What follows belongs to an exercise in optimizing a design on an open flow for small area and few clock cycles per item; a production flow would make more cautious choices. RTL that was checked went through simulation tests only; none was proved equivalent to the original. The series may have gaps, and a smaller design here may also do less where the tests do not look. For runs 4 to 6, only the layout was checked, not whether the RTL still works.

--- flow/design.v: outline only ---
// module joinC: 15 lines
// module OEHB: 26 lines
// module mul_comb: 763 lines
// module fa_cell: 4 lines
// module ha_cell: 4 lines
// module mul_op: 22 lines
module mul_op #(parameter INPUTS = 2,
		parameter OUTPUTS = 1,
		parameter DATA_IN_SIZE = 32,
		parameter DATA_OUT_SIZE = 32)
		(
		input clk,
		input rst,
		input [INPUTS * (DATA_IN_SIZE)- 1 : 0]data_in_bus,
		input [INPUTS - 1 : 0]valid_in_bus,
		output [INPUTS - 1 : 0] ready_in_bus,
		output [OUTPUTS * (DATA_OUT_SIZE) - 1 : 0]data_out_bus,
		output [OUTPUTS - 1 : 0]valid_out_bus,
		input 	[OUTPUTS - 1 : 0] ready_out_bus
);
  // ...
==> flow/flow/run.sh <==
#!/bin/bash
# The standard layout (standard.sh) with three changes to how it is made:
#  - ABC's area script for the synthesis's technology mapping is flow/abc_area.script
#    (run from a copy of ORFS's scripts folder that differs only in that file);
#  - the port buffers are made from the smallest buffer cell, buf_1;
#  - clock tree synthesis uses clkbuf_8 for its root and tree buffers and adds no dummy loads.
# The synthesis is otherwise the standard one (synth_recipe.tcl), so the registers
# and their names are the standard synthesis's.
set -euo pipefail
cd "$(dirname "$0")/.."
W=$PWD
rm -rf "$W/scripts_abc"
cp -r "$FLOW_HOME/scripts" "$W/scripts_abc"
cp "$W/flow/abc_area.script" "$W/scripts_abc/abc_area.script"
diff -r "$FLOW_HOME/scripts" "$W/scripts_abc" > scripts_diff.log 2>&1 || true
bash standard.sh "SCRIPTS_DIR=$W/scripts_abc" 'BUFFER_PORTS_ARGS=-buffer_cell sky130_fd_sc_hd__buf_1' \
  'CTS_ARGS=-sink_clustering_enable -repair_clock_nets -root_buf sky130_fd_sc_hd__clkbuf_8 -buf_list sky130_fd_sc_hd__clkbuf_8 -dont_use_dummy_load' finish > standard_sh.log 2>&1 || { tail -50 standard_sh.log; exit 1; }
tail -5 standard_sh.log
ls -l out/final.def
==> flow/flow/abc_area.script <==
strash
dch
map -a
topo
==> flow/standard.sh <==
#!/bin/bash
# synth_recipe.tcl (not shown) runs the flow's synth.tcl, then flattens the netlist and writes it again
# the make line also repeats each setting of config.mk as NAME=value (left out here)
make -C /OpenROAD-flow-scripts/flow DESIGN_CONFIG=/design/flow/config.mk WORK_HOME=/design/flow/orfs CLKGATE_MAP_FILE= SYNTH_SCRIPT=/design/flow/synth_recipe.tcl "${@:-finish}"
==> flow/config.mk <==
export PLATFORM = sky130hd
export DESIGN_NAME = mul_op
export DESIGN_NICKNAME = mul_op
export VERILOG_FILES = /design/flow/design.v
export SDC_FILE = /design/flow/constraint.sdc
export NUM_CORES = 4
export LEC_CHECK = 0
export ABC_AREA = 1
export CAP_MARGIN = 20
export CORE_MARGIN = 2
export CORE_UTILIZATION = 60
export CTS_BUF_LIST = sky130_fd_sc_hd__clkbuf_8
export GPL_TIMING_DRIVEN = 0
export PLACE_DENSITY = 0.75
export SLEW_MARGIN = 20
export SYNTH_HIERARCHICAL = 1
==> flow/constraint.sdc <==
create_clock -name core_clock -period 8.0 [get_ports {clk}]
set_input_delay 1.6000 -clock core_clock [delete_from_list [all_inputs] [get_ports {clk}]]
set_output_delay 1.6000 -clock core_clock [all_outputs]
set_load 0.01 [all_outputs]
Figure 1. Placed standard cells (run 1).
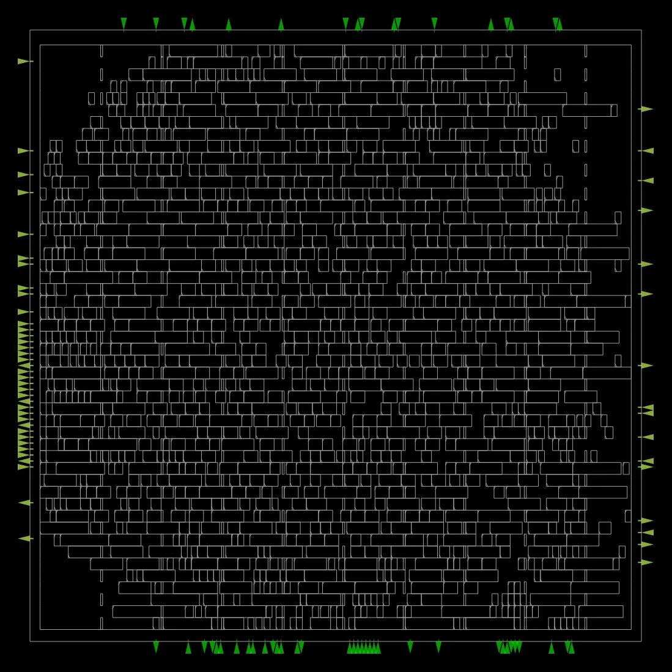
num sequential: 33
row count: 49
post-layout util: 0.682
fraction of area in registers: 0.0804
final std cells w/o fill: 1452

Figure 2. Signal metal coverage by tile (run 1).
The die is cut into 28 by 28 equal tiles; dark blue is low, red is high, scaled to the fullest tile. Values are wire area over tile area, all layers added.
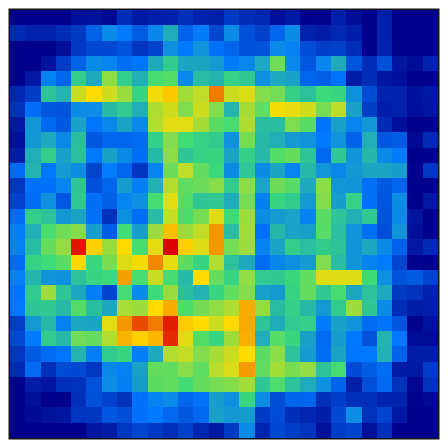
7.7% of the tiles are nearly empty. 23% of the tiles are over half the peak. The emptiest ninth of the die: north-east. The fullest tile reaches 0.83. The mean over all tiles is 0.27.
Detailed Route WL: 31200 µm
Via Count: 9454
WL/cell: 21.5 µm
Global Route Usage Sum: 0.329

Figure 3. Close-up of the layout (run 1).
Region (60, 32) to (80, 52) µm. Cells in gray, sequential cells in the stronger gray; small squares are vias.
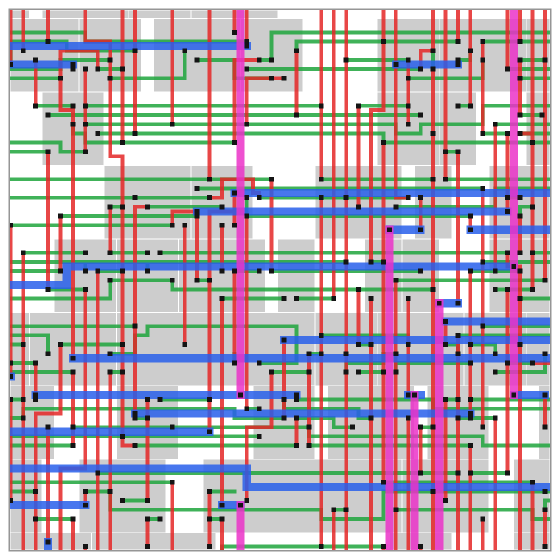
Key: blue = met3; magenta = met4; red = met2; green = met1
Most frequent: o22ai_1 (15), xor2_1 (11), clkinv_1 (5). 34 logic cells have their middle in the window. Sequential cells in the window: 0.

==> run_results.csv, run 1 <==
group,metric,value,unit
outcome,outcome,"complete, no violations",
global_routing,grt_pass1_vias,9369,
logic_synthesis,netlist_area,11000,µm²
logic_synthesis,synth_area_per_cell,10.0,µm²
finish,fill_cells,1463,
finish,area_share_nonclk_buffers,0.0543,
sta,finClkSkew,0.0165,ns
sta,final_max_slew_viol_count,0,
setup_path,cp-end-kind,"flip-flop",
clock_network,clk_pin_slew,0.08,ns
routing,drt_iter0_drc,1100,
setup_path,cp-start-kind,"input pin",
run,max_cap_viol_count,0,
finish,postLayoutCellArea,12300,µm²
floorplan,taps,229,
setup_path,arrival,7.72,ns
floorplan,dieWidth,139,µm
global_routing,met2_usage,0.532,
clock_network,post_cts.repair.setup_buffers,0,
logic_synthesis,synth_seq_cells,33,
placed_design,gp_congestion,0.892,
clock_network,cts_num_sinks,33,
setup_path,path_class,"input pin to flip-flop",
finish,clock_buffers,5,
finish,nMultiInputCombCells,960,
min_path,min_path_cells,2,
logic_synthesis,synth-compound-area-share,0.167,
finish,dominant_cells,"multi-input combinational cells",
routing,drtAntennaViolNets,0,
sta,slew_headroom,0.460,
sta,hold_slack,0.853,ns
global_routing,grt_overflow,0,
logic_synthesis,seq_area_frac_synth,0.0896,
finish,multiInputGateArea,9770,µm²
logic_synthesis,synth.most_common_cell,"xor2_1",
floorplan,fp.dieArea,19400,µm²
finish,largest_register_ff_count,32,
sta,clock.fmax,130,MHz
Testbench counts for the RTL of run 1, summed over its fixed seeds: cycles 12,008, items 12,000.
==> run 1 -> run 2 <==
==> flow/flow/run.sh (replaced) <==
#!/bin/bash
# The standard layout (standard.sh) with three changes to how it is made:
#  - ABC's area script for the synthesis's technology mapping is flow/abc_area.script
#    (run from a copy of ORFS's scripts folder that differs only in that file);
#  - the port buffers are made from the smallest buffer cell, buf_1;
#  - clock tree synthesis uses clkbuf_8 for its root and tree buffers and adds no dummy loads; its sink clusters may hold up to 50 registers.
# The synthesis is otherwise the standard one (synth_recipe.tcl), so the registers
# and their names are the standard synthesis's.
set -euo pipefail
cd "$(dirname "$0")/.."
W=$PWD
rm -rf "$W/scripts_abc"
cp -r "$FLOW_HOME/scripts" "$W/scripts_abc"
cp "$W/flow/abc_area.script" "$W/scripts_abc/abc_area.script"
diff -r "$FLOW_HOME/scripts" "$W/scripts_abc" > scripts_diff.log 2>&1 || true
bash standard.sh "SCRIPTS_DIR=$W/scripts_abc" 'BUFFER_PORTS_ARGS=-buffer_cell sky130_fd_sc_hd__buf_1' \
  'CTS_ARGS=-sink_clustering_enable -repair_clock_nets -root_buf sky130_fd_sc_hd__clkbuf_8 -buf_list sky130_fd_sc_hd__clkbuf_8 -dont_use_dummy_load -sink_clustering_size 50 -sink_clustering_max_diameter 500' finish > standard_sh.log 2>&1 || { tail -50 standard_sh.log; exit 1; }
tail -5 standard_sh.log
ls -l out/final.def
Figure 4. Cell density map (run 2).
The die is cut into 14 by 14 equal tiles; dark blue is low, red is high, 0 to 100% covered.
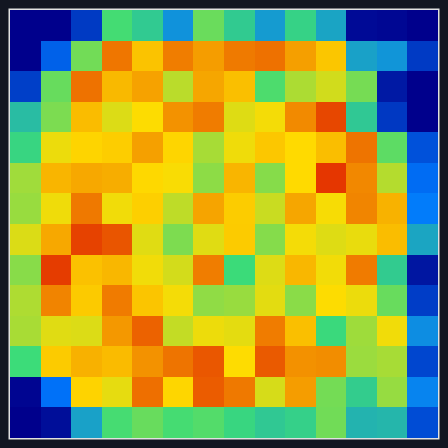
The emptiest ninth of the die: north-east. 4.6% of the tiles are nearly empty. 38% of the tiles are over 75% full. The mean over all tiles is 62%. The fullest tile reaches 94%.
initial core utilization: 0.612
Core Area: 18000 µm²

Figure 5. Selected gate families (run 2).
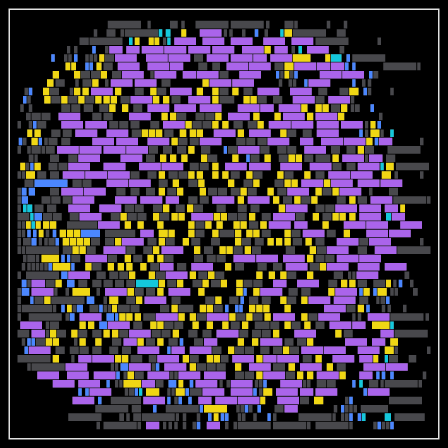
Key: blue = inverters [cells 106, where all over the die]; purple = adder and majority cells [cells 251, where all over the die]; cyan = NAND gates [cells 21, where all over the die]; yellow = inverting AOI/OAI gates [cells 300]
multi-input logic portion of the cell area: 0.797
commonest non-fill, non-tap cell in the layout: xor2_1

==> run_results.csv, run 2 <==
group,metric,value,unit
finish,clock_buffers,5,
finish,area_share_nonclk_buffers,0.0543,
routing,vias,9454,
setup_path,path_class,"input pin to flip-flop",
sta,hold_slack,0.853,ns
logic_synthesis,netlist_area,11000,µm²
global_routing,gr-usage-all-layers,0.329,
sta,final_max_slew_viol_count,0,
floorplan,taps,229,
setup_path,cp-end-kind,"flip-flop",
global_routing,grt_overflow,0,
finish,multiInputGateArea,9770,µm²
logic_synthesis,synth-compound-area-share,0.167,
clock_network,post_cts.repair.setup_buffers,0,
finish,design.seq.count,33,
finish,nMultiInputCombCells,960,
setup_path,cp-start-kind,"input pin",
min_path,min_path_cells,2,
sta,slew_headroom,0.460,
floorplan,rows,49,
routing,drt_iter0_drc,1100,
finish,final_core_util,0.682,
clock_network,clk_pin_slew,0.08,ns
sta,clock.fmax,130,MHz
run,max_cap_viol_count,0,
outcome,outcome,"complete, no violations",
routing,wl,31200,µm
finish,stdcell_count,1452,
logic_synthesis,seq_area_frac_synth,0.0896,
Figure 6. Top view of the die (run 2).
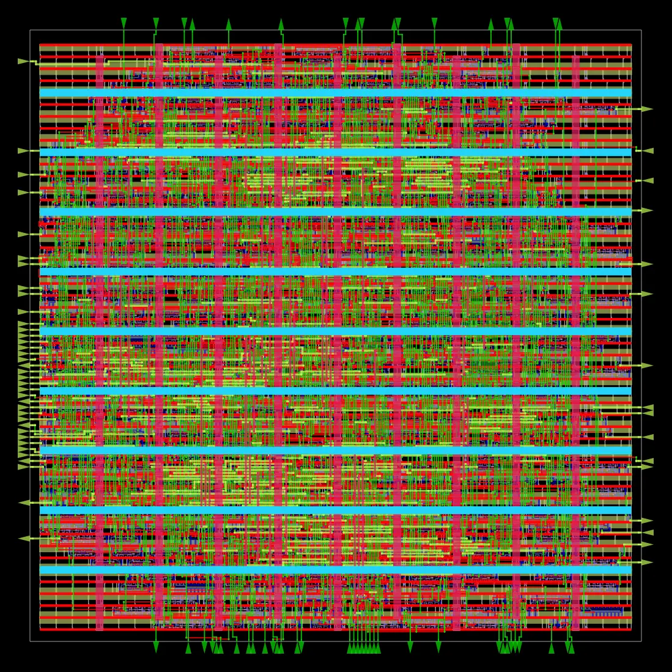
die area: 19400 µm²
chip width: 139 µm
Die Y: 139 µm
I/O pin cnt: 104
Final Cell Area: 12300 µm²

==> run 2 -> run 3 <==
==> flow/flow/run.sh (replaced) <==
#!/bin/bash
# The standard layout (standard.sh) with three changes to how it is made:
#  - ABC's area script for the synthesis's technology mapping is flow/abc_area.script
#    (run from a copy of ORFS's scripts folder that differs only in that file);
#  - the port buffers are made from the smallest buffer cell, buf_1;
#  - clock tree synthesis uses clkbuf_8 for its root and tree buffers and adds no dummy loads or sink clusters.
# The synthesis is otherwise the standard one (synth_recipe.tcl), so the registers
# and their names are the standard synthesis's.
set -euo pipefail
cd "$(dirname "$0")/.."
W=$PWD
rm -rf "$W/scripts_abc"
cp -r "$FLOW_HOME/scripts" "$W/scripts_abc"
cp "$W/flow/abc_area.script" "$W/scripts_abc/abc_area.script"
diff -r "$FLOW_HOME/scripts" "$W/scripts_abc" > scripts_diff.log 2>&1 || true
bash standard.sh "SCRIPTS_DIR=$W/scripts_abc" 'BUFFER_PORTS_ARGS=-buffer_cell sky130_fd_sc_hd__buf_1' \
  'CTS_ARGS=-repair_clock_nets -root_buf sky130_fd_sc_hd__clkbuf_8 -buf_list sky130_fd_sc_hd__clkbuf_8 -dont_use_dummy_load' finish > standard_sh.log 2>&1 || { tail -50 standard_sh.log; exit 1; }
tail -5 standard_sh.log
ls -l out/final.def
--- a/flow/config.mk
+++ b/flow/config.mk
@@ -6,11 +6,10 @@
 export NUM_CORES = 4
 export LEC_CHECK = 0
 export ABC_AREA = 1
-export CAP_MARGIN = 20
+export CAP_MARGIN = 10
 export CORE_MARGIN = 2
 export CORE_UTILIZATION = 60
-export CTS_BUF_LIST = sky130_fd_sc_hd__clkbuf_8
 export GPL_TIMING_DRIVEN = 0
 export PLACE_DENSITY = 0.75
-export SLEW_MARGIN = 20
+export SLEW_MARGIN = 10
 export SYNTH_HIERARCHICAL = 1
Figure 7. Close-up of the layout (run 3).
Region (60, 32) to (80, 52) µm. Cells in gray, sequential cells in the stronger gray; small squares are vias.
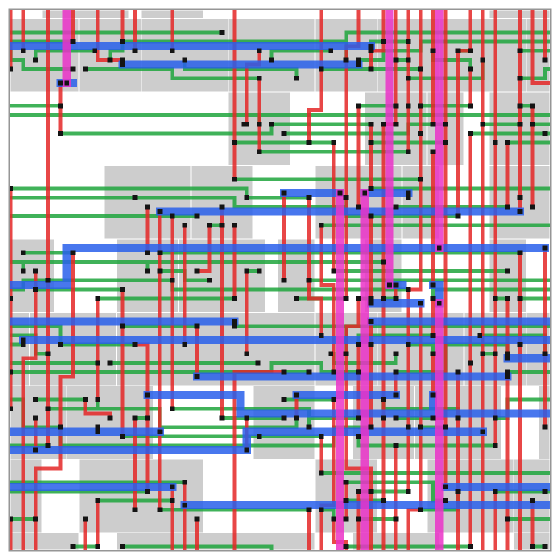
Key: green = met1; magenta = met4; red = met2; blue = met3
35 logic cells have their middle in the window. Sequential cells in the window: 0. Most frequent: o22ai_1 (15), xor2_1 (11), clkinv_1 (5).

Figure 8. Placed standard cells (run 3).
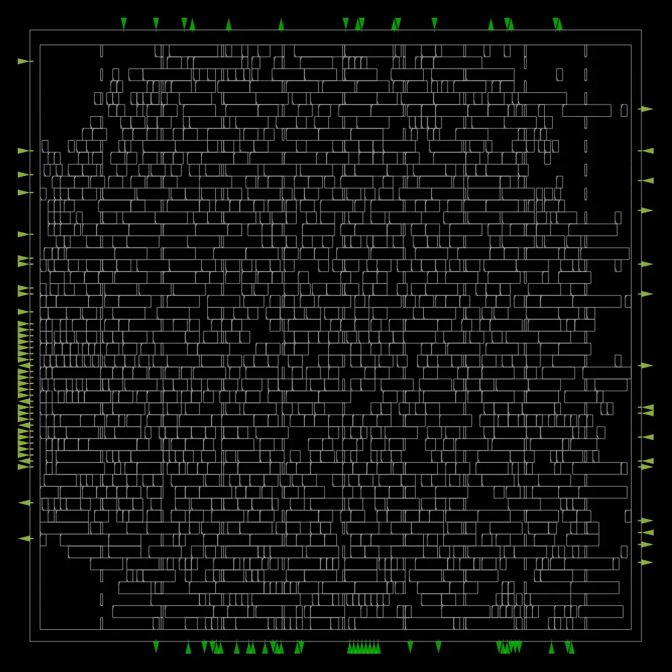
post-layout util: 0.681
fraction of area in registers: 0.0806
fill count: 1446
# Taps: 229
final std cells w/o fill: 1454

==> run_results.csv, run 3 <==
group,metric,value,unit
finish,dominant_cells,"multi-input combinational cells",
sta,clock.fmax,130,MHz
finish,nMultiInputCombCells,959,
global_routing,gr-usage-all-layers,0.325,
routing,drt_iter0_drc,1196,
sta,finClkSkew,0.0145,ns
finish,clock_buffers,5,
clock_network,post_cts.repair.setup_buffers,0,
sta,slew_headroom,0.458,
floorplan,io_pins,104,
logic_synthesis,seq_area_frac_synth,0.0896,
routing,drtAntennaViolNets,0,
floorplan,fp.dieArea,19400,µm²
sta,hold_slack,0.852,ns
finish,area_share_nonclk_buffers,0.0532,
setup_path,cp-end-kind,"flip-flop",
routing,vias,9460,
finish,design.seq.count,33,
outcome,outcome,"complete, no violations",
logic_synthesis,netlist_area,11000,µm²
clock_network,clk_pin_slew,0.08,ns
floorplan,core,18000,µm²
setup_path,cp-start-kind,"input pin",
finish,largest_register_ff_count,32,
floorplan,start_util,0.612,
global_routing,grt_pass1_vias,9544,
floorplan,die_h,139,µm
run,max_cap_viol_count,0,
clock_network,cts_num_sinks,33,
Figure 9. Top view of the die (run 3).
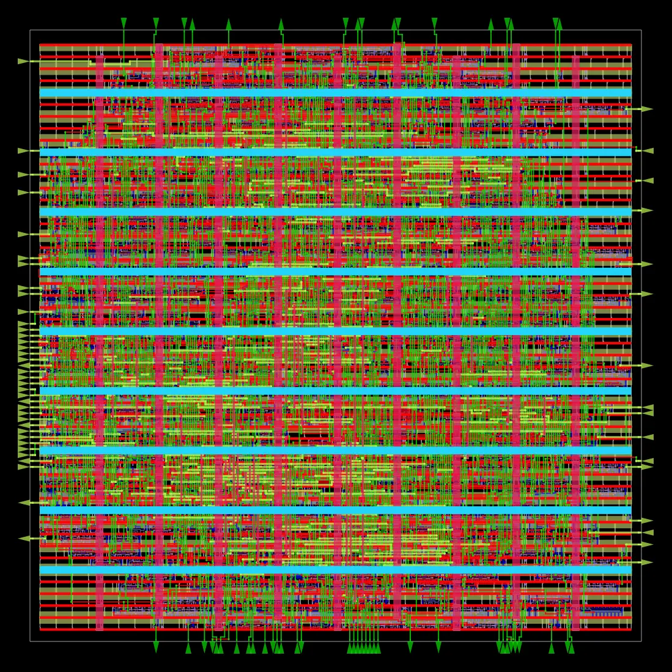
Final Cell Area: 12200 µm²
Detailed Route WL: 31100 µm

Figure 10. Signal metal coverage by tile (run 3).
The die is cut into 28 by 28 equal tiles; dark blue is low, red is high, scaled to the fullest tile. Values are wire area over tile area, all layers added.
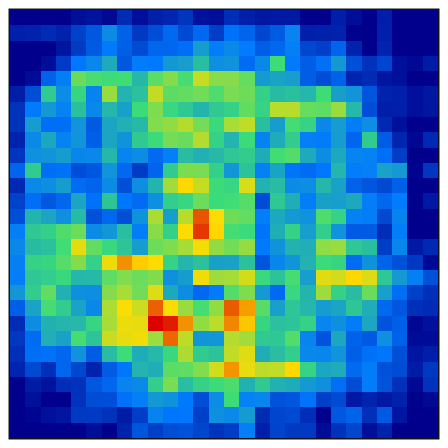

==> run 3 -> run 4 <==
--- a/flow/design.v
+++ b/flow/design.v
@@ -689,36 +689,36 @@
   wire pp7 = t[7] & pp6;
   wire pg8 = g[8] | (t[8] & pg7);
   wire pp8 = t[8] & pp7;
-  wire pg9 = g[10] | (t[10] & g[9]);
-  wire pp9 = t[10] & t[9];
-  wire pg10 = g[12] | (t[12] & g[11]);
-  wire pp10 = t[12] & t[11];
-  wire pg11 = g[14] | (t[14] & g[13]);
-  wire pp11 = t[14] & t[13];
-  wire pg12 = g[16] | (t[16] & g[15]);
-  wire pp12 = t[16] & t[15];
-  wire pg13 = g[18] | (t[18] & g[17]);
-  wire pp13 = t[18] & t[17];
-  wire pg14 = g[20] | (t[20] & g[19]);
-  wire pp14 = t[20] & t[19];
-  wire pg15 = g[22] | (t[22] & g[21]);
-  wire pp15 = t[22] & t[21];
-  wire pg16 = g[24] | (t[24] & g[23]);
-  wire pp16 = t[24] & t[23];
-  wire pg17 = g[26] | (t[26] & g[25]);
-  wire pp17 = t[26] & t[25];
-  wire pg18 = g[28] | (t[28] & g[27]);
-  wire pp18 = t[28] & t[27];
-  wire pg19 = g[30] | (t[30] & g[29]);
-  wire pp19 = t[30] & t[29];
-  wire pg20 = pg9 | (pp9 & pg8);
-  wire pp20 = pp9 & pp8;
-  wire pg21 = pg11 | (pp11 & pg10);
-  wire pp21 = pp11 & pp10;
-  wire pg22 = pg13 | (pp13 & pg12);
-  wire pp22 = pp13 & pp12;
-  wire pg23 = pg15 | (pp15 & pg14);
-  wire pp23 = pp15 & pp14;
+  wire pg9 = g[9] | (t[9] & pg8);
+  wire pp9 = t[9] & pp8;
+  wire pg10 = g[10] | (t[10] & pg9);
+  wire pp10 = t[10] & pp9;
+  wire pg11 = g[11] | (t[11] & pg10);
+  wire pp11 = t[11] & pp10;
+  wire pg12 = g[12] | (t[12] & pg11);
+  wire pp12 = t[12] & pp11;
+  wire pg13 = g[13] | (t[13] & pg12);
+  wire pp13 = t[13] & pp12;
+  wire pg14 = g[14] | (t[14] & pg13);
+  wire pp14 = t[14] & pp13;
+  wire pg15 = g[15] | (t[15] & pg14);
+  wire pp15 = t[15] & pp14;
+  wire pg16 = g[16] | (t[16] & pg15);
+  wire pp16 = t[16] & pp15;
+  wire pg17 = g[18] | (t[18] & g[17]);
+  wire pp17 = t[18] & t[17];
+  wire pg18 = g[20] | (t[20] & g[19]);
+  wire pp18 = t[20] & t[19];
+  wire pg19 = g[22] | (t[22] & g[21]);
+  wire pp19 = t[22] & t[21];
+  wire pg20 = g[24] | (t[24] & g[23]);
+  wire pp20 = t[24] & t[23];
+  wire pg21 = g[26] | (t[26] & g[25]);
+  wire pp21 = t[26] & t[25];
+  wire pg22 = g[28] | (t[28] & g[27]);
+  wire pp22 = t[28] & t[27];
+  wire pg23 = g[30] | (t[30] & g[29]);
+  wire pp23 = t[30] & t[29];
   wire pg24 = pg17 | (pp17 & pg16);
   wire pp24 = pp17 & pp16;
   wire pg25 = pg19 | (pp19 & pg18);
@@ -731,44 +731,30 @@
   wire pp28 = pp25 & pp24;
   wire pg29 = pg27 | (pp27 & pg26);
   wire pp29 = pp27 & pp26;
-  wire pg30 = pg28 | (pp28 & pg29);
-  wire pp30 = pp28 & pp29;
-  wire pg31 = pg22 | (pp22 & pg26);
-  wire pp31 = pp22 & pp26;
-  wire pg32 = pg24 | (pp24 & pg29);
-  wire pp32 = pp24 & pp29;
-  wire pg33 = pg10 | (pp10 & pg20);
-  wire pp33 = pp10 & pp20;
-  wire pg34 = pg12 | (pp12 & pg26);
-  wire pp34 = pp12 & pp26;
-  wire pg35 = pg14 | (pp14 & pg31);
-  wire pp35 = pp14 & pp31;
-  wire pg36 = pg16 | (pp16 & pg29);
-  wire pp36 = pp16 & pp29;
-  wire pg37 = pg18 | (pp18 & pg32);
-  wire pp37 = pp18 & pp32;
-  wire pg38 = g[9] | (t[9] & pg8);
-  wire pp38 = t[9] & pp8;
-  wire pg39 = g[11] | (t[11] & pg20);
-  wire pp39 = t[11] & pp20;
-  wire pg40 = g[13] | (t[13] & pg33);
-  wire pp40 = t[13] & pp33;
-  wire pg41 = g[15] | (t[15] & pg26);
-  wire pp41 = t[15] & pp26;
-  wire pg42 = g[17] | (t[17] & pg34);
-  wire pp42 = t[17] & pp34;
-  wire pg43 = g[19] | (t[19] & pg31);
-  wire pp43 = t[19] & pp31;
-  wire pg44 = g[21] | (t[21] & pg35);
-  wire pp44 = t[21] & pp35;
-  wire pg45 = g[23] | (t[23] & pg29);
-  wire pp45 = t[23] & pp29;
-  wire pg46 = g[25] | (t[25] & pg36);
-  wire pp46 = t[25] & pp36;
-  wire pg47 = g[27] | (t[27] & pg32);
-  wire pp47 = t[27] & pp32;
-  wire pg48 = g[29] | (t[29] & pg37);
-  wire pp48 = t[29] & pp37;
+  wire pg30 = pg29 | (pp29 & pg28);
+  wire pp30 = pp29 & pp28;
+  wire pg31 = pg26 | (pp26 & pg28);
+  wire pp31 = pp26 & pp28;
+  wire pg32 = pg18 | (pp18 & pg24);
+  wire pp32 = pp18 & pp24;
+  wire pg33 = pg20 | (pp20 & pg28);
+  wire pp33 = pp20 & pp28;
+  wire pg34 = pg22 | (pp22 & pg31);
+  wire pp34 = pp22 & pp31;
+  wire pg35 = g[17] | (t[17] & pg16);
+  wire pp35 = t[17] & pp16;
+  wire pg36 = g[19] | (t[19] & pg24);
+  wire pp36 = t[19] & pp24;
+  wire pg37 = g[21] | (t[21] & pg32);
+  wire pp37 = t[21] & pp32;
+  wire pg38 = g[23] | (t[23] & pg28);
+  wire pp38 = t[23] & pp28;
+  wire pg39 = g[25] | (t[25] & pg33);
+  wire pp39 = t[25] & pp33;
+  wire pg40 = g[27] | (t[27] & pg31);
+  wire pp40 = t[27] & pp31;
+  wire pg41 = g[29] | (t[29] & pg34);
+  wire pp41 = t[29] & pp34;
   assign p[0] = t[0];
   assign p[1] = t[1] ^ g[0];
   assign p[2] = t[2] ^ pg1;
@@ -779,27 +765,27 @@
   assign p[7] = t[7] ^ pg6;
   assign p[8] = t[8] ^ pg7;
   assign p[9] = t[9] ^ pg8;
-  assign p[10] = t[10] ^ pg38;
-  assign p[11] = t[11] ^ pg20;
-  assign p[12] = t[12] ^ pg39;
-  assign p[13] = t[13] ^ pg33;
-  assign p[14] = t[14] ^ pg40;
-  assign p[15] = t[15] ^ pg26;
-  assign p[16] = t[16] ^ pg41;
-  assign p[17] = t[17] ^ pg34;
-  assign p[18] = t[18] ^ pg42;
-  assign p[19] = t[19] ^ pg31;
-  assign p[20] = t[20] ^ pg43;
-  assign p[21] = t[21] ^ pg35;
-  assign p[22] = t[22] ^ pg44;
-  assign p[23] = t[23] ^ pg29;
-  assign p[24] = t[24] ^ pg45;
-  assign p[25] = t[25] ^ pg36;
-  assign p[26] = t[26] ^ pg46;
-  assign p[27] = t[27] ^ pg32;
-  assign p[28] = t[28] ^ pg47;
-  assign p[29] = t[29] ^ pg37;
-  assign p[30] = t[30] ^ pg48;
+  assign p[10] = t[10] ^ pg9;
+  assign p[11] = t[11] ^ pg10;
+  assign p[12] = t[12] ^ pg11;
+  assign p[13] = t[13] ^ pg12;
+  assign p[14] = t[14] ^ pg13;
+  assign p[15] = t[15] ^ pg14;
+  assign p[16] = t[16] ^ pg15;
+  assign p[17] = t[17] ^ pg16;
+  assign p[18] = t[18] ^ pg35;
+  assign p[19] = t[19] ^ pg24;
+  assign p[20] = t[20] ^ pg36;
+  assign p[21] = t[21] ^ pg32;
+  assign p[22] = t[22] ^ pg37;
+  assign p[23] = t[23] ^ pg28;
+  assign p[24] = t[24] ^ pg38;
+  assign p[25] = t[25] ^ pg33;
+  assign p[26] = t[26] ^ pg39;
+  assign p[27] = t[27] ^ pg31;
+  assign p[28] = t[28] ^ pg40;
+  assign p[29] = t[29] ^ pg34;
+  assign p[30] = t[30] ^ pg41;
   assign p[31] = t[31] ^ pg30;
 endmodule
 module fa_cell (input a, input b, input ci, output s, output co);
==> flow/flow/run.sh (replaced) <==
#!/bin/bash
set -euo pipefail
cd "$(dirname "$0")/.."
bash standard.sh 'BUFFER_PORTS_ARGS=-buffer_cell sky130_fd_sc_hd__buf_1' finish > standard_sh.log 2>&1 || { tail -50 standard_sh.log; exit 1; }
tail -5 standard_sh.log
ls -l out/final.def
==> flow/config.mk (replaced) <==
export PLATFORM = sky130hd
export DESIGN_NAME = mul_op
export DESIGN_NICKNAME = mul_op
export VERILOG_FILES = /design/flow/design.v
export SDC_FILE = /design/flow/constraint.sdc
export NUM_CORES = 4
export LEC_CHECK = 0
export ABC_AREA = 1
export CAP_MARGIN = 20
export CORE_MARGIN = 2
export CORE_UTILIZATION = 40
export SLEW_MARGIN = 20
export SYNTH_HIERARCHICAL = 1
removed: flow/flow/abc_area.script
Figure 11. Signal metal coverage by tile (run 4).
The die is cut into 35 by 35 equal tiles; dark blue is low, red is high, scaled to the fullest tile. Values are wire area over tile area, all layers added.
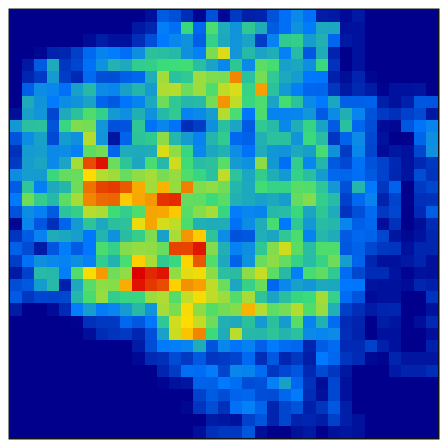
17% of the tiles are over half the peak. The fullest tile reaches 0.75. The emptiest ninth of the die: south-west.
Detailed Route WL: 36900 µm
Global Route Usage Sum: 0.240
Via Count: 10252

Figure 12. Cell density map (run 4).
The die is cut into 18 by 18 equal tiles; dark blue is low, red is high, 0 to 100% covered.
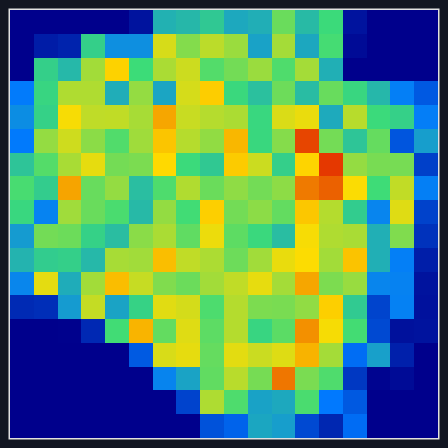
7.4% of the tiles are over 75% full. The mean over all tiles is 42%. 17% of the tiles are nearly empty. The fullest tile reaches 94%. The emptiest ninth of the die: south-west.
initial core utilization: 0.403
Core Area: 29500 µm²

==> run_results.csv, run 4 <==
group,metric,value,unit
finish,fill_cells,2907,
routing,wl_per_cell,19.9,µm
finish,postLayoutCellArea,13600,µm²
finish,multiInputGateArea,10100,µm²
finish,dominant_cells,"multi-input combinational cells",
global_routing,grt_pass1_vias,10533,
global_routing,grt_overflow,0,
sta,clock.fmax,114,MHz
finish,final_common_cell,"xor2_1",
sta,fin_ws,-0.761,ns
routing,drtAntennaViolNets,0,
outcome,outcome,"finished with violations",
finish,design.seq.count,33,
floorplan,io_pins,104,
finish,final_core_util,0.462,
clock_network,clk_pin_slew,0.06,ns
finish,seq_area_frac,0.0724,
floorplan,fp.dieArea,31100,µm²
min_path,min_path_cells,2,
floorplan,rows,63,
logic_synthesis,synth.most_common_cell,"xor2_1",
clock_network,cts_num_sinks,33,
setup_path,arrival,8.80,ns
logic_synthesis,synth-compound-area-share,0.145,
sta,setup_viol,13,
routing,drt_iter0_drc,868,
floorplan,taps,390,
logic_synthesis,synth_area_per_cell,8.85,µm²
clock_network,post_cts.repair.setup_buffers,3,
finish,area_share_nonclk_buffers,0.0990,
logic_synthesis,seq_area_frac_synth,0.0829,
logic_synthesis,synth_seq_cells,33,
floorplan,die_h,176,µm
sta,finClkSkew,0.00827,ns
outcome,check-failures,"setup timing",
sta,final_max_slew_viol_count,0,
setup_path,cp-start-kind,"input pin",
sta,hold_slack,1.05,ns
floorplan,dieWidth,176,µm
Figure 13. Selected gate families (run 4).
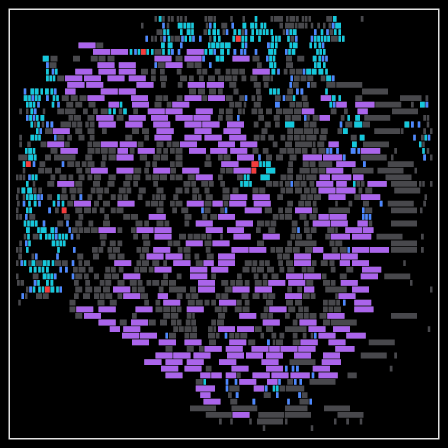
Key: red = AND and OR gates [cells 7]; cyan = NAND gates [cells 239]; purple = adder and majority cells [cells 247]; blue = inverters [cells 142, where all over the die]
multi-input logic portion of the cell area: 0.739
final std cells w/o fill: 1853

Figure 14. Placed standard cells (run 4).
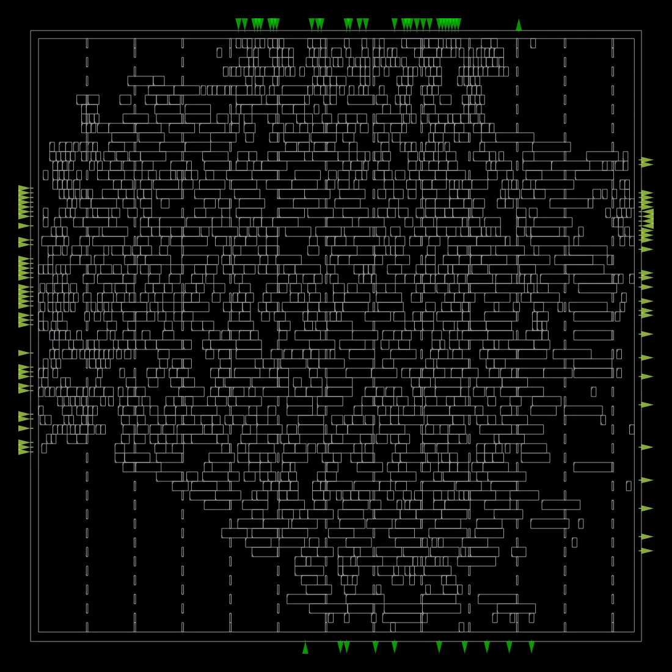

==> run 4 -> run 5 <==
--- a/flow/design.v
+++ b/flow/design.v
@@ -697,28 +697,28 @@
   wire pp11 = t[11] & pp10;
   wire pg12 = g[12] | (t[12] & pg11);
   wire pp12 = t[12] & pp11;
-  wire pg13 = g[13] | (t[13] & pg12);
-  wire pp13 = t[13] & pp12;
-  wire pg14 = g[14] | (t[14] & pg13);
-  wire pp14 = t[14] & pp13;
-  wire pg15 = g[15] | (t[15] & pg14);
-  wire pp15 = t[15] & pp14;
-  wire pg16 = g[16] | (t[16] & pg15);
-  wire pp16 = t[16] & pp15;
-  wire pg17 = g[18] | (t[18] & g[17]);
-  wire pp17 = t[18] & t[17];
-  wire pg18 = g[20] | (t[20] & g[19]);
-  wire pp18 = t[20] & t[19];
-  wire pg19 = g[22] | (t[22] & g[21]);
-  wire pp19 = t[22] & t[21];
-  wire pg20 = g[24] | (t[24] & g[23]);
-  wire pp20 = t[24] & t[23];
-  wire pg21 = g[26] | (t[26] & g[25]);
-  wire pp21 = t[26] & t[25];
-  wire pg22 = g[28] | (t[28] & g[27]);
-  wire pp22 = t[28] & t[27];
-  wire pg23 = g[30] | (t[30] & g[29]);
-  wire pp23 = t[30] & t[29];
+  wire pg13 = g[14] | (t[14] & g[13]);
+  wire pp13 = t[14] & t[13];
+  wire pg14 = g[16] | (t[16] & g[15]);
+  wire pp14 = t[16] & t[15];
+  wire pg15 = g[18] | (t[18] & g[17]);
+  wire pp15 = t[18] & t[17];
+  wire pg16 = g[20] | (t[20] & g[19]);
+  wire pp16 = t[20] & t[19];
+  wire pg17 = g[22] | (t[22] & g[21]);
+  wire pp17 = t[22] & t[21];
+  wire pg18 = g[24] | (t[24] & g[23]);
+  wire pp18 = t[24] & t[23];
+  wire pg19 = g[26] | (t[26] & g[25]);
+  wire pp19 = t[26] & t[25];
+  wire pg20 = g[28] | (t[28] & g[27]);
+  wire pp20 = t[28] & t[27];
+  wire pg21 = g[30] | (t[30] & g[29]);
+  wire pp21 = t[30] & t[29];
+  wire pg22 = pg13 | (pp13 & pg12);
+  wire pp22 = pp13 & pp12;
+  wire pg23 = pg15 | (pp15 & pg14);
+  wire pp23 = pp15 & pp14;
   wire pg24 = pg17 | (pp17 & pg16);
   wire pp24 = pp17 & pp16;
   wire pg25 = pg19 | (pp19 & pg18);
@@ -729,32 +729,38 @@
   wire pp27 = pp23 & pp22;
   wire pg28 = pg25 | (pp25 & pg24);
   wire pp28 = pp25 & pp24;
-  wire pg29 = pg27 | (pp27 & pg26);
-  wire pp29 = pp27 & pp26;
-  wire pg30 = pg29 | (pp29 & pg28);
-  wire pp30 = pp29 & pp28;
-  wire pg31 = pg26 | (pp26 & pg28);
-  wire pp31 = pp26 & pp28;
-  wire pg32 = pg18 | (pp18 & pg24);
-  wire pp32 = pp18 & pp24;
-  wire pg33 = pg20 | (pp20 & pg28);
-  wire pp33 = pp20 & pp28;
-  wire pg34 = pg22 | (pp22 & pg31);
-  wire pp34 = pp22 & pp31;
-  wire pg35 = g[17] | (t[17] & pg16);
-  wire pp35 = t[17] & pp16;
-  wire pg36 = g[19] | (t[19] & pg24);
-  wire pp36 = t[19] & pp24;
-  wire pg37 = g[21] | (t[21] & pg32);
-  wire pp37 = t[21] & pp32;
-  wire pg38 = g[23] | (t[23] & pg28);
-  wire pp38 = t[23] & pp28;
-  wire pg39 = g[25] | (t[25] & pg33);
-  wire pp39 = t[25] & pp33;
-  wire pg40 = g[27] | (t[27] & pg31);
-  wire pp40 = t[27] & pp31;
-  wire pg41 = g[29] | (t[29] & pg34);
-  wire pp41 = t[29] & pp34;
+  wire pg29 = pg28 | (pp28 & pg27);
+  wire pp29 = pp28 & pp27;
+  wire pg30 = pg24 | (pp24 & pg27);
+  wire pp30 = pp24 & pp27;
+  wire pg31 = pg26 | (pp26 & pg29);
+  wire pp31 = pp26 & pp29;
+  wire pg32 = pg14 | (pp14 & pg22);
+  wire pp32 = pp14 & pp22;
+  wire pg33 = pg16 | (pp16 & pg27);
+  wire pp33 = pp16 & pp27;
+  wire pg34 = pg18 | (pp18 & pg30);
+  wire pp34 = pp18 & pp30;
+  wire pg35 = pg20 | (pp20 & pg29);
+  wire pp35 = pp20 & pp29;
+  wire pg36 = g[13] | (t[13] & pg12);
+  wire pp36 = t[13] & pp12;
+  wire pg37 = g[15] | (t[15] & pg22);
+  wire pp37 = t[15] & pp22;
+  wire pg38 = g[17] | (t[17] & pg32);
+  wire pp38 = t[17] & pp32;
+  wire pg39 = g[19] | (t[19] & pg27);
+  wire pp39 = t[19] & pp27;
+  wire pg40 = g[21] | (t[21] & pg33);
+  wire pp40 = t[21] & pp33;
+  wire pg41 = g[23] | (t[23] & pg30);
+  wire pp41 = t[23] & pp30;
+  wire pg42 = g[25] | (t[25] & pg34);
+  wire pp42 = t[25] & pp34;
+  wire pg43 = g[27] | (t[27] & pg29);
+  wire pp43 = t[27] & pp29;
+  wire pg44 = g[29] | (t[29] & pg35);
+  wire pp44 = t[29] & pp35;
   assign p[0] = t[0];
   assign p[1] = t[1] ^ g[0];
   assign p[2] = t[2] ^ pg1;
@@ -769,24 +775,24 @@
   assign p[11] = t[11] ^ pg10;
   assign p[12] = t[12] ^ pg11;
   assign p[13] = t[13] ^ pg12;
-  assign p[14] = t[14] ^ pg13;
-  assign p[15] = t[15] ^ pg14;
-  assign p[16] = t[16] ^ pg15;
-  assign p[17] = t[17] ^ pg16;
-  assign p[18] = t[18] ^ pg35;
-  assign p[19] = t[19] ^ pg24;
-  assign p[20] = t[20] ^ pg36;
-  assign p[21] = t[21] ^ pg32;
-  assign p[22] = t[22] ^ pg37;
-  assign p[23] = t[23] ^ pg28;
-  assign p[24] = t[24] ^ pg38;
-  assign p[25] = t[25] ^ pg33;
-  assign p[26] = t[26] ^ pg39;
-  assign p[27] = t[27] ^ pg31;
-  assign p[28] = t[28] ^ pg40;
-  assign p[29] = t[29] ^ pg34;
-  assign p[30] = t[30] ^ pg41;
-  assign p[31] = t[31] ^ pg30;
+  assign p[14] = t[14] ^ pg36;
+  assign p[15] = t[15] ^ pg22;
+  assign p[16] = t[16] ^ pg37;
+  assign p[17] = t[17] ^ pg32;
+  assign p[18] = t[18] ^ pg38;
+  assign p[19] = t[19] ^ pg27;
+  assign p[20] = t[20] ^ pg39;
+  assign p[21] = t[21] ^ pg33;
+  assign p[22] = t[22] ^ pg40;
+  assign p[23] = t[23] ^ pg30;
+  assign p[24] = t[24] ^ pg41;
+  assign p[25] = t[25] ^ pg34;
+  assign p[26] = t[26] ^ pg42;
+  assign p[27] = t[27] ^ pg29;
+  assign p[28] = t[28] ^ pg43;
+  assign p[29] = t[29] ^ pg35;
+  assign p[30] = t[30] ^ pg44;
+  assign p[31] = t[31] ^ pg31;
 endmodule
 module fa_cell (input a, input b, input ci, output s, output co);
   assign s = a ^ b ^ ci;
==> flow/flow/run.sh (replaced) <==
#!/bin/bash
# The standard layout (standard.sh) with three changes to how it is made:
#  - ABC's area script for the synthesis's technology mapping is flow/abc_area.script
#    (run from a copy of ORFS's scripts folder that differs only in that file);
#  - the port buffers are made from the smallest buffer cell, buf_1;
#  - clock tree synthesis uses clkbuf_8 for its root and tree buffers and adds no dummy loads.
# The synthesis is otherwise the standard one (synth_recipe.tcl), so the registers
# and their names are the standard synthesis's.
set -euo pipefail
cd "$(dirname "$0")/.."
W=$PWD
rm -rf "$W/scripts_abc"
cp -r "$FLOW_HOME/scripts" "$W/scripts_abc"
cp "$W/flow/abc_area.script" "$W/scripts_abc/abc_area.script"
diff -r "$FLOW_HOME/scripts" "$W/scripts_abc" > scripts_diff.log 2>&1 || true
bash standard.sh "SCRIPTS_DIR=$W/scripts_abc" 'BUFFER_PORTS_ARGS=-buffer_cell sky130_fd_sc_hd__buf_1' \
  'CTS_ARGS=-sink_clustering_enable -repair_clock_nets -root_buf sky130_fd_sc_hd__clkbuf_8 -buf_list sky130_fd_sc_hd__clkbuf_8 -dont_use_dummy_load' finish > standard_sh.log 2>&1 || { tail -50 standard_sh.log; exit 1; }
tail -5 standard_sh.log
ls -l out/final.def
==> flow/flow/abc_area.script (new file) <==
strash
dch
map -a
topo
--- a/flow/config.mk
+++ b/flow/config.mk
@@ -8,6 +8,9 @@
 export ABC_AREA = 1
 export CAP_MARGIN = 20
 export CORE_MARGIN = 2
-export CORE_UTILIZATION = 40
+export CORE_UTILIZATION = 60
+export CTS_BUF_LIST = sky130_fd_sc_hd__clkbuf_8
+export GPL_TIMING_DRIVEN = 0
+export PLACE_DENSITY = 0.75
 export SLEW_MARGIN = 20
 export SYNTH_HIERARCHICAL = 1
Figure 15. Placed standard cells (run 5).
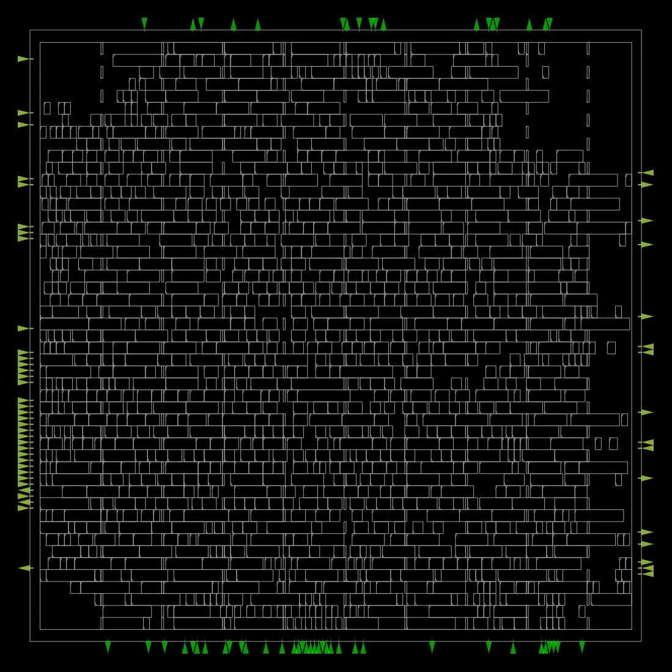
post-layout util: 0.713
fill count: 1348
Core Area: 17900 µm²

Figure 16. Cell density map (run 5).
The die is cut into 14 by 14 equal tiles; dark blue is low, red is high, 0 to 100% covered.
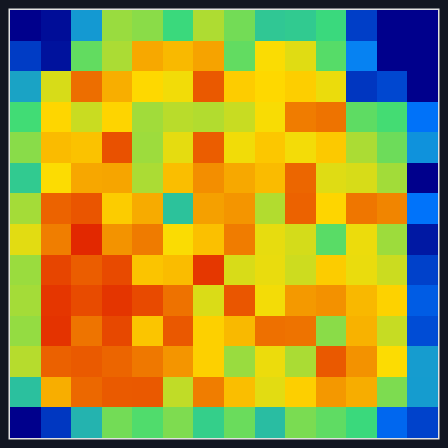
44% of the tiles are over 75% full. 4.1% of the tiles are nearly empty. The mean over all tiles is 65%. The fullest tile reaches 95%.
initial core utilization: 0.609

Figure 17. Signal metal coverage by tile (run 5).
The die is cut into 28 by 28 equal tiles; dark blue is low, red is high, scaled to the fullest tile. Values are wire area over tile area, all layers added.
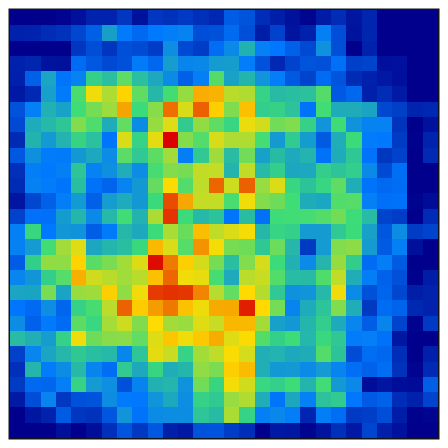
7.3% of the tiles are nearly empty. The emptiest ninth of the die: north-east. The mean over all tiles is 0.29.
Via Count: 9761
Global Route Usage Sum: 0.345

==> run_results.csv, run 5 <==
group,metric,value,unit
finish,regArea,986,µm²
logic_synthesis,synth_seq_cells,33,
run,max_cap_viol_count,0,
floorplan,io_pins,104,
clock_network,post_cts.repair.setup_buffers,27,
global_routing,grt_pass1_vias,10089,
sta,hold_slack,0.860,ns
outcome,outcome,"finished with violations",
finish,multiInputGateArea,9840,µm²
sta,clock.fmax,123,MHz
finish,largest_register_ff_count,32,
logic_synthesis,seq_area_frac_synth,0.0904,
routing,drt_iter0_drc,1182,
setup_path,path_class,"input pin to flip-flop",
min_path,min_path_cells,2,
placed_design,gp_congestion,0.903,
sta,final_max_slew_viol_count,0,
logic_synthesis,synth.most_common_cell,"xor2_1",
finish,multi_input_area_share,0.771,
global_routing,grt_overflow,0,
global_routing,busiest_layer,"met2",
logic_synthesis,netlist_area,10900,µm²
setup_path,cp-start-kind,"input pin",
finish,seq_area_frac,0.0773,
routing,wl,32500,µm
finish,dominant_cells,"multi-input combinational cells",
finish,nMultiInputCombCells,947,
setup_path,cp-end-kind,"flip-flop",
floorplan,taps,229,
sta,slew_headroom,0.226,
finish,design.seq.count,33,
logic_synthesis,synth-compound-area-share,0.162,
outcome,check-failures,"setup timing",
routing,drtAntennaViolNets,0,
sta,finClkSkew,0.0127,ns
global_routing,grt_start_max_net_pins,30,
sta,fin_ws,-0.129,ns
finish,area_share_nonclk_buffers,0.0791,
finish,clock_buffers,5,
finish,postLayoutCellArea,12800,µm²
floorplan,die_h,139,µm
sta,setup_viol,4,
finish,final_common_cell,"xor2_1",
logic_synthesis,synth_area_per_cell,10.1,µm²
routing,wl_per_cell,22.0,µm
setup_path,arrival,8.18,ns
Figure 18. Top view of the die (run 5).
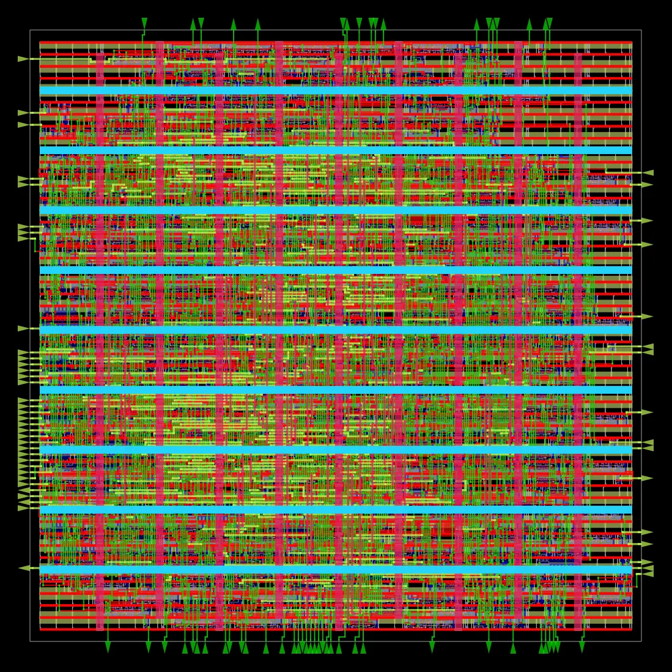

==> run 5 -> run 6 <==
--- a/flow/design.v
+++ b/flow/design.v
@@ -673,126 +673,122 @@
   wire [31:0] g, t, cg, cp;
   assign g = x & y;
   assign t = x ^ y;
-  wire pg1 = g[1] | (t[1] & g[0]);
-  wire pp1 = t[1] & t[0];
-  wire pg2 = g[2] | (t[2] & pg1);
-  wire pp2 = t[2] & pp1;
-  wire pg3 = g[3] | (t[3] & pg2);
-  wire pp3 = t[3] & pp2;
-  wire pg4 = g[4] | (t[4] & pg3);
-  wire pp4 = t[4] & pp3;
-  wire pg5 = g[5] | (t[5] & pg4);
-  wire pp5 = t[5] & pp4;
-  wire pg6 = g[6] | (t[6] & pg5);
-  wire pp6 = t[6] & pp5;
-  wire pg7 = g[7] | (t[7] & pg6);
-  wire pp7 = t[7] & pp6;
-  wire pg8 = g[8] | (t[8] & pg7);
-  wire pp8 = t[8] & pp7;
-  wire pg9 = g[9] | (t[9] & pg8);
-  wire pp9 = t[9] & pp8;
-  wire pg10 = g[10] | (t[10] & pg9);
-  wire pp10 = t[10] & pp9;
-  wire pg11 = g[11] | (t[11] & pg10);
-  wire pp11 = t[11] & pp10;
-  wire pg12 = g[12] | (t[12] & pg11);
-  wire pp12 = t[12] & pp11;
-  wire pg13 = g[14] | (t[14] & g[13]);
-  wire pp13 = t[14] & t[13];
-  wire pg14 = g[16] | (t[16] & g[15]);
-  wire pp14 = t[16] & t[15];
-  wire pg15 = g[18] | (t[18] & g[17]);
-  wire pp15 = t[18] & t[17];
-  wire pg16 = g[20] | (t[20] & g[19]);
-  wire pp16 = t[20] & t[19];
-  wire pg17 = g[22] | (t[22] & g[21]);
-  wire pp17 = t[22] & t[21];
-  wire pg18 = g[24] | (t[24] & g[23]);
-  wire pp18 = t[24] & t[23];
-  wire pg19 = g[26] | (t[26] & g[25]);
-  wire pp19 = t[26] & t[25];
-  wire pg20 = g[28] | (t[28] & g[27]);
-  wire pp20 = t[28] & t[27];
-  wire pg21 = g[30] | (t[30] & g[29]);
-  wire pp21 = t[30] & t[29];
-  wire pg22 = pg13 | (pp13 & pg12);
-  wire pp22 = pp13 & pp12;
-  wire pg23 = pg15 | (pp15 & pg14);
-  wire pp23 = pp15 & pp14;
-  wire pg24 = pg17 | (pp17 & pg16);
-  wire pp24 = pp17 & pp16;
-  wire pg25 = pg19 | (pp19 & pg18);
-  wire pp25 = pp19 & pp18;
-  wire pg26 = pg21 | (pp21 & pg20);
-  wire pp26 = pp21 & pp20;
-  wire pg27 = pg23 | (pp23 & pg22);
-  wire pp27 = pp23 & pp22;
-  wire pg28 = pg25 | (pp25 & pg24);
-  wire pp28 = pp25 & pp24;
-  wire pg29 = pg28 | (pp28 & pg27);
-  wire pp29 = pp28 & pp27;
-  wire pg30 = pg24 | (pp24 & pg27);
-  wire pp30 = pp24 & pp27;
-  wire pg31 = pg26 | (pp26 & pg29);
-  wire pp31 = pp26 & pp29;
-  wire pg32 = pg14 | (pp14 & pg22);
-  wire pp32 = pp14 & pp22;
-  wire pg33 = pg16 | (pp16 & pg27);
-  wire pp33 = pp16 & pp27;
-  wire pg34 = pg18 | (pp18 & pg30);
-  wire pp34 = pp18 & pp30;
-  wire pg35 = pg20 | (pp20 & pg29);
-  wire pp35 = pp20 & pp29;
-  wire pg36 = g[13] | (t[13] & pg12);
-  wire pp36 = t[13] & pp12;
-  wire pg37 = g[15] | (t[15] & pg22);
-  wire pp37 = t[15] & pp22;
-  wire pg38 = g[17] | (t[17] & pg32);
-  wire pp38 = t[17] & pp32;
-  wire pg39 = g[19] | (t[19] & pg27);
-  wire pp39 = t[19] & pp27;
-  wire pg40 = g[21] | (t[21] & pg33);
-  wire pp40 = t[21] & pp33;
-  wire pg41 = g[23] | (t[23] & pg30);
-  wire pp41 = t[23] & pp30;
-  wire pg42 = g[25] | (t[25] & pg34);
-  wire pp42 = t[25] & pp34;
-  wire pg43 = g[27] | (t[27] & pg29);
-  wire pp43 = t[27] & pp29;
-  wire pg44 = g[29] | (t[29] & pg35);
-  wire pp44 = t[29] & pp35;
+  wire [7:0] rc;
+  assign rc[0] = 1'b0;
+  ha_cell ur1 (.a(x[1]), .b(y[1]), .s(p[1]), .co(rc[1]));
+  fa_cell ur2 (.a(x[2]), .b(y[2]), .ci(rc[1]), .s(p[2]), .co(rc[2]));
+  fa_cell ur3 (.a(x[3]), .b(y[3]), .ci(rc[2]), .s(p[3]), .co(rc[3]));
+  fa_cell ur4 (.a(x[4]), .b(y[4]), .ci(rc[3]), .s(p[4]), .co(rc[4]));
+  fa_cell ur5 (.a(x[5]), .b(y[5]), .ci(rc[4]), .s(p[5]), .co(rc[5]));
+  fa_cell ur6 (.a(x[6]), .b(y[6]), .ci(rc[5]), .s(p[6]), .co(rc[6]));
+  fa_cell ur7 (.a(x[7]), .b(y[7]), .ci(rc[6]), .s(p[7]), .co(rc[7]));
+  wire pg1 = g[8] | (t[8] & rc[7]);
+  wire pp1 = t[8] & 1'b0;
+  wire pg2 = g[10] | (t[10] & g[9]);
+  wire pp2 = t[10] & t[9];
+  wire pg3 = g[12] | (t[12] & g[11]);
+  wire pp3 = t[12] & t[11];
+  wire pg4 = g[14] | (t[14] & g[13]);
+  wire pp4 = t[14] & t[13];
+  wire pg5 = g[16] | (t[16] & g[15]);
+  wire pp5 = t[16] & t[15];
+  wire pg6 = g[18] | (t[18] & g[17]);
+  wire pp6 = t[18] & t[17];
+  wire pg7 = g[20] | (t[20] & g[19]);
+  wire pp7 = t[20] & t[19];
+  wire pg8 = g[22] | (t[22] & g[21]);
+  wire pp8 = t[22] & t[21];
+  wire pg9 = g[24] | (t[24] & g[23]);
+  wire pp9 = t[24] & t[23];
+  wire pg10 = g[26] | (t[26] & g[25]);
+  wire pp10 = t[26] & t[25];
+  wire pg11 = g[28] | (t[28] & g[27]);
+  wire pp11 = t[28] & t[27];
+  wire pg12 = g[30] | (t[30] & g[29]);
+  wire pp12 = t[30] & t[29];
+  wire pg13 = pg2 | (pp2 & pg1);
+  wire pp13 = pp2 & pp1;
+  wire pg14 = pg4 | (pp4 & pg3);
+  wire pp14 = pp4 & pp3;
+  wire pg15 = pg6 | (pp6 & pg5);
+  wire pp15 = pp6 & pp5;
+  wire pg16 = pg8 | (pp8 & pg7);
+  wire pp16 = pp8 & pp7;
+  wire pg17 = pg10 | (pp10 & pg9);
+  wire pp17 = pp10 & pp9;
+  wire pg18 = pg12 | (pp12 & pg11);
+  wire pp18 = pp12 & pp11;
+  wire pg19 = pg14 | (pp14 & pg13);
+  wire pp19 = pp14 & pp13;
+  wire pg20 = pg16 | (pp16 & pg15);
+  wire pp20 = pp16 & pp15;
+  wire pg21 = pg18 | (pp18 & pg17);
+  wire pp21 = pp18 & pp17;
+  wire pg22 = pg20 | (pp20 & pg19);
+  wire pp22 = pp20 & pp19;
+  wire pg23 = pg21 | (pp21 & pg22);
+  wire pp23 = pp21 & pp22;
+  wire pg24 = pg15 | (pp15 & pg19);
+  wire pp24 = pp15 & pp19;
+  wire pg25 = pg17 | (pp17 & pg22);
+  wire pp25 = pp17 & pp22;
+  wire pg26 = pg3 | (pp3 & pg13);
+  wire pp26 = pp3 & pp13;
+  wire pg27 = pg5 | (pp5 & pg19);
+  wire pp27 = pp5 & pp19;
+  wire pg28 = pg7 | (pp7 & pg24);
+  wire pp28 = pp7 & pp24;
+  wire pg29 = pg9 | (pp9 & pg22);
+  wire pp29 = pp9 & pp22;
+  wire pg30 = pg11 | (pp11 & pg25);
+  wire pp30 = pp11 & pp25;
+  wire pg31 = g[9] | (t[9] & pg1);
+  wire pp31 = t[9] & pp1;
+  wire pg32 = g[11] | (t[11] & pg13);
+  wire pp32 = t[11] & pp13;
+  wire pg33 = g[13] | (t[13] & pg26);
+  wire pp33 = t[13] & pp26;
+  wire pg34 = g[15] | (t[15] & pg19);
+  wire pp34 = t[15] & pp19;
+  wire pg35 = g[17] | (t[17] & pg27);
+  wire pp35 = t[17] & pp27;
+  wire pg36 = g[19] | (t[19] & pg24);
+  wire pp36 = t[19] & pp24;
+  wire pg37 = g[21] | (t[21] & pg28);
+  wire pp37 = t[21] & pp28;
+  wire pg38 = g[23] | (t[23] & pg22);
+  wire pp38 = t[23] & pp22;
+  wire pg39 = g[25] | (t[25] & pg29);
+  wire pp39 = t[25] & pp29;
+  wire pg40 = g[27] | (t[27] & pg25);
+  wire pp40 = t[27] & pp25;
+  wire pg41 = g[29] | (t[29] & pg30);
+  wire pp41 = t[29] & pp30;
   assign p[0] = t[0];
-  assign p[1] = t[1] ^ g[0];
-  assign p[2] = t[2] ^ pg1;
-  assign p[3] = t[3] ^ pg2;
-  assign p[4] = t[4] ^ pg3;
-  assign p[5] = t[5] ^ pg4;
-  assign p[6] = t[6] ^ pg5;
-  assign p[7] = t[7] ^ pg6;
-  assign p[8] = t[8] ^ pg7;
-  assign p[9] = t[9] ^ pg8;
-  assign p[10] = t[10] ^ pg9;
-  assign p[11] = t[11] ^ pg10;
-  assign p[12] = t[12] ^ pg11;
-  assign p[13] = t[13] ^ pg12;
-  assign p[14] = t[14] ^ pg36;
-  assign p[15] = t[15] ^ pg22;
-  assign p[16] = t[16] ^ pg37;
-  assign p[17] = t[17] ^ pg32;
-  assign p[18] = t[18] ^ pg38;
-  assign p[19] = t[19] ^ pg27;
-  assign p[20] = t[20] ^ pg39;
-  assign p[21] = t[21] ^ pg33;
-  assign p[22] = t[22] ^ pg40;
-  assign p[23] = t[23] ^ pg30;
-  assign p[24] = t[24] ^ pg41;
-  assign p[25] = t[25] ^ pg34;
-  assign p[26] = t[26] ^ pg42;
-  assign p[27] = t[27] ^ pg29;
-  assign p[28] = t[28] ^ pg43;
-  assign p[29] = t[29] ^ pg35;
-  assign p[30] = t[30] ^ pg44;
-  assign p[31] = t[31] ^ pg31;
+  assign p[8] = t[8] ^ rc[7];
+  assign p[9] = t[9] ^ pg1;
+  assign p[10] = t[10] ^ pg31;
+  assign p[11] = t[11] ^ pg13;
+  assign p[12] = t[12] ^ pg32;
+  assign p[13] = t[13] ^ pg26;
+  assign p[14] = t[14] ^ pg33;
+  assign p[15] = t[15] ^ pg19;
+  assign p[16] = t[16] ^ pg34;
+  assign p[17] = t[17] ^ pg27;
+  assign p[18] = t[18] ^ pg35;
+  assign p[19] = t[19] ^ pg24;
+  assign p[20] = t[20] ^ pg36;
+  assign p[21] = t[21] ^ pg28;
+  assign p[22] = t[22] ^ pg37;
+  assign p[23] = t[23] ^ pg22;
+  assign p[24] = t[24] ^ pg38;
+  assign p[25] = t[25] ^ pg29;
+  assign p[26] = t[26] ^ pg39;
+  assign p[27] = t[27] ^ pg25;
+  assign p[28] = t[28] ^ pg40;
+  assign p[29] = t[29] ^ pg30;
+  assign p[30] = t[30] ^ pg41;
+  assign p[31] = t[31] ^ pg23;
 endmodule
 module fa_cell (input a, input b, input ci, output s, output co);
   assign s = a ^ b ^ ci;
Figure 19. Top view of the die (run 6).
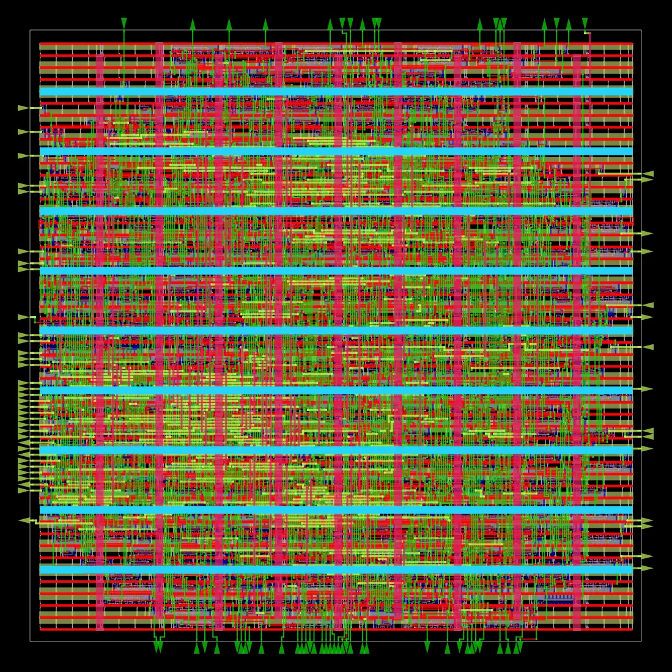
chip width: 139 µm
post-layout util: 0.688
Die Y: 139 µm

Figure 20. Signal metal coverage by tile (run 6).
The die is cut into 28 by 28 equal tiles; dark blue is low, red is high, scaled to the fullest tile. Values are wire area over tile area, all layers added.
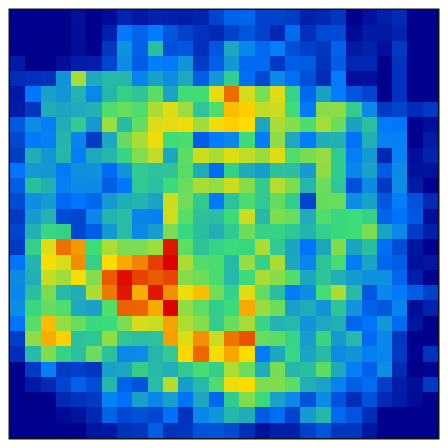
The fullest tile reaches 0.83. The densest ninth of the die: center. 8.4% of the tiles are nearly empty.
Via Count: 9531
Global Route Usage Sum: 0.334
Detailed Route WL: 31800 µm

==> run_results.csv, run 6 <==
group,metric,value,unit
finish,regArea,986,µm²
routing,drtAntennaViolNets,0,
logic_synthesis,synth-compound-area-share,0.164,
setup_path,cp-start-kind,"input pin",
finish,area_share_nonclk_buffers,0.0667,
sta,hold_slack,0.826,ns
finish,clock_buffers,5,
logic_synthesis,synth_seq_cells,33,
global_routing,grt_overflow,0,
global_routing,grt_pass1_vias,9681,
floorplan,io_pins,104,
logic_synthesis,seq_area_frac_synth,0.0900,
floorplan,rows,49,
sta,finClkSkew,0.0167,ns
outcome,outcome,"complete, no violations",
finish,nMultiInputCombCells,956,
finish,postLayoutCellArea,12400,µm²
min_path,min_path_cells,2,
routing,drt_iter0_drc,1130,
setup_path,arrival,7.79,ns
global_routing,met2_usage,0.543,
logic_synthesis,netlist_area,11000,µm²
finish,dominant_cells,"multi-input combinational cells",
setup_path,cp-end-kind,"flip-flop",
setup_path,path_class,"input pin to flip-flop",
sta,clock.fmax,129,MHz
sta,setup_viol,0,
finish,design.seq.count,33,
sta,fin_ws,0.271,ns
floorplan,taps,229,
clock_network,clk_pin_slew,0.08,ns
global_routing,grt_start_max_net_pins,31,
logic_synthesis,synth_area_per_cell,10.0,µm²
routing,wl_per_cell,21.7,µm
sta,final_max_slew_viol_count,0,
finish,largest_register_ff_count,32,
sta,slew_headroom,0.223,
clock_network,cts_num_sinks,33,
run,max_cap_viol_count,0,
Figure 21. Placed standard cells (run 6).
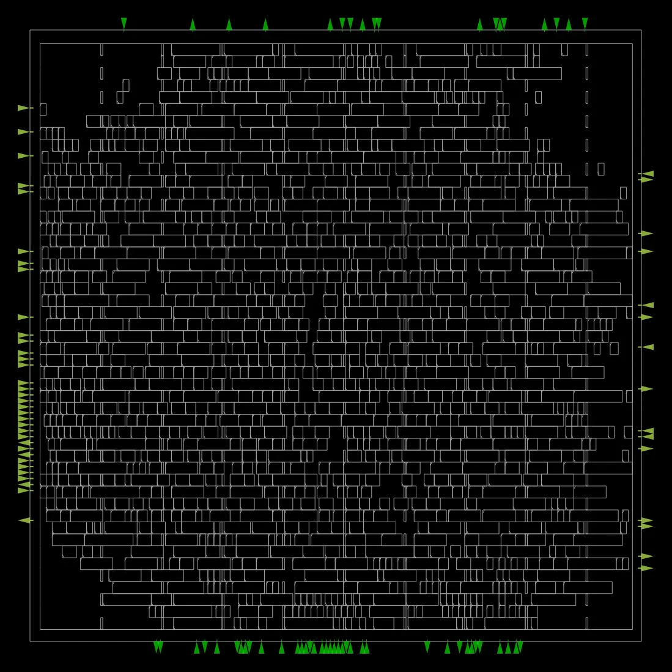
fill count: 1379
Core Area: 18000 µm²
final std cells w/o fill: 1466
fraction of area in registers: 0.0798

Figure 22. Selected gate families (run 6).
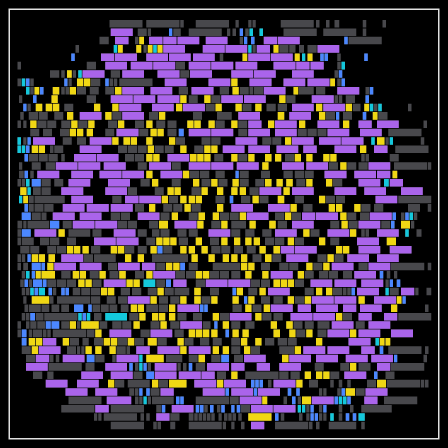

==> run 7: too many edits to list; what changed since run 6 <==
flow/design.v: 822 -> 822 lines; modules unchanged: 5
  mul_comb: edited, 751 -> 751 lines
==> flow/flow/abc_area.script (replaced) <==
strash
dch
amap
topo
--- a/flow/config.mk
+++ b/flow/config.mk
@@ -7,10 +7,9 @@
 export LEC_CHECK = 0
 export ABC_AREA = 1
-export CAP_MARGIN = 20
+export CAP_MARGIN = 10
 export CORE_MARGIN = 2
 export CORE_UTILIZATION = 60
-export CTS_BUF_LIST = sky130_fd_sc_hd__clkbuf_8
 export GPL_TIMING_DRIVEN = 0
 export PLACE_DENSITY = 0.75
-export SLEW_MARGIN = 20
+export SLEW_MARGIN = 10
 export SYNTH_HIERARCHICAL = 1
Figure 23. Selected gate families (run 7).
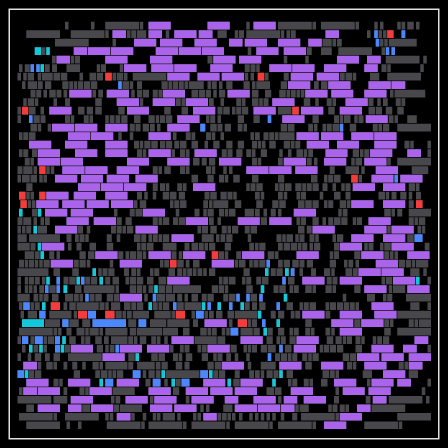
Key: purple = adder and majority cells [cells 240, where all over the die]; cyan = NAND gates [cells 41]; red = AND and OR gates [cells 18]; blue = inverters [cells 52, where all over the die]
multi-input logic portion of the cell area: 0.797
final std cells w/o fill: 1640
commonest non-fill, non-tap cell in the layout: nor2_1

Figure 24. Signal metal coverage by tile (run 7).
The die is cut into 27 by 27 equal tiles; dark blue is low, red is high, scaled to the fullest tile. Values are wire area over tile area, all layers added.
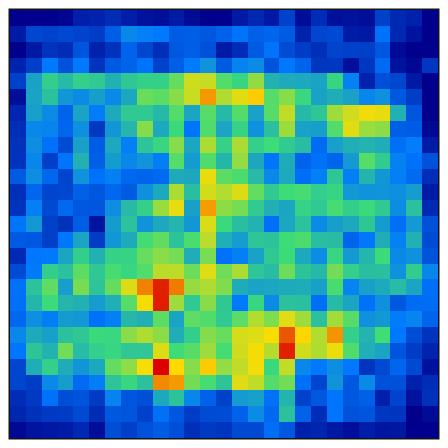
2.7% of the tiles are nearly empty. The mean over all tiles is 0.32. The fullest tile reaches 0.96. 20% of the tiles are over half the peak.
Global Route Usage Sum: 0.373
Via Count: 10946
WL/cell: 21.0 µm
Detailed Route WL: 34500 µm

==> run_results.csv, run 7 <==
group,metric,value,unit
outcome,outcome,"complete, no violations",
global_routing,grt_start_max_net_pins,53,
setup_path,arrival,7.90,ns
global_routing,grt_overflow,0,
logic_synthesis,seq_area_frac_synth,0.0931,
logic_synthesis,synth_seq_cells,33,
floorplan,io_pins,104,
setup_path,cp-end-kind,"flip-flop",
finish,regArea,986,µm²
finish,nMultiInputCombCells,1196,
global_routing,met2_usage,0.591,
setup_path,path_class,"input pin to flip-flop",
global_routing,grt_pass1_vias,10222,
logic_synthesis,synth.most_common_cell,"nor2_1",
finish,largest_register_ff_count,32,
finish,postLayoutCellArea,12100,µm²
run,max_cap_viol_count,0,
finish,multiInputGateArea,9650,µm²
finish,fill_cells,1410,
setup_path,cp-start-kind,"input pin",
sta,setup_viol,0,
sta,hold_slack,0.676,ns
logic_synthesis,netlist_area,10600,µm²
clock_network,clk_pin_slew,0.07,ns
sta,clock.fmax,128,MHz
Testbench counts for the RTL of run 7, summed over its fixed seeds: cycles 12,008, items 12,000.
Figure 25. Cell density map (run 7).
The die is cut into 14 by 14 equal tiles; dark blue is low, red is high, 0 to 100% covered.
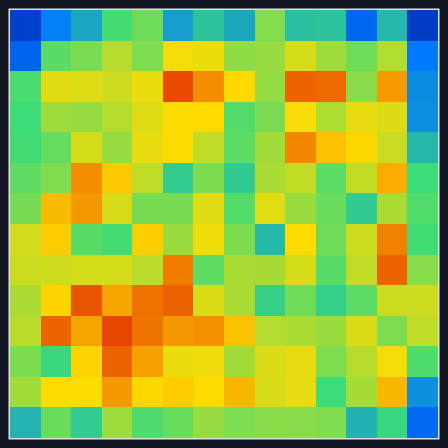
The mean over all tiles is 63%. 20% of the tiles are over 75% full. The fullest tile reaches 92%.
initial core utilization: 0.613
Core Area: 17300 µm²
post-layout util: 0.700

Figure 26. Placed standard cells (run 7).
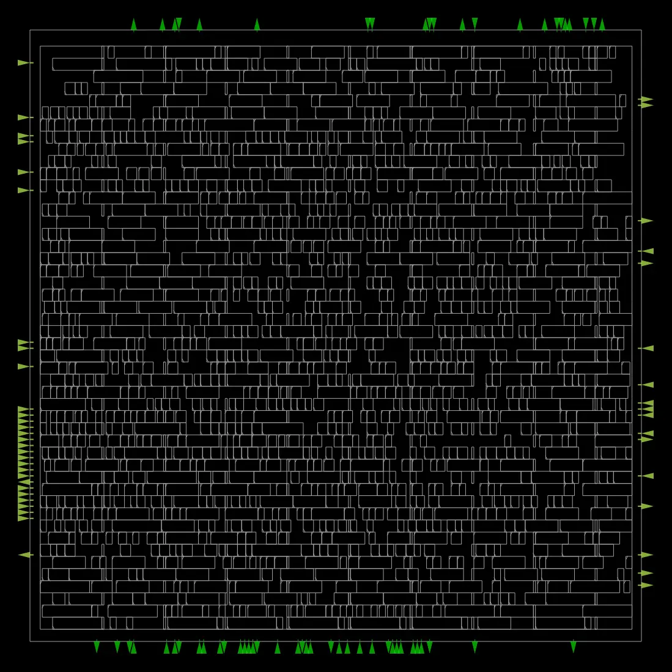

==> run 7 -> run 8 <==
==> flow/flow/abc_area.script (replaced) <==
strash
dch
map -a
topo
Figure 27. Placed standard cells (run 8).
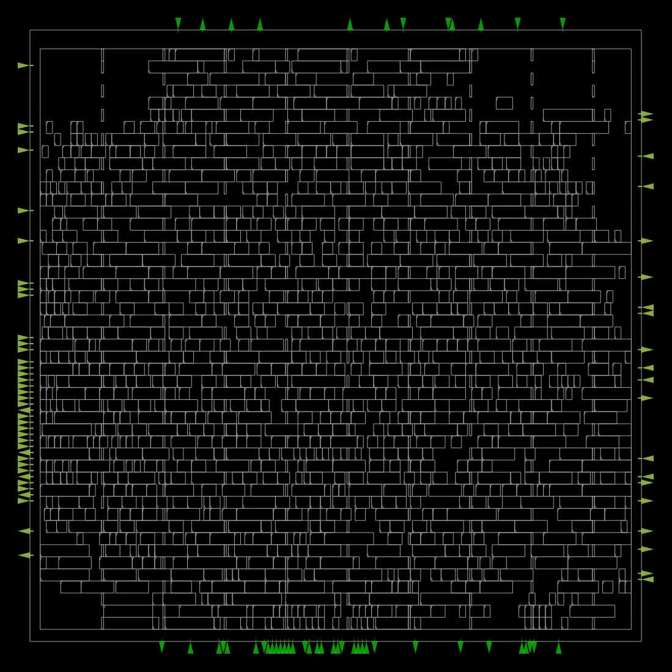
fraction of area in registers: 0.0816
final std cells w/o fill: 1399
row count: 48
post-layout util: 0.696
# Taps: 225

Figure 28. Top view of the die (run 8).
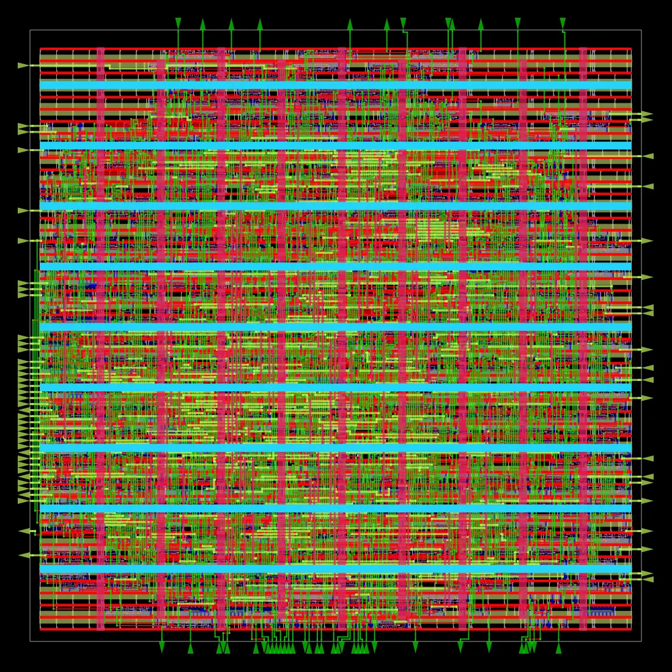
Detailed Route WL: 32600 µm
Final Cell Area: 12100 µm²

Figure 29. Selected gate families (run 8).
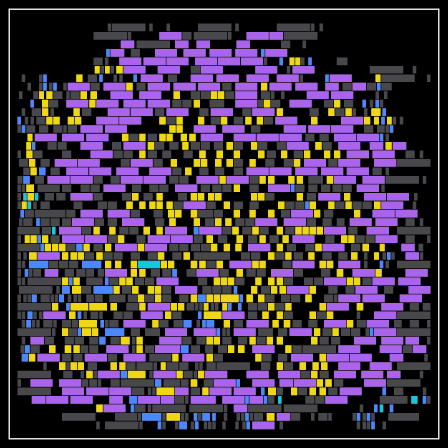
Key: cyan = NAND gates [cells 8]; yellow = inverting AOI/OAI gates [cells 291]; blue = inverters [cells 89, where all over the die]; purple = adder and majority cells [cells 240, where all over the die]
multi-input logic portion of the cell area: 0.788
commonest non-fill, non-tap cell in the layout: xor2_1

==> run_results.csv, run 8 <==
group,metric,value,unit
floorplan,core,17400,µm²
clock_network,post_cts.repair.setup_buffers,7,
floorplan,start_util,0.616,
logic_synthesis,seq_area_frac_synth,0.0922,
floorplan,dieWidth,138,µm
run,max_cap_viol_count,0,
global_routing,met2_usage,0.578,
sta,slew_headroom,0.396,
floorplan,io_pins,104,
routing,wl_per_cell,23.3,µm
finish,design.seq.count,33,
finish,largest_register_ff_count,32,
floorplan,die_h,138,µm
finish,nMultiInputCombCells,921,
sta,clock.fmax,128,MHz
finish,dominant_cells,"multi-input combinational cells",
sta,finClkSkew,0.0153,ns
routing,vias,9491,
outcome,outcome,"complete, no violations",
clock_network,cts_num_sinks,33,
logic_synthesis,netlist_area,10700,µm²
finish,area_share_nonclk_buffers,0.0632,
routing,drtAntennaViolNets,0,
logic_synthesis,synth.most_common_cell,"xor2_1",
setup_path,cp-start-kind,"input pin",
setup_path,arrival,7.86,ns
min_path,min_path_cells,2,
sta,setup_viol,0,
floorplan,fp.dieArea,18900,µm²
logic_synthesis,synth_area_per_cell,10.3,µm²
global_routing,gr-usage-all-layers,0.352,
global_routing,grt_pass1_vias,9598,
logic_synthesis,synth-compound-area-share,0.171,
clock_network,clk_pin_slew,0.08,ns
finish,clock_buffers,5,
setup_path,cp-end-kind,"flip-flop",
finish,fill_cells,1312,
sta,final_max_slew_viol_count,0,
finish,multiInputGateArea,9520,µm²

## Gallery

Close-up of the layout.
(a)
Region (59, 32) to (79, 52) µm. Cells in gray, sequential cells in the stronger gray; small squares are vias.
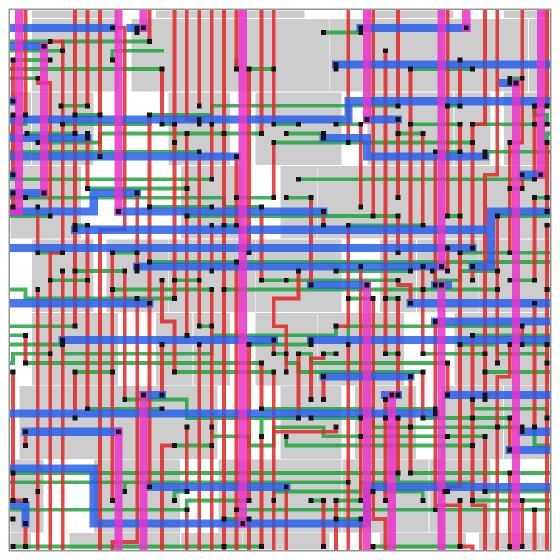
(b)
Region (58, 31) to (78, 51) µm. Cells in gray, sequential cells in the stronger gray; small squares are vias.
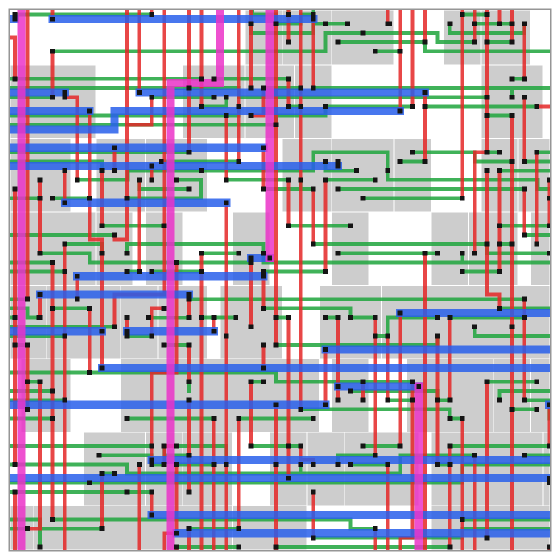
(c)
Region (78, 43) to (98, 63) µm. Cells in gray, sequential cells in the stronger gray; small squares are vias.
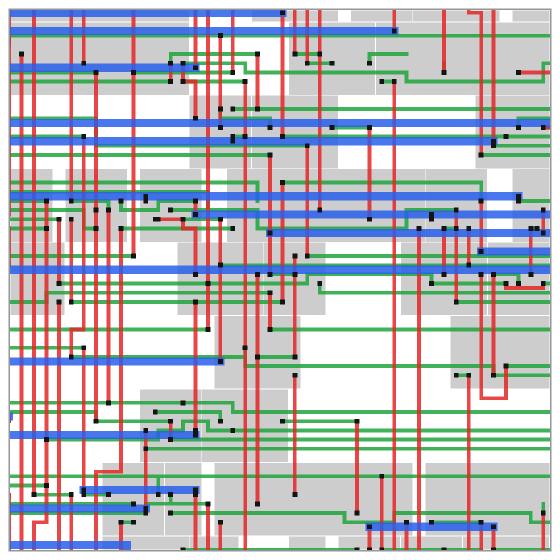
(d)
Region (60, 32) to (80, 52) µm. Cells in gray, sequential cells in the stronger gray; small squares are vias.
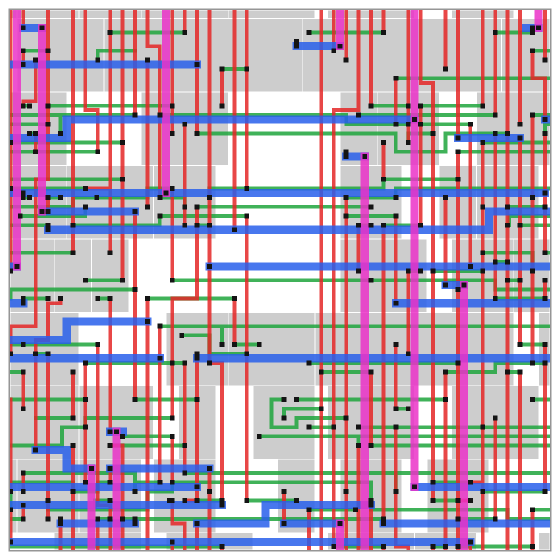
(e)
Region (59, 31) to (79, 51) µm. Cells in gray, sequential cells in the stronger gray; small squares are vias.
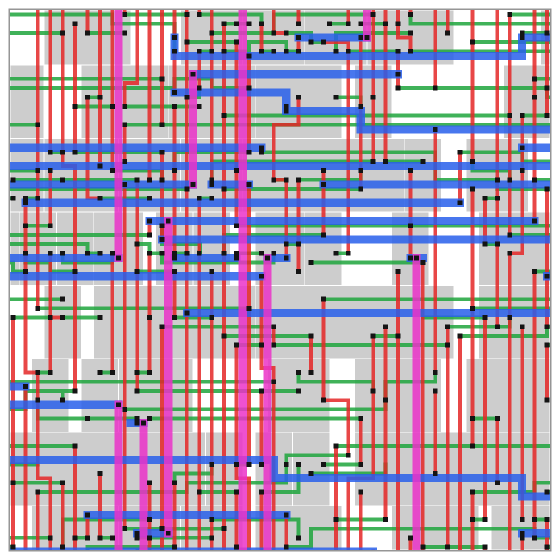
(b): run 7
(d): run 6
(a): run 5
(e): run 8
(c): run 4

Key to (c):
Key: green = met1; red = met2; blue = met3
Sequential cells in the window: 0. 23 logic cells have their middle in the window. Most frequent: xor2_1 (8), o22ai_1 (8), fa_1 (6).


==> screenshots <==
Cell density map.
The die is cut into 14 by 14 equal tiles; dark blue is low, red is high, 0 to 100% covered.
picture 1
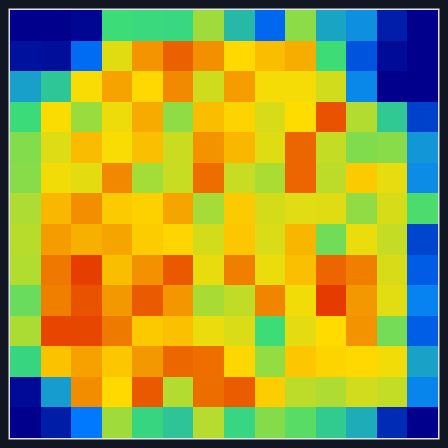
picture 2
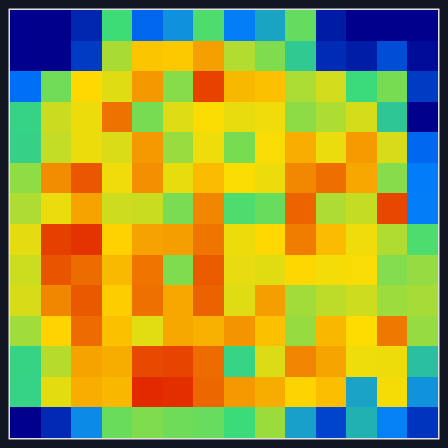
| picture | from |
|---|---|
| picture 1 | run 6 |
| picture 2 | run 8 |

Key to picture 1:
The mean over all tiles is 62%. The fullest tile reaches 93%. 39% of the tiles are over 75% full. 4.6% of the tiles are nearly empty.

re-timing with driven ports:
Ports are ideal in the flow. The routed layouts listed here were re-timed in OpenROAD. Step 1 sets driving cells, clkbuf_16 on the clock port and buf_2 on the other inputs (assumed; they add their load-dependent delay and slew). Step 2 adds t to the input delays and takes it off the output delays; t is the mean of the earliest and latest rising clock arrival at the registers after step 1. Input paths then give back, and output paths get back, about the clock's delay inside the block. Slacks: ideal / step 1 / step 2; pairs: ideal / step 1.
run	t, ns	setup slack, ns	worst setup path after step 2	clock arrival spread, ns	slew at the worst register clock pin (ns)
run 1	0.363	0.327 / 0.344 / -0.019	input to register	0.032 / 0.032	0.10 / 0.10
run 2	0.363	0.327 / 0.344 / -0.019	input to register	0.032 / 0.032	0.10 / 0.10
run 3	0.363	0.304 / 0.322 / -0.042	input to register	0.025 / 0.025	0.09 / 0.09
run 4	0.327	-0.761 / -0.775 / -1.101	input to register	0.008 / 0.009	0.06 / 0.06
run 5	0.349	-0.129 / -0.138 / -0.487	input to register	0.021 / 0.022	0.08 / 0.08
run 6	0.362	0.271 / 0.280 / -0.082	input to register	0.033 / 0.032	0.10 / 0.10
run 7	0.354	0.169 / 0.080 / -0.275	input to register	0.015 / 0.015	0.08 / 0.08
run 8	0.357	0.203 / 0.212 / -0.145	input to register	0.024 / 0.024	0.09 / 0.09
Met with ideal ports but missed after step 2: setup timing in 6 of these runs. The setup slack of run 7, which loses most, moves by -0.089 ns with the drivers and by -0.444 ns with both steps.
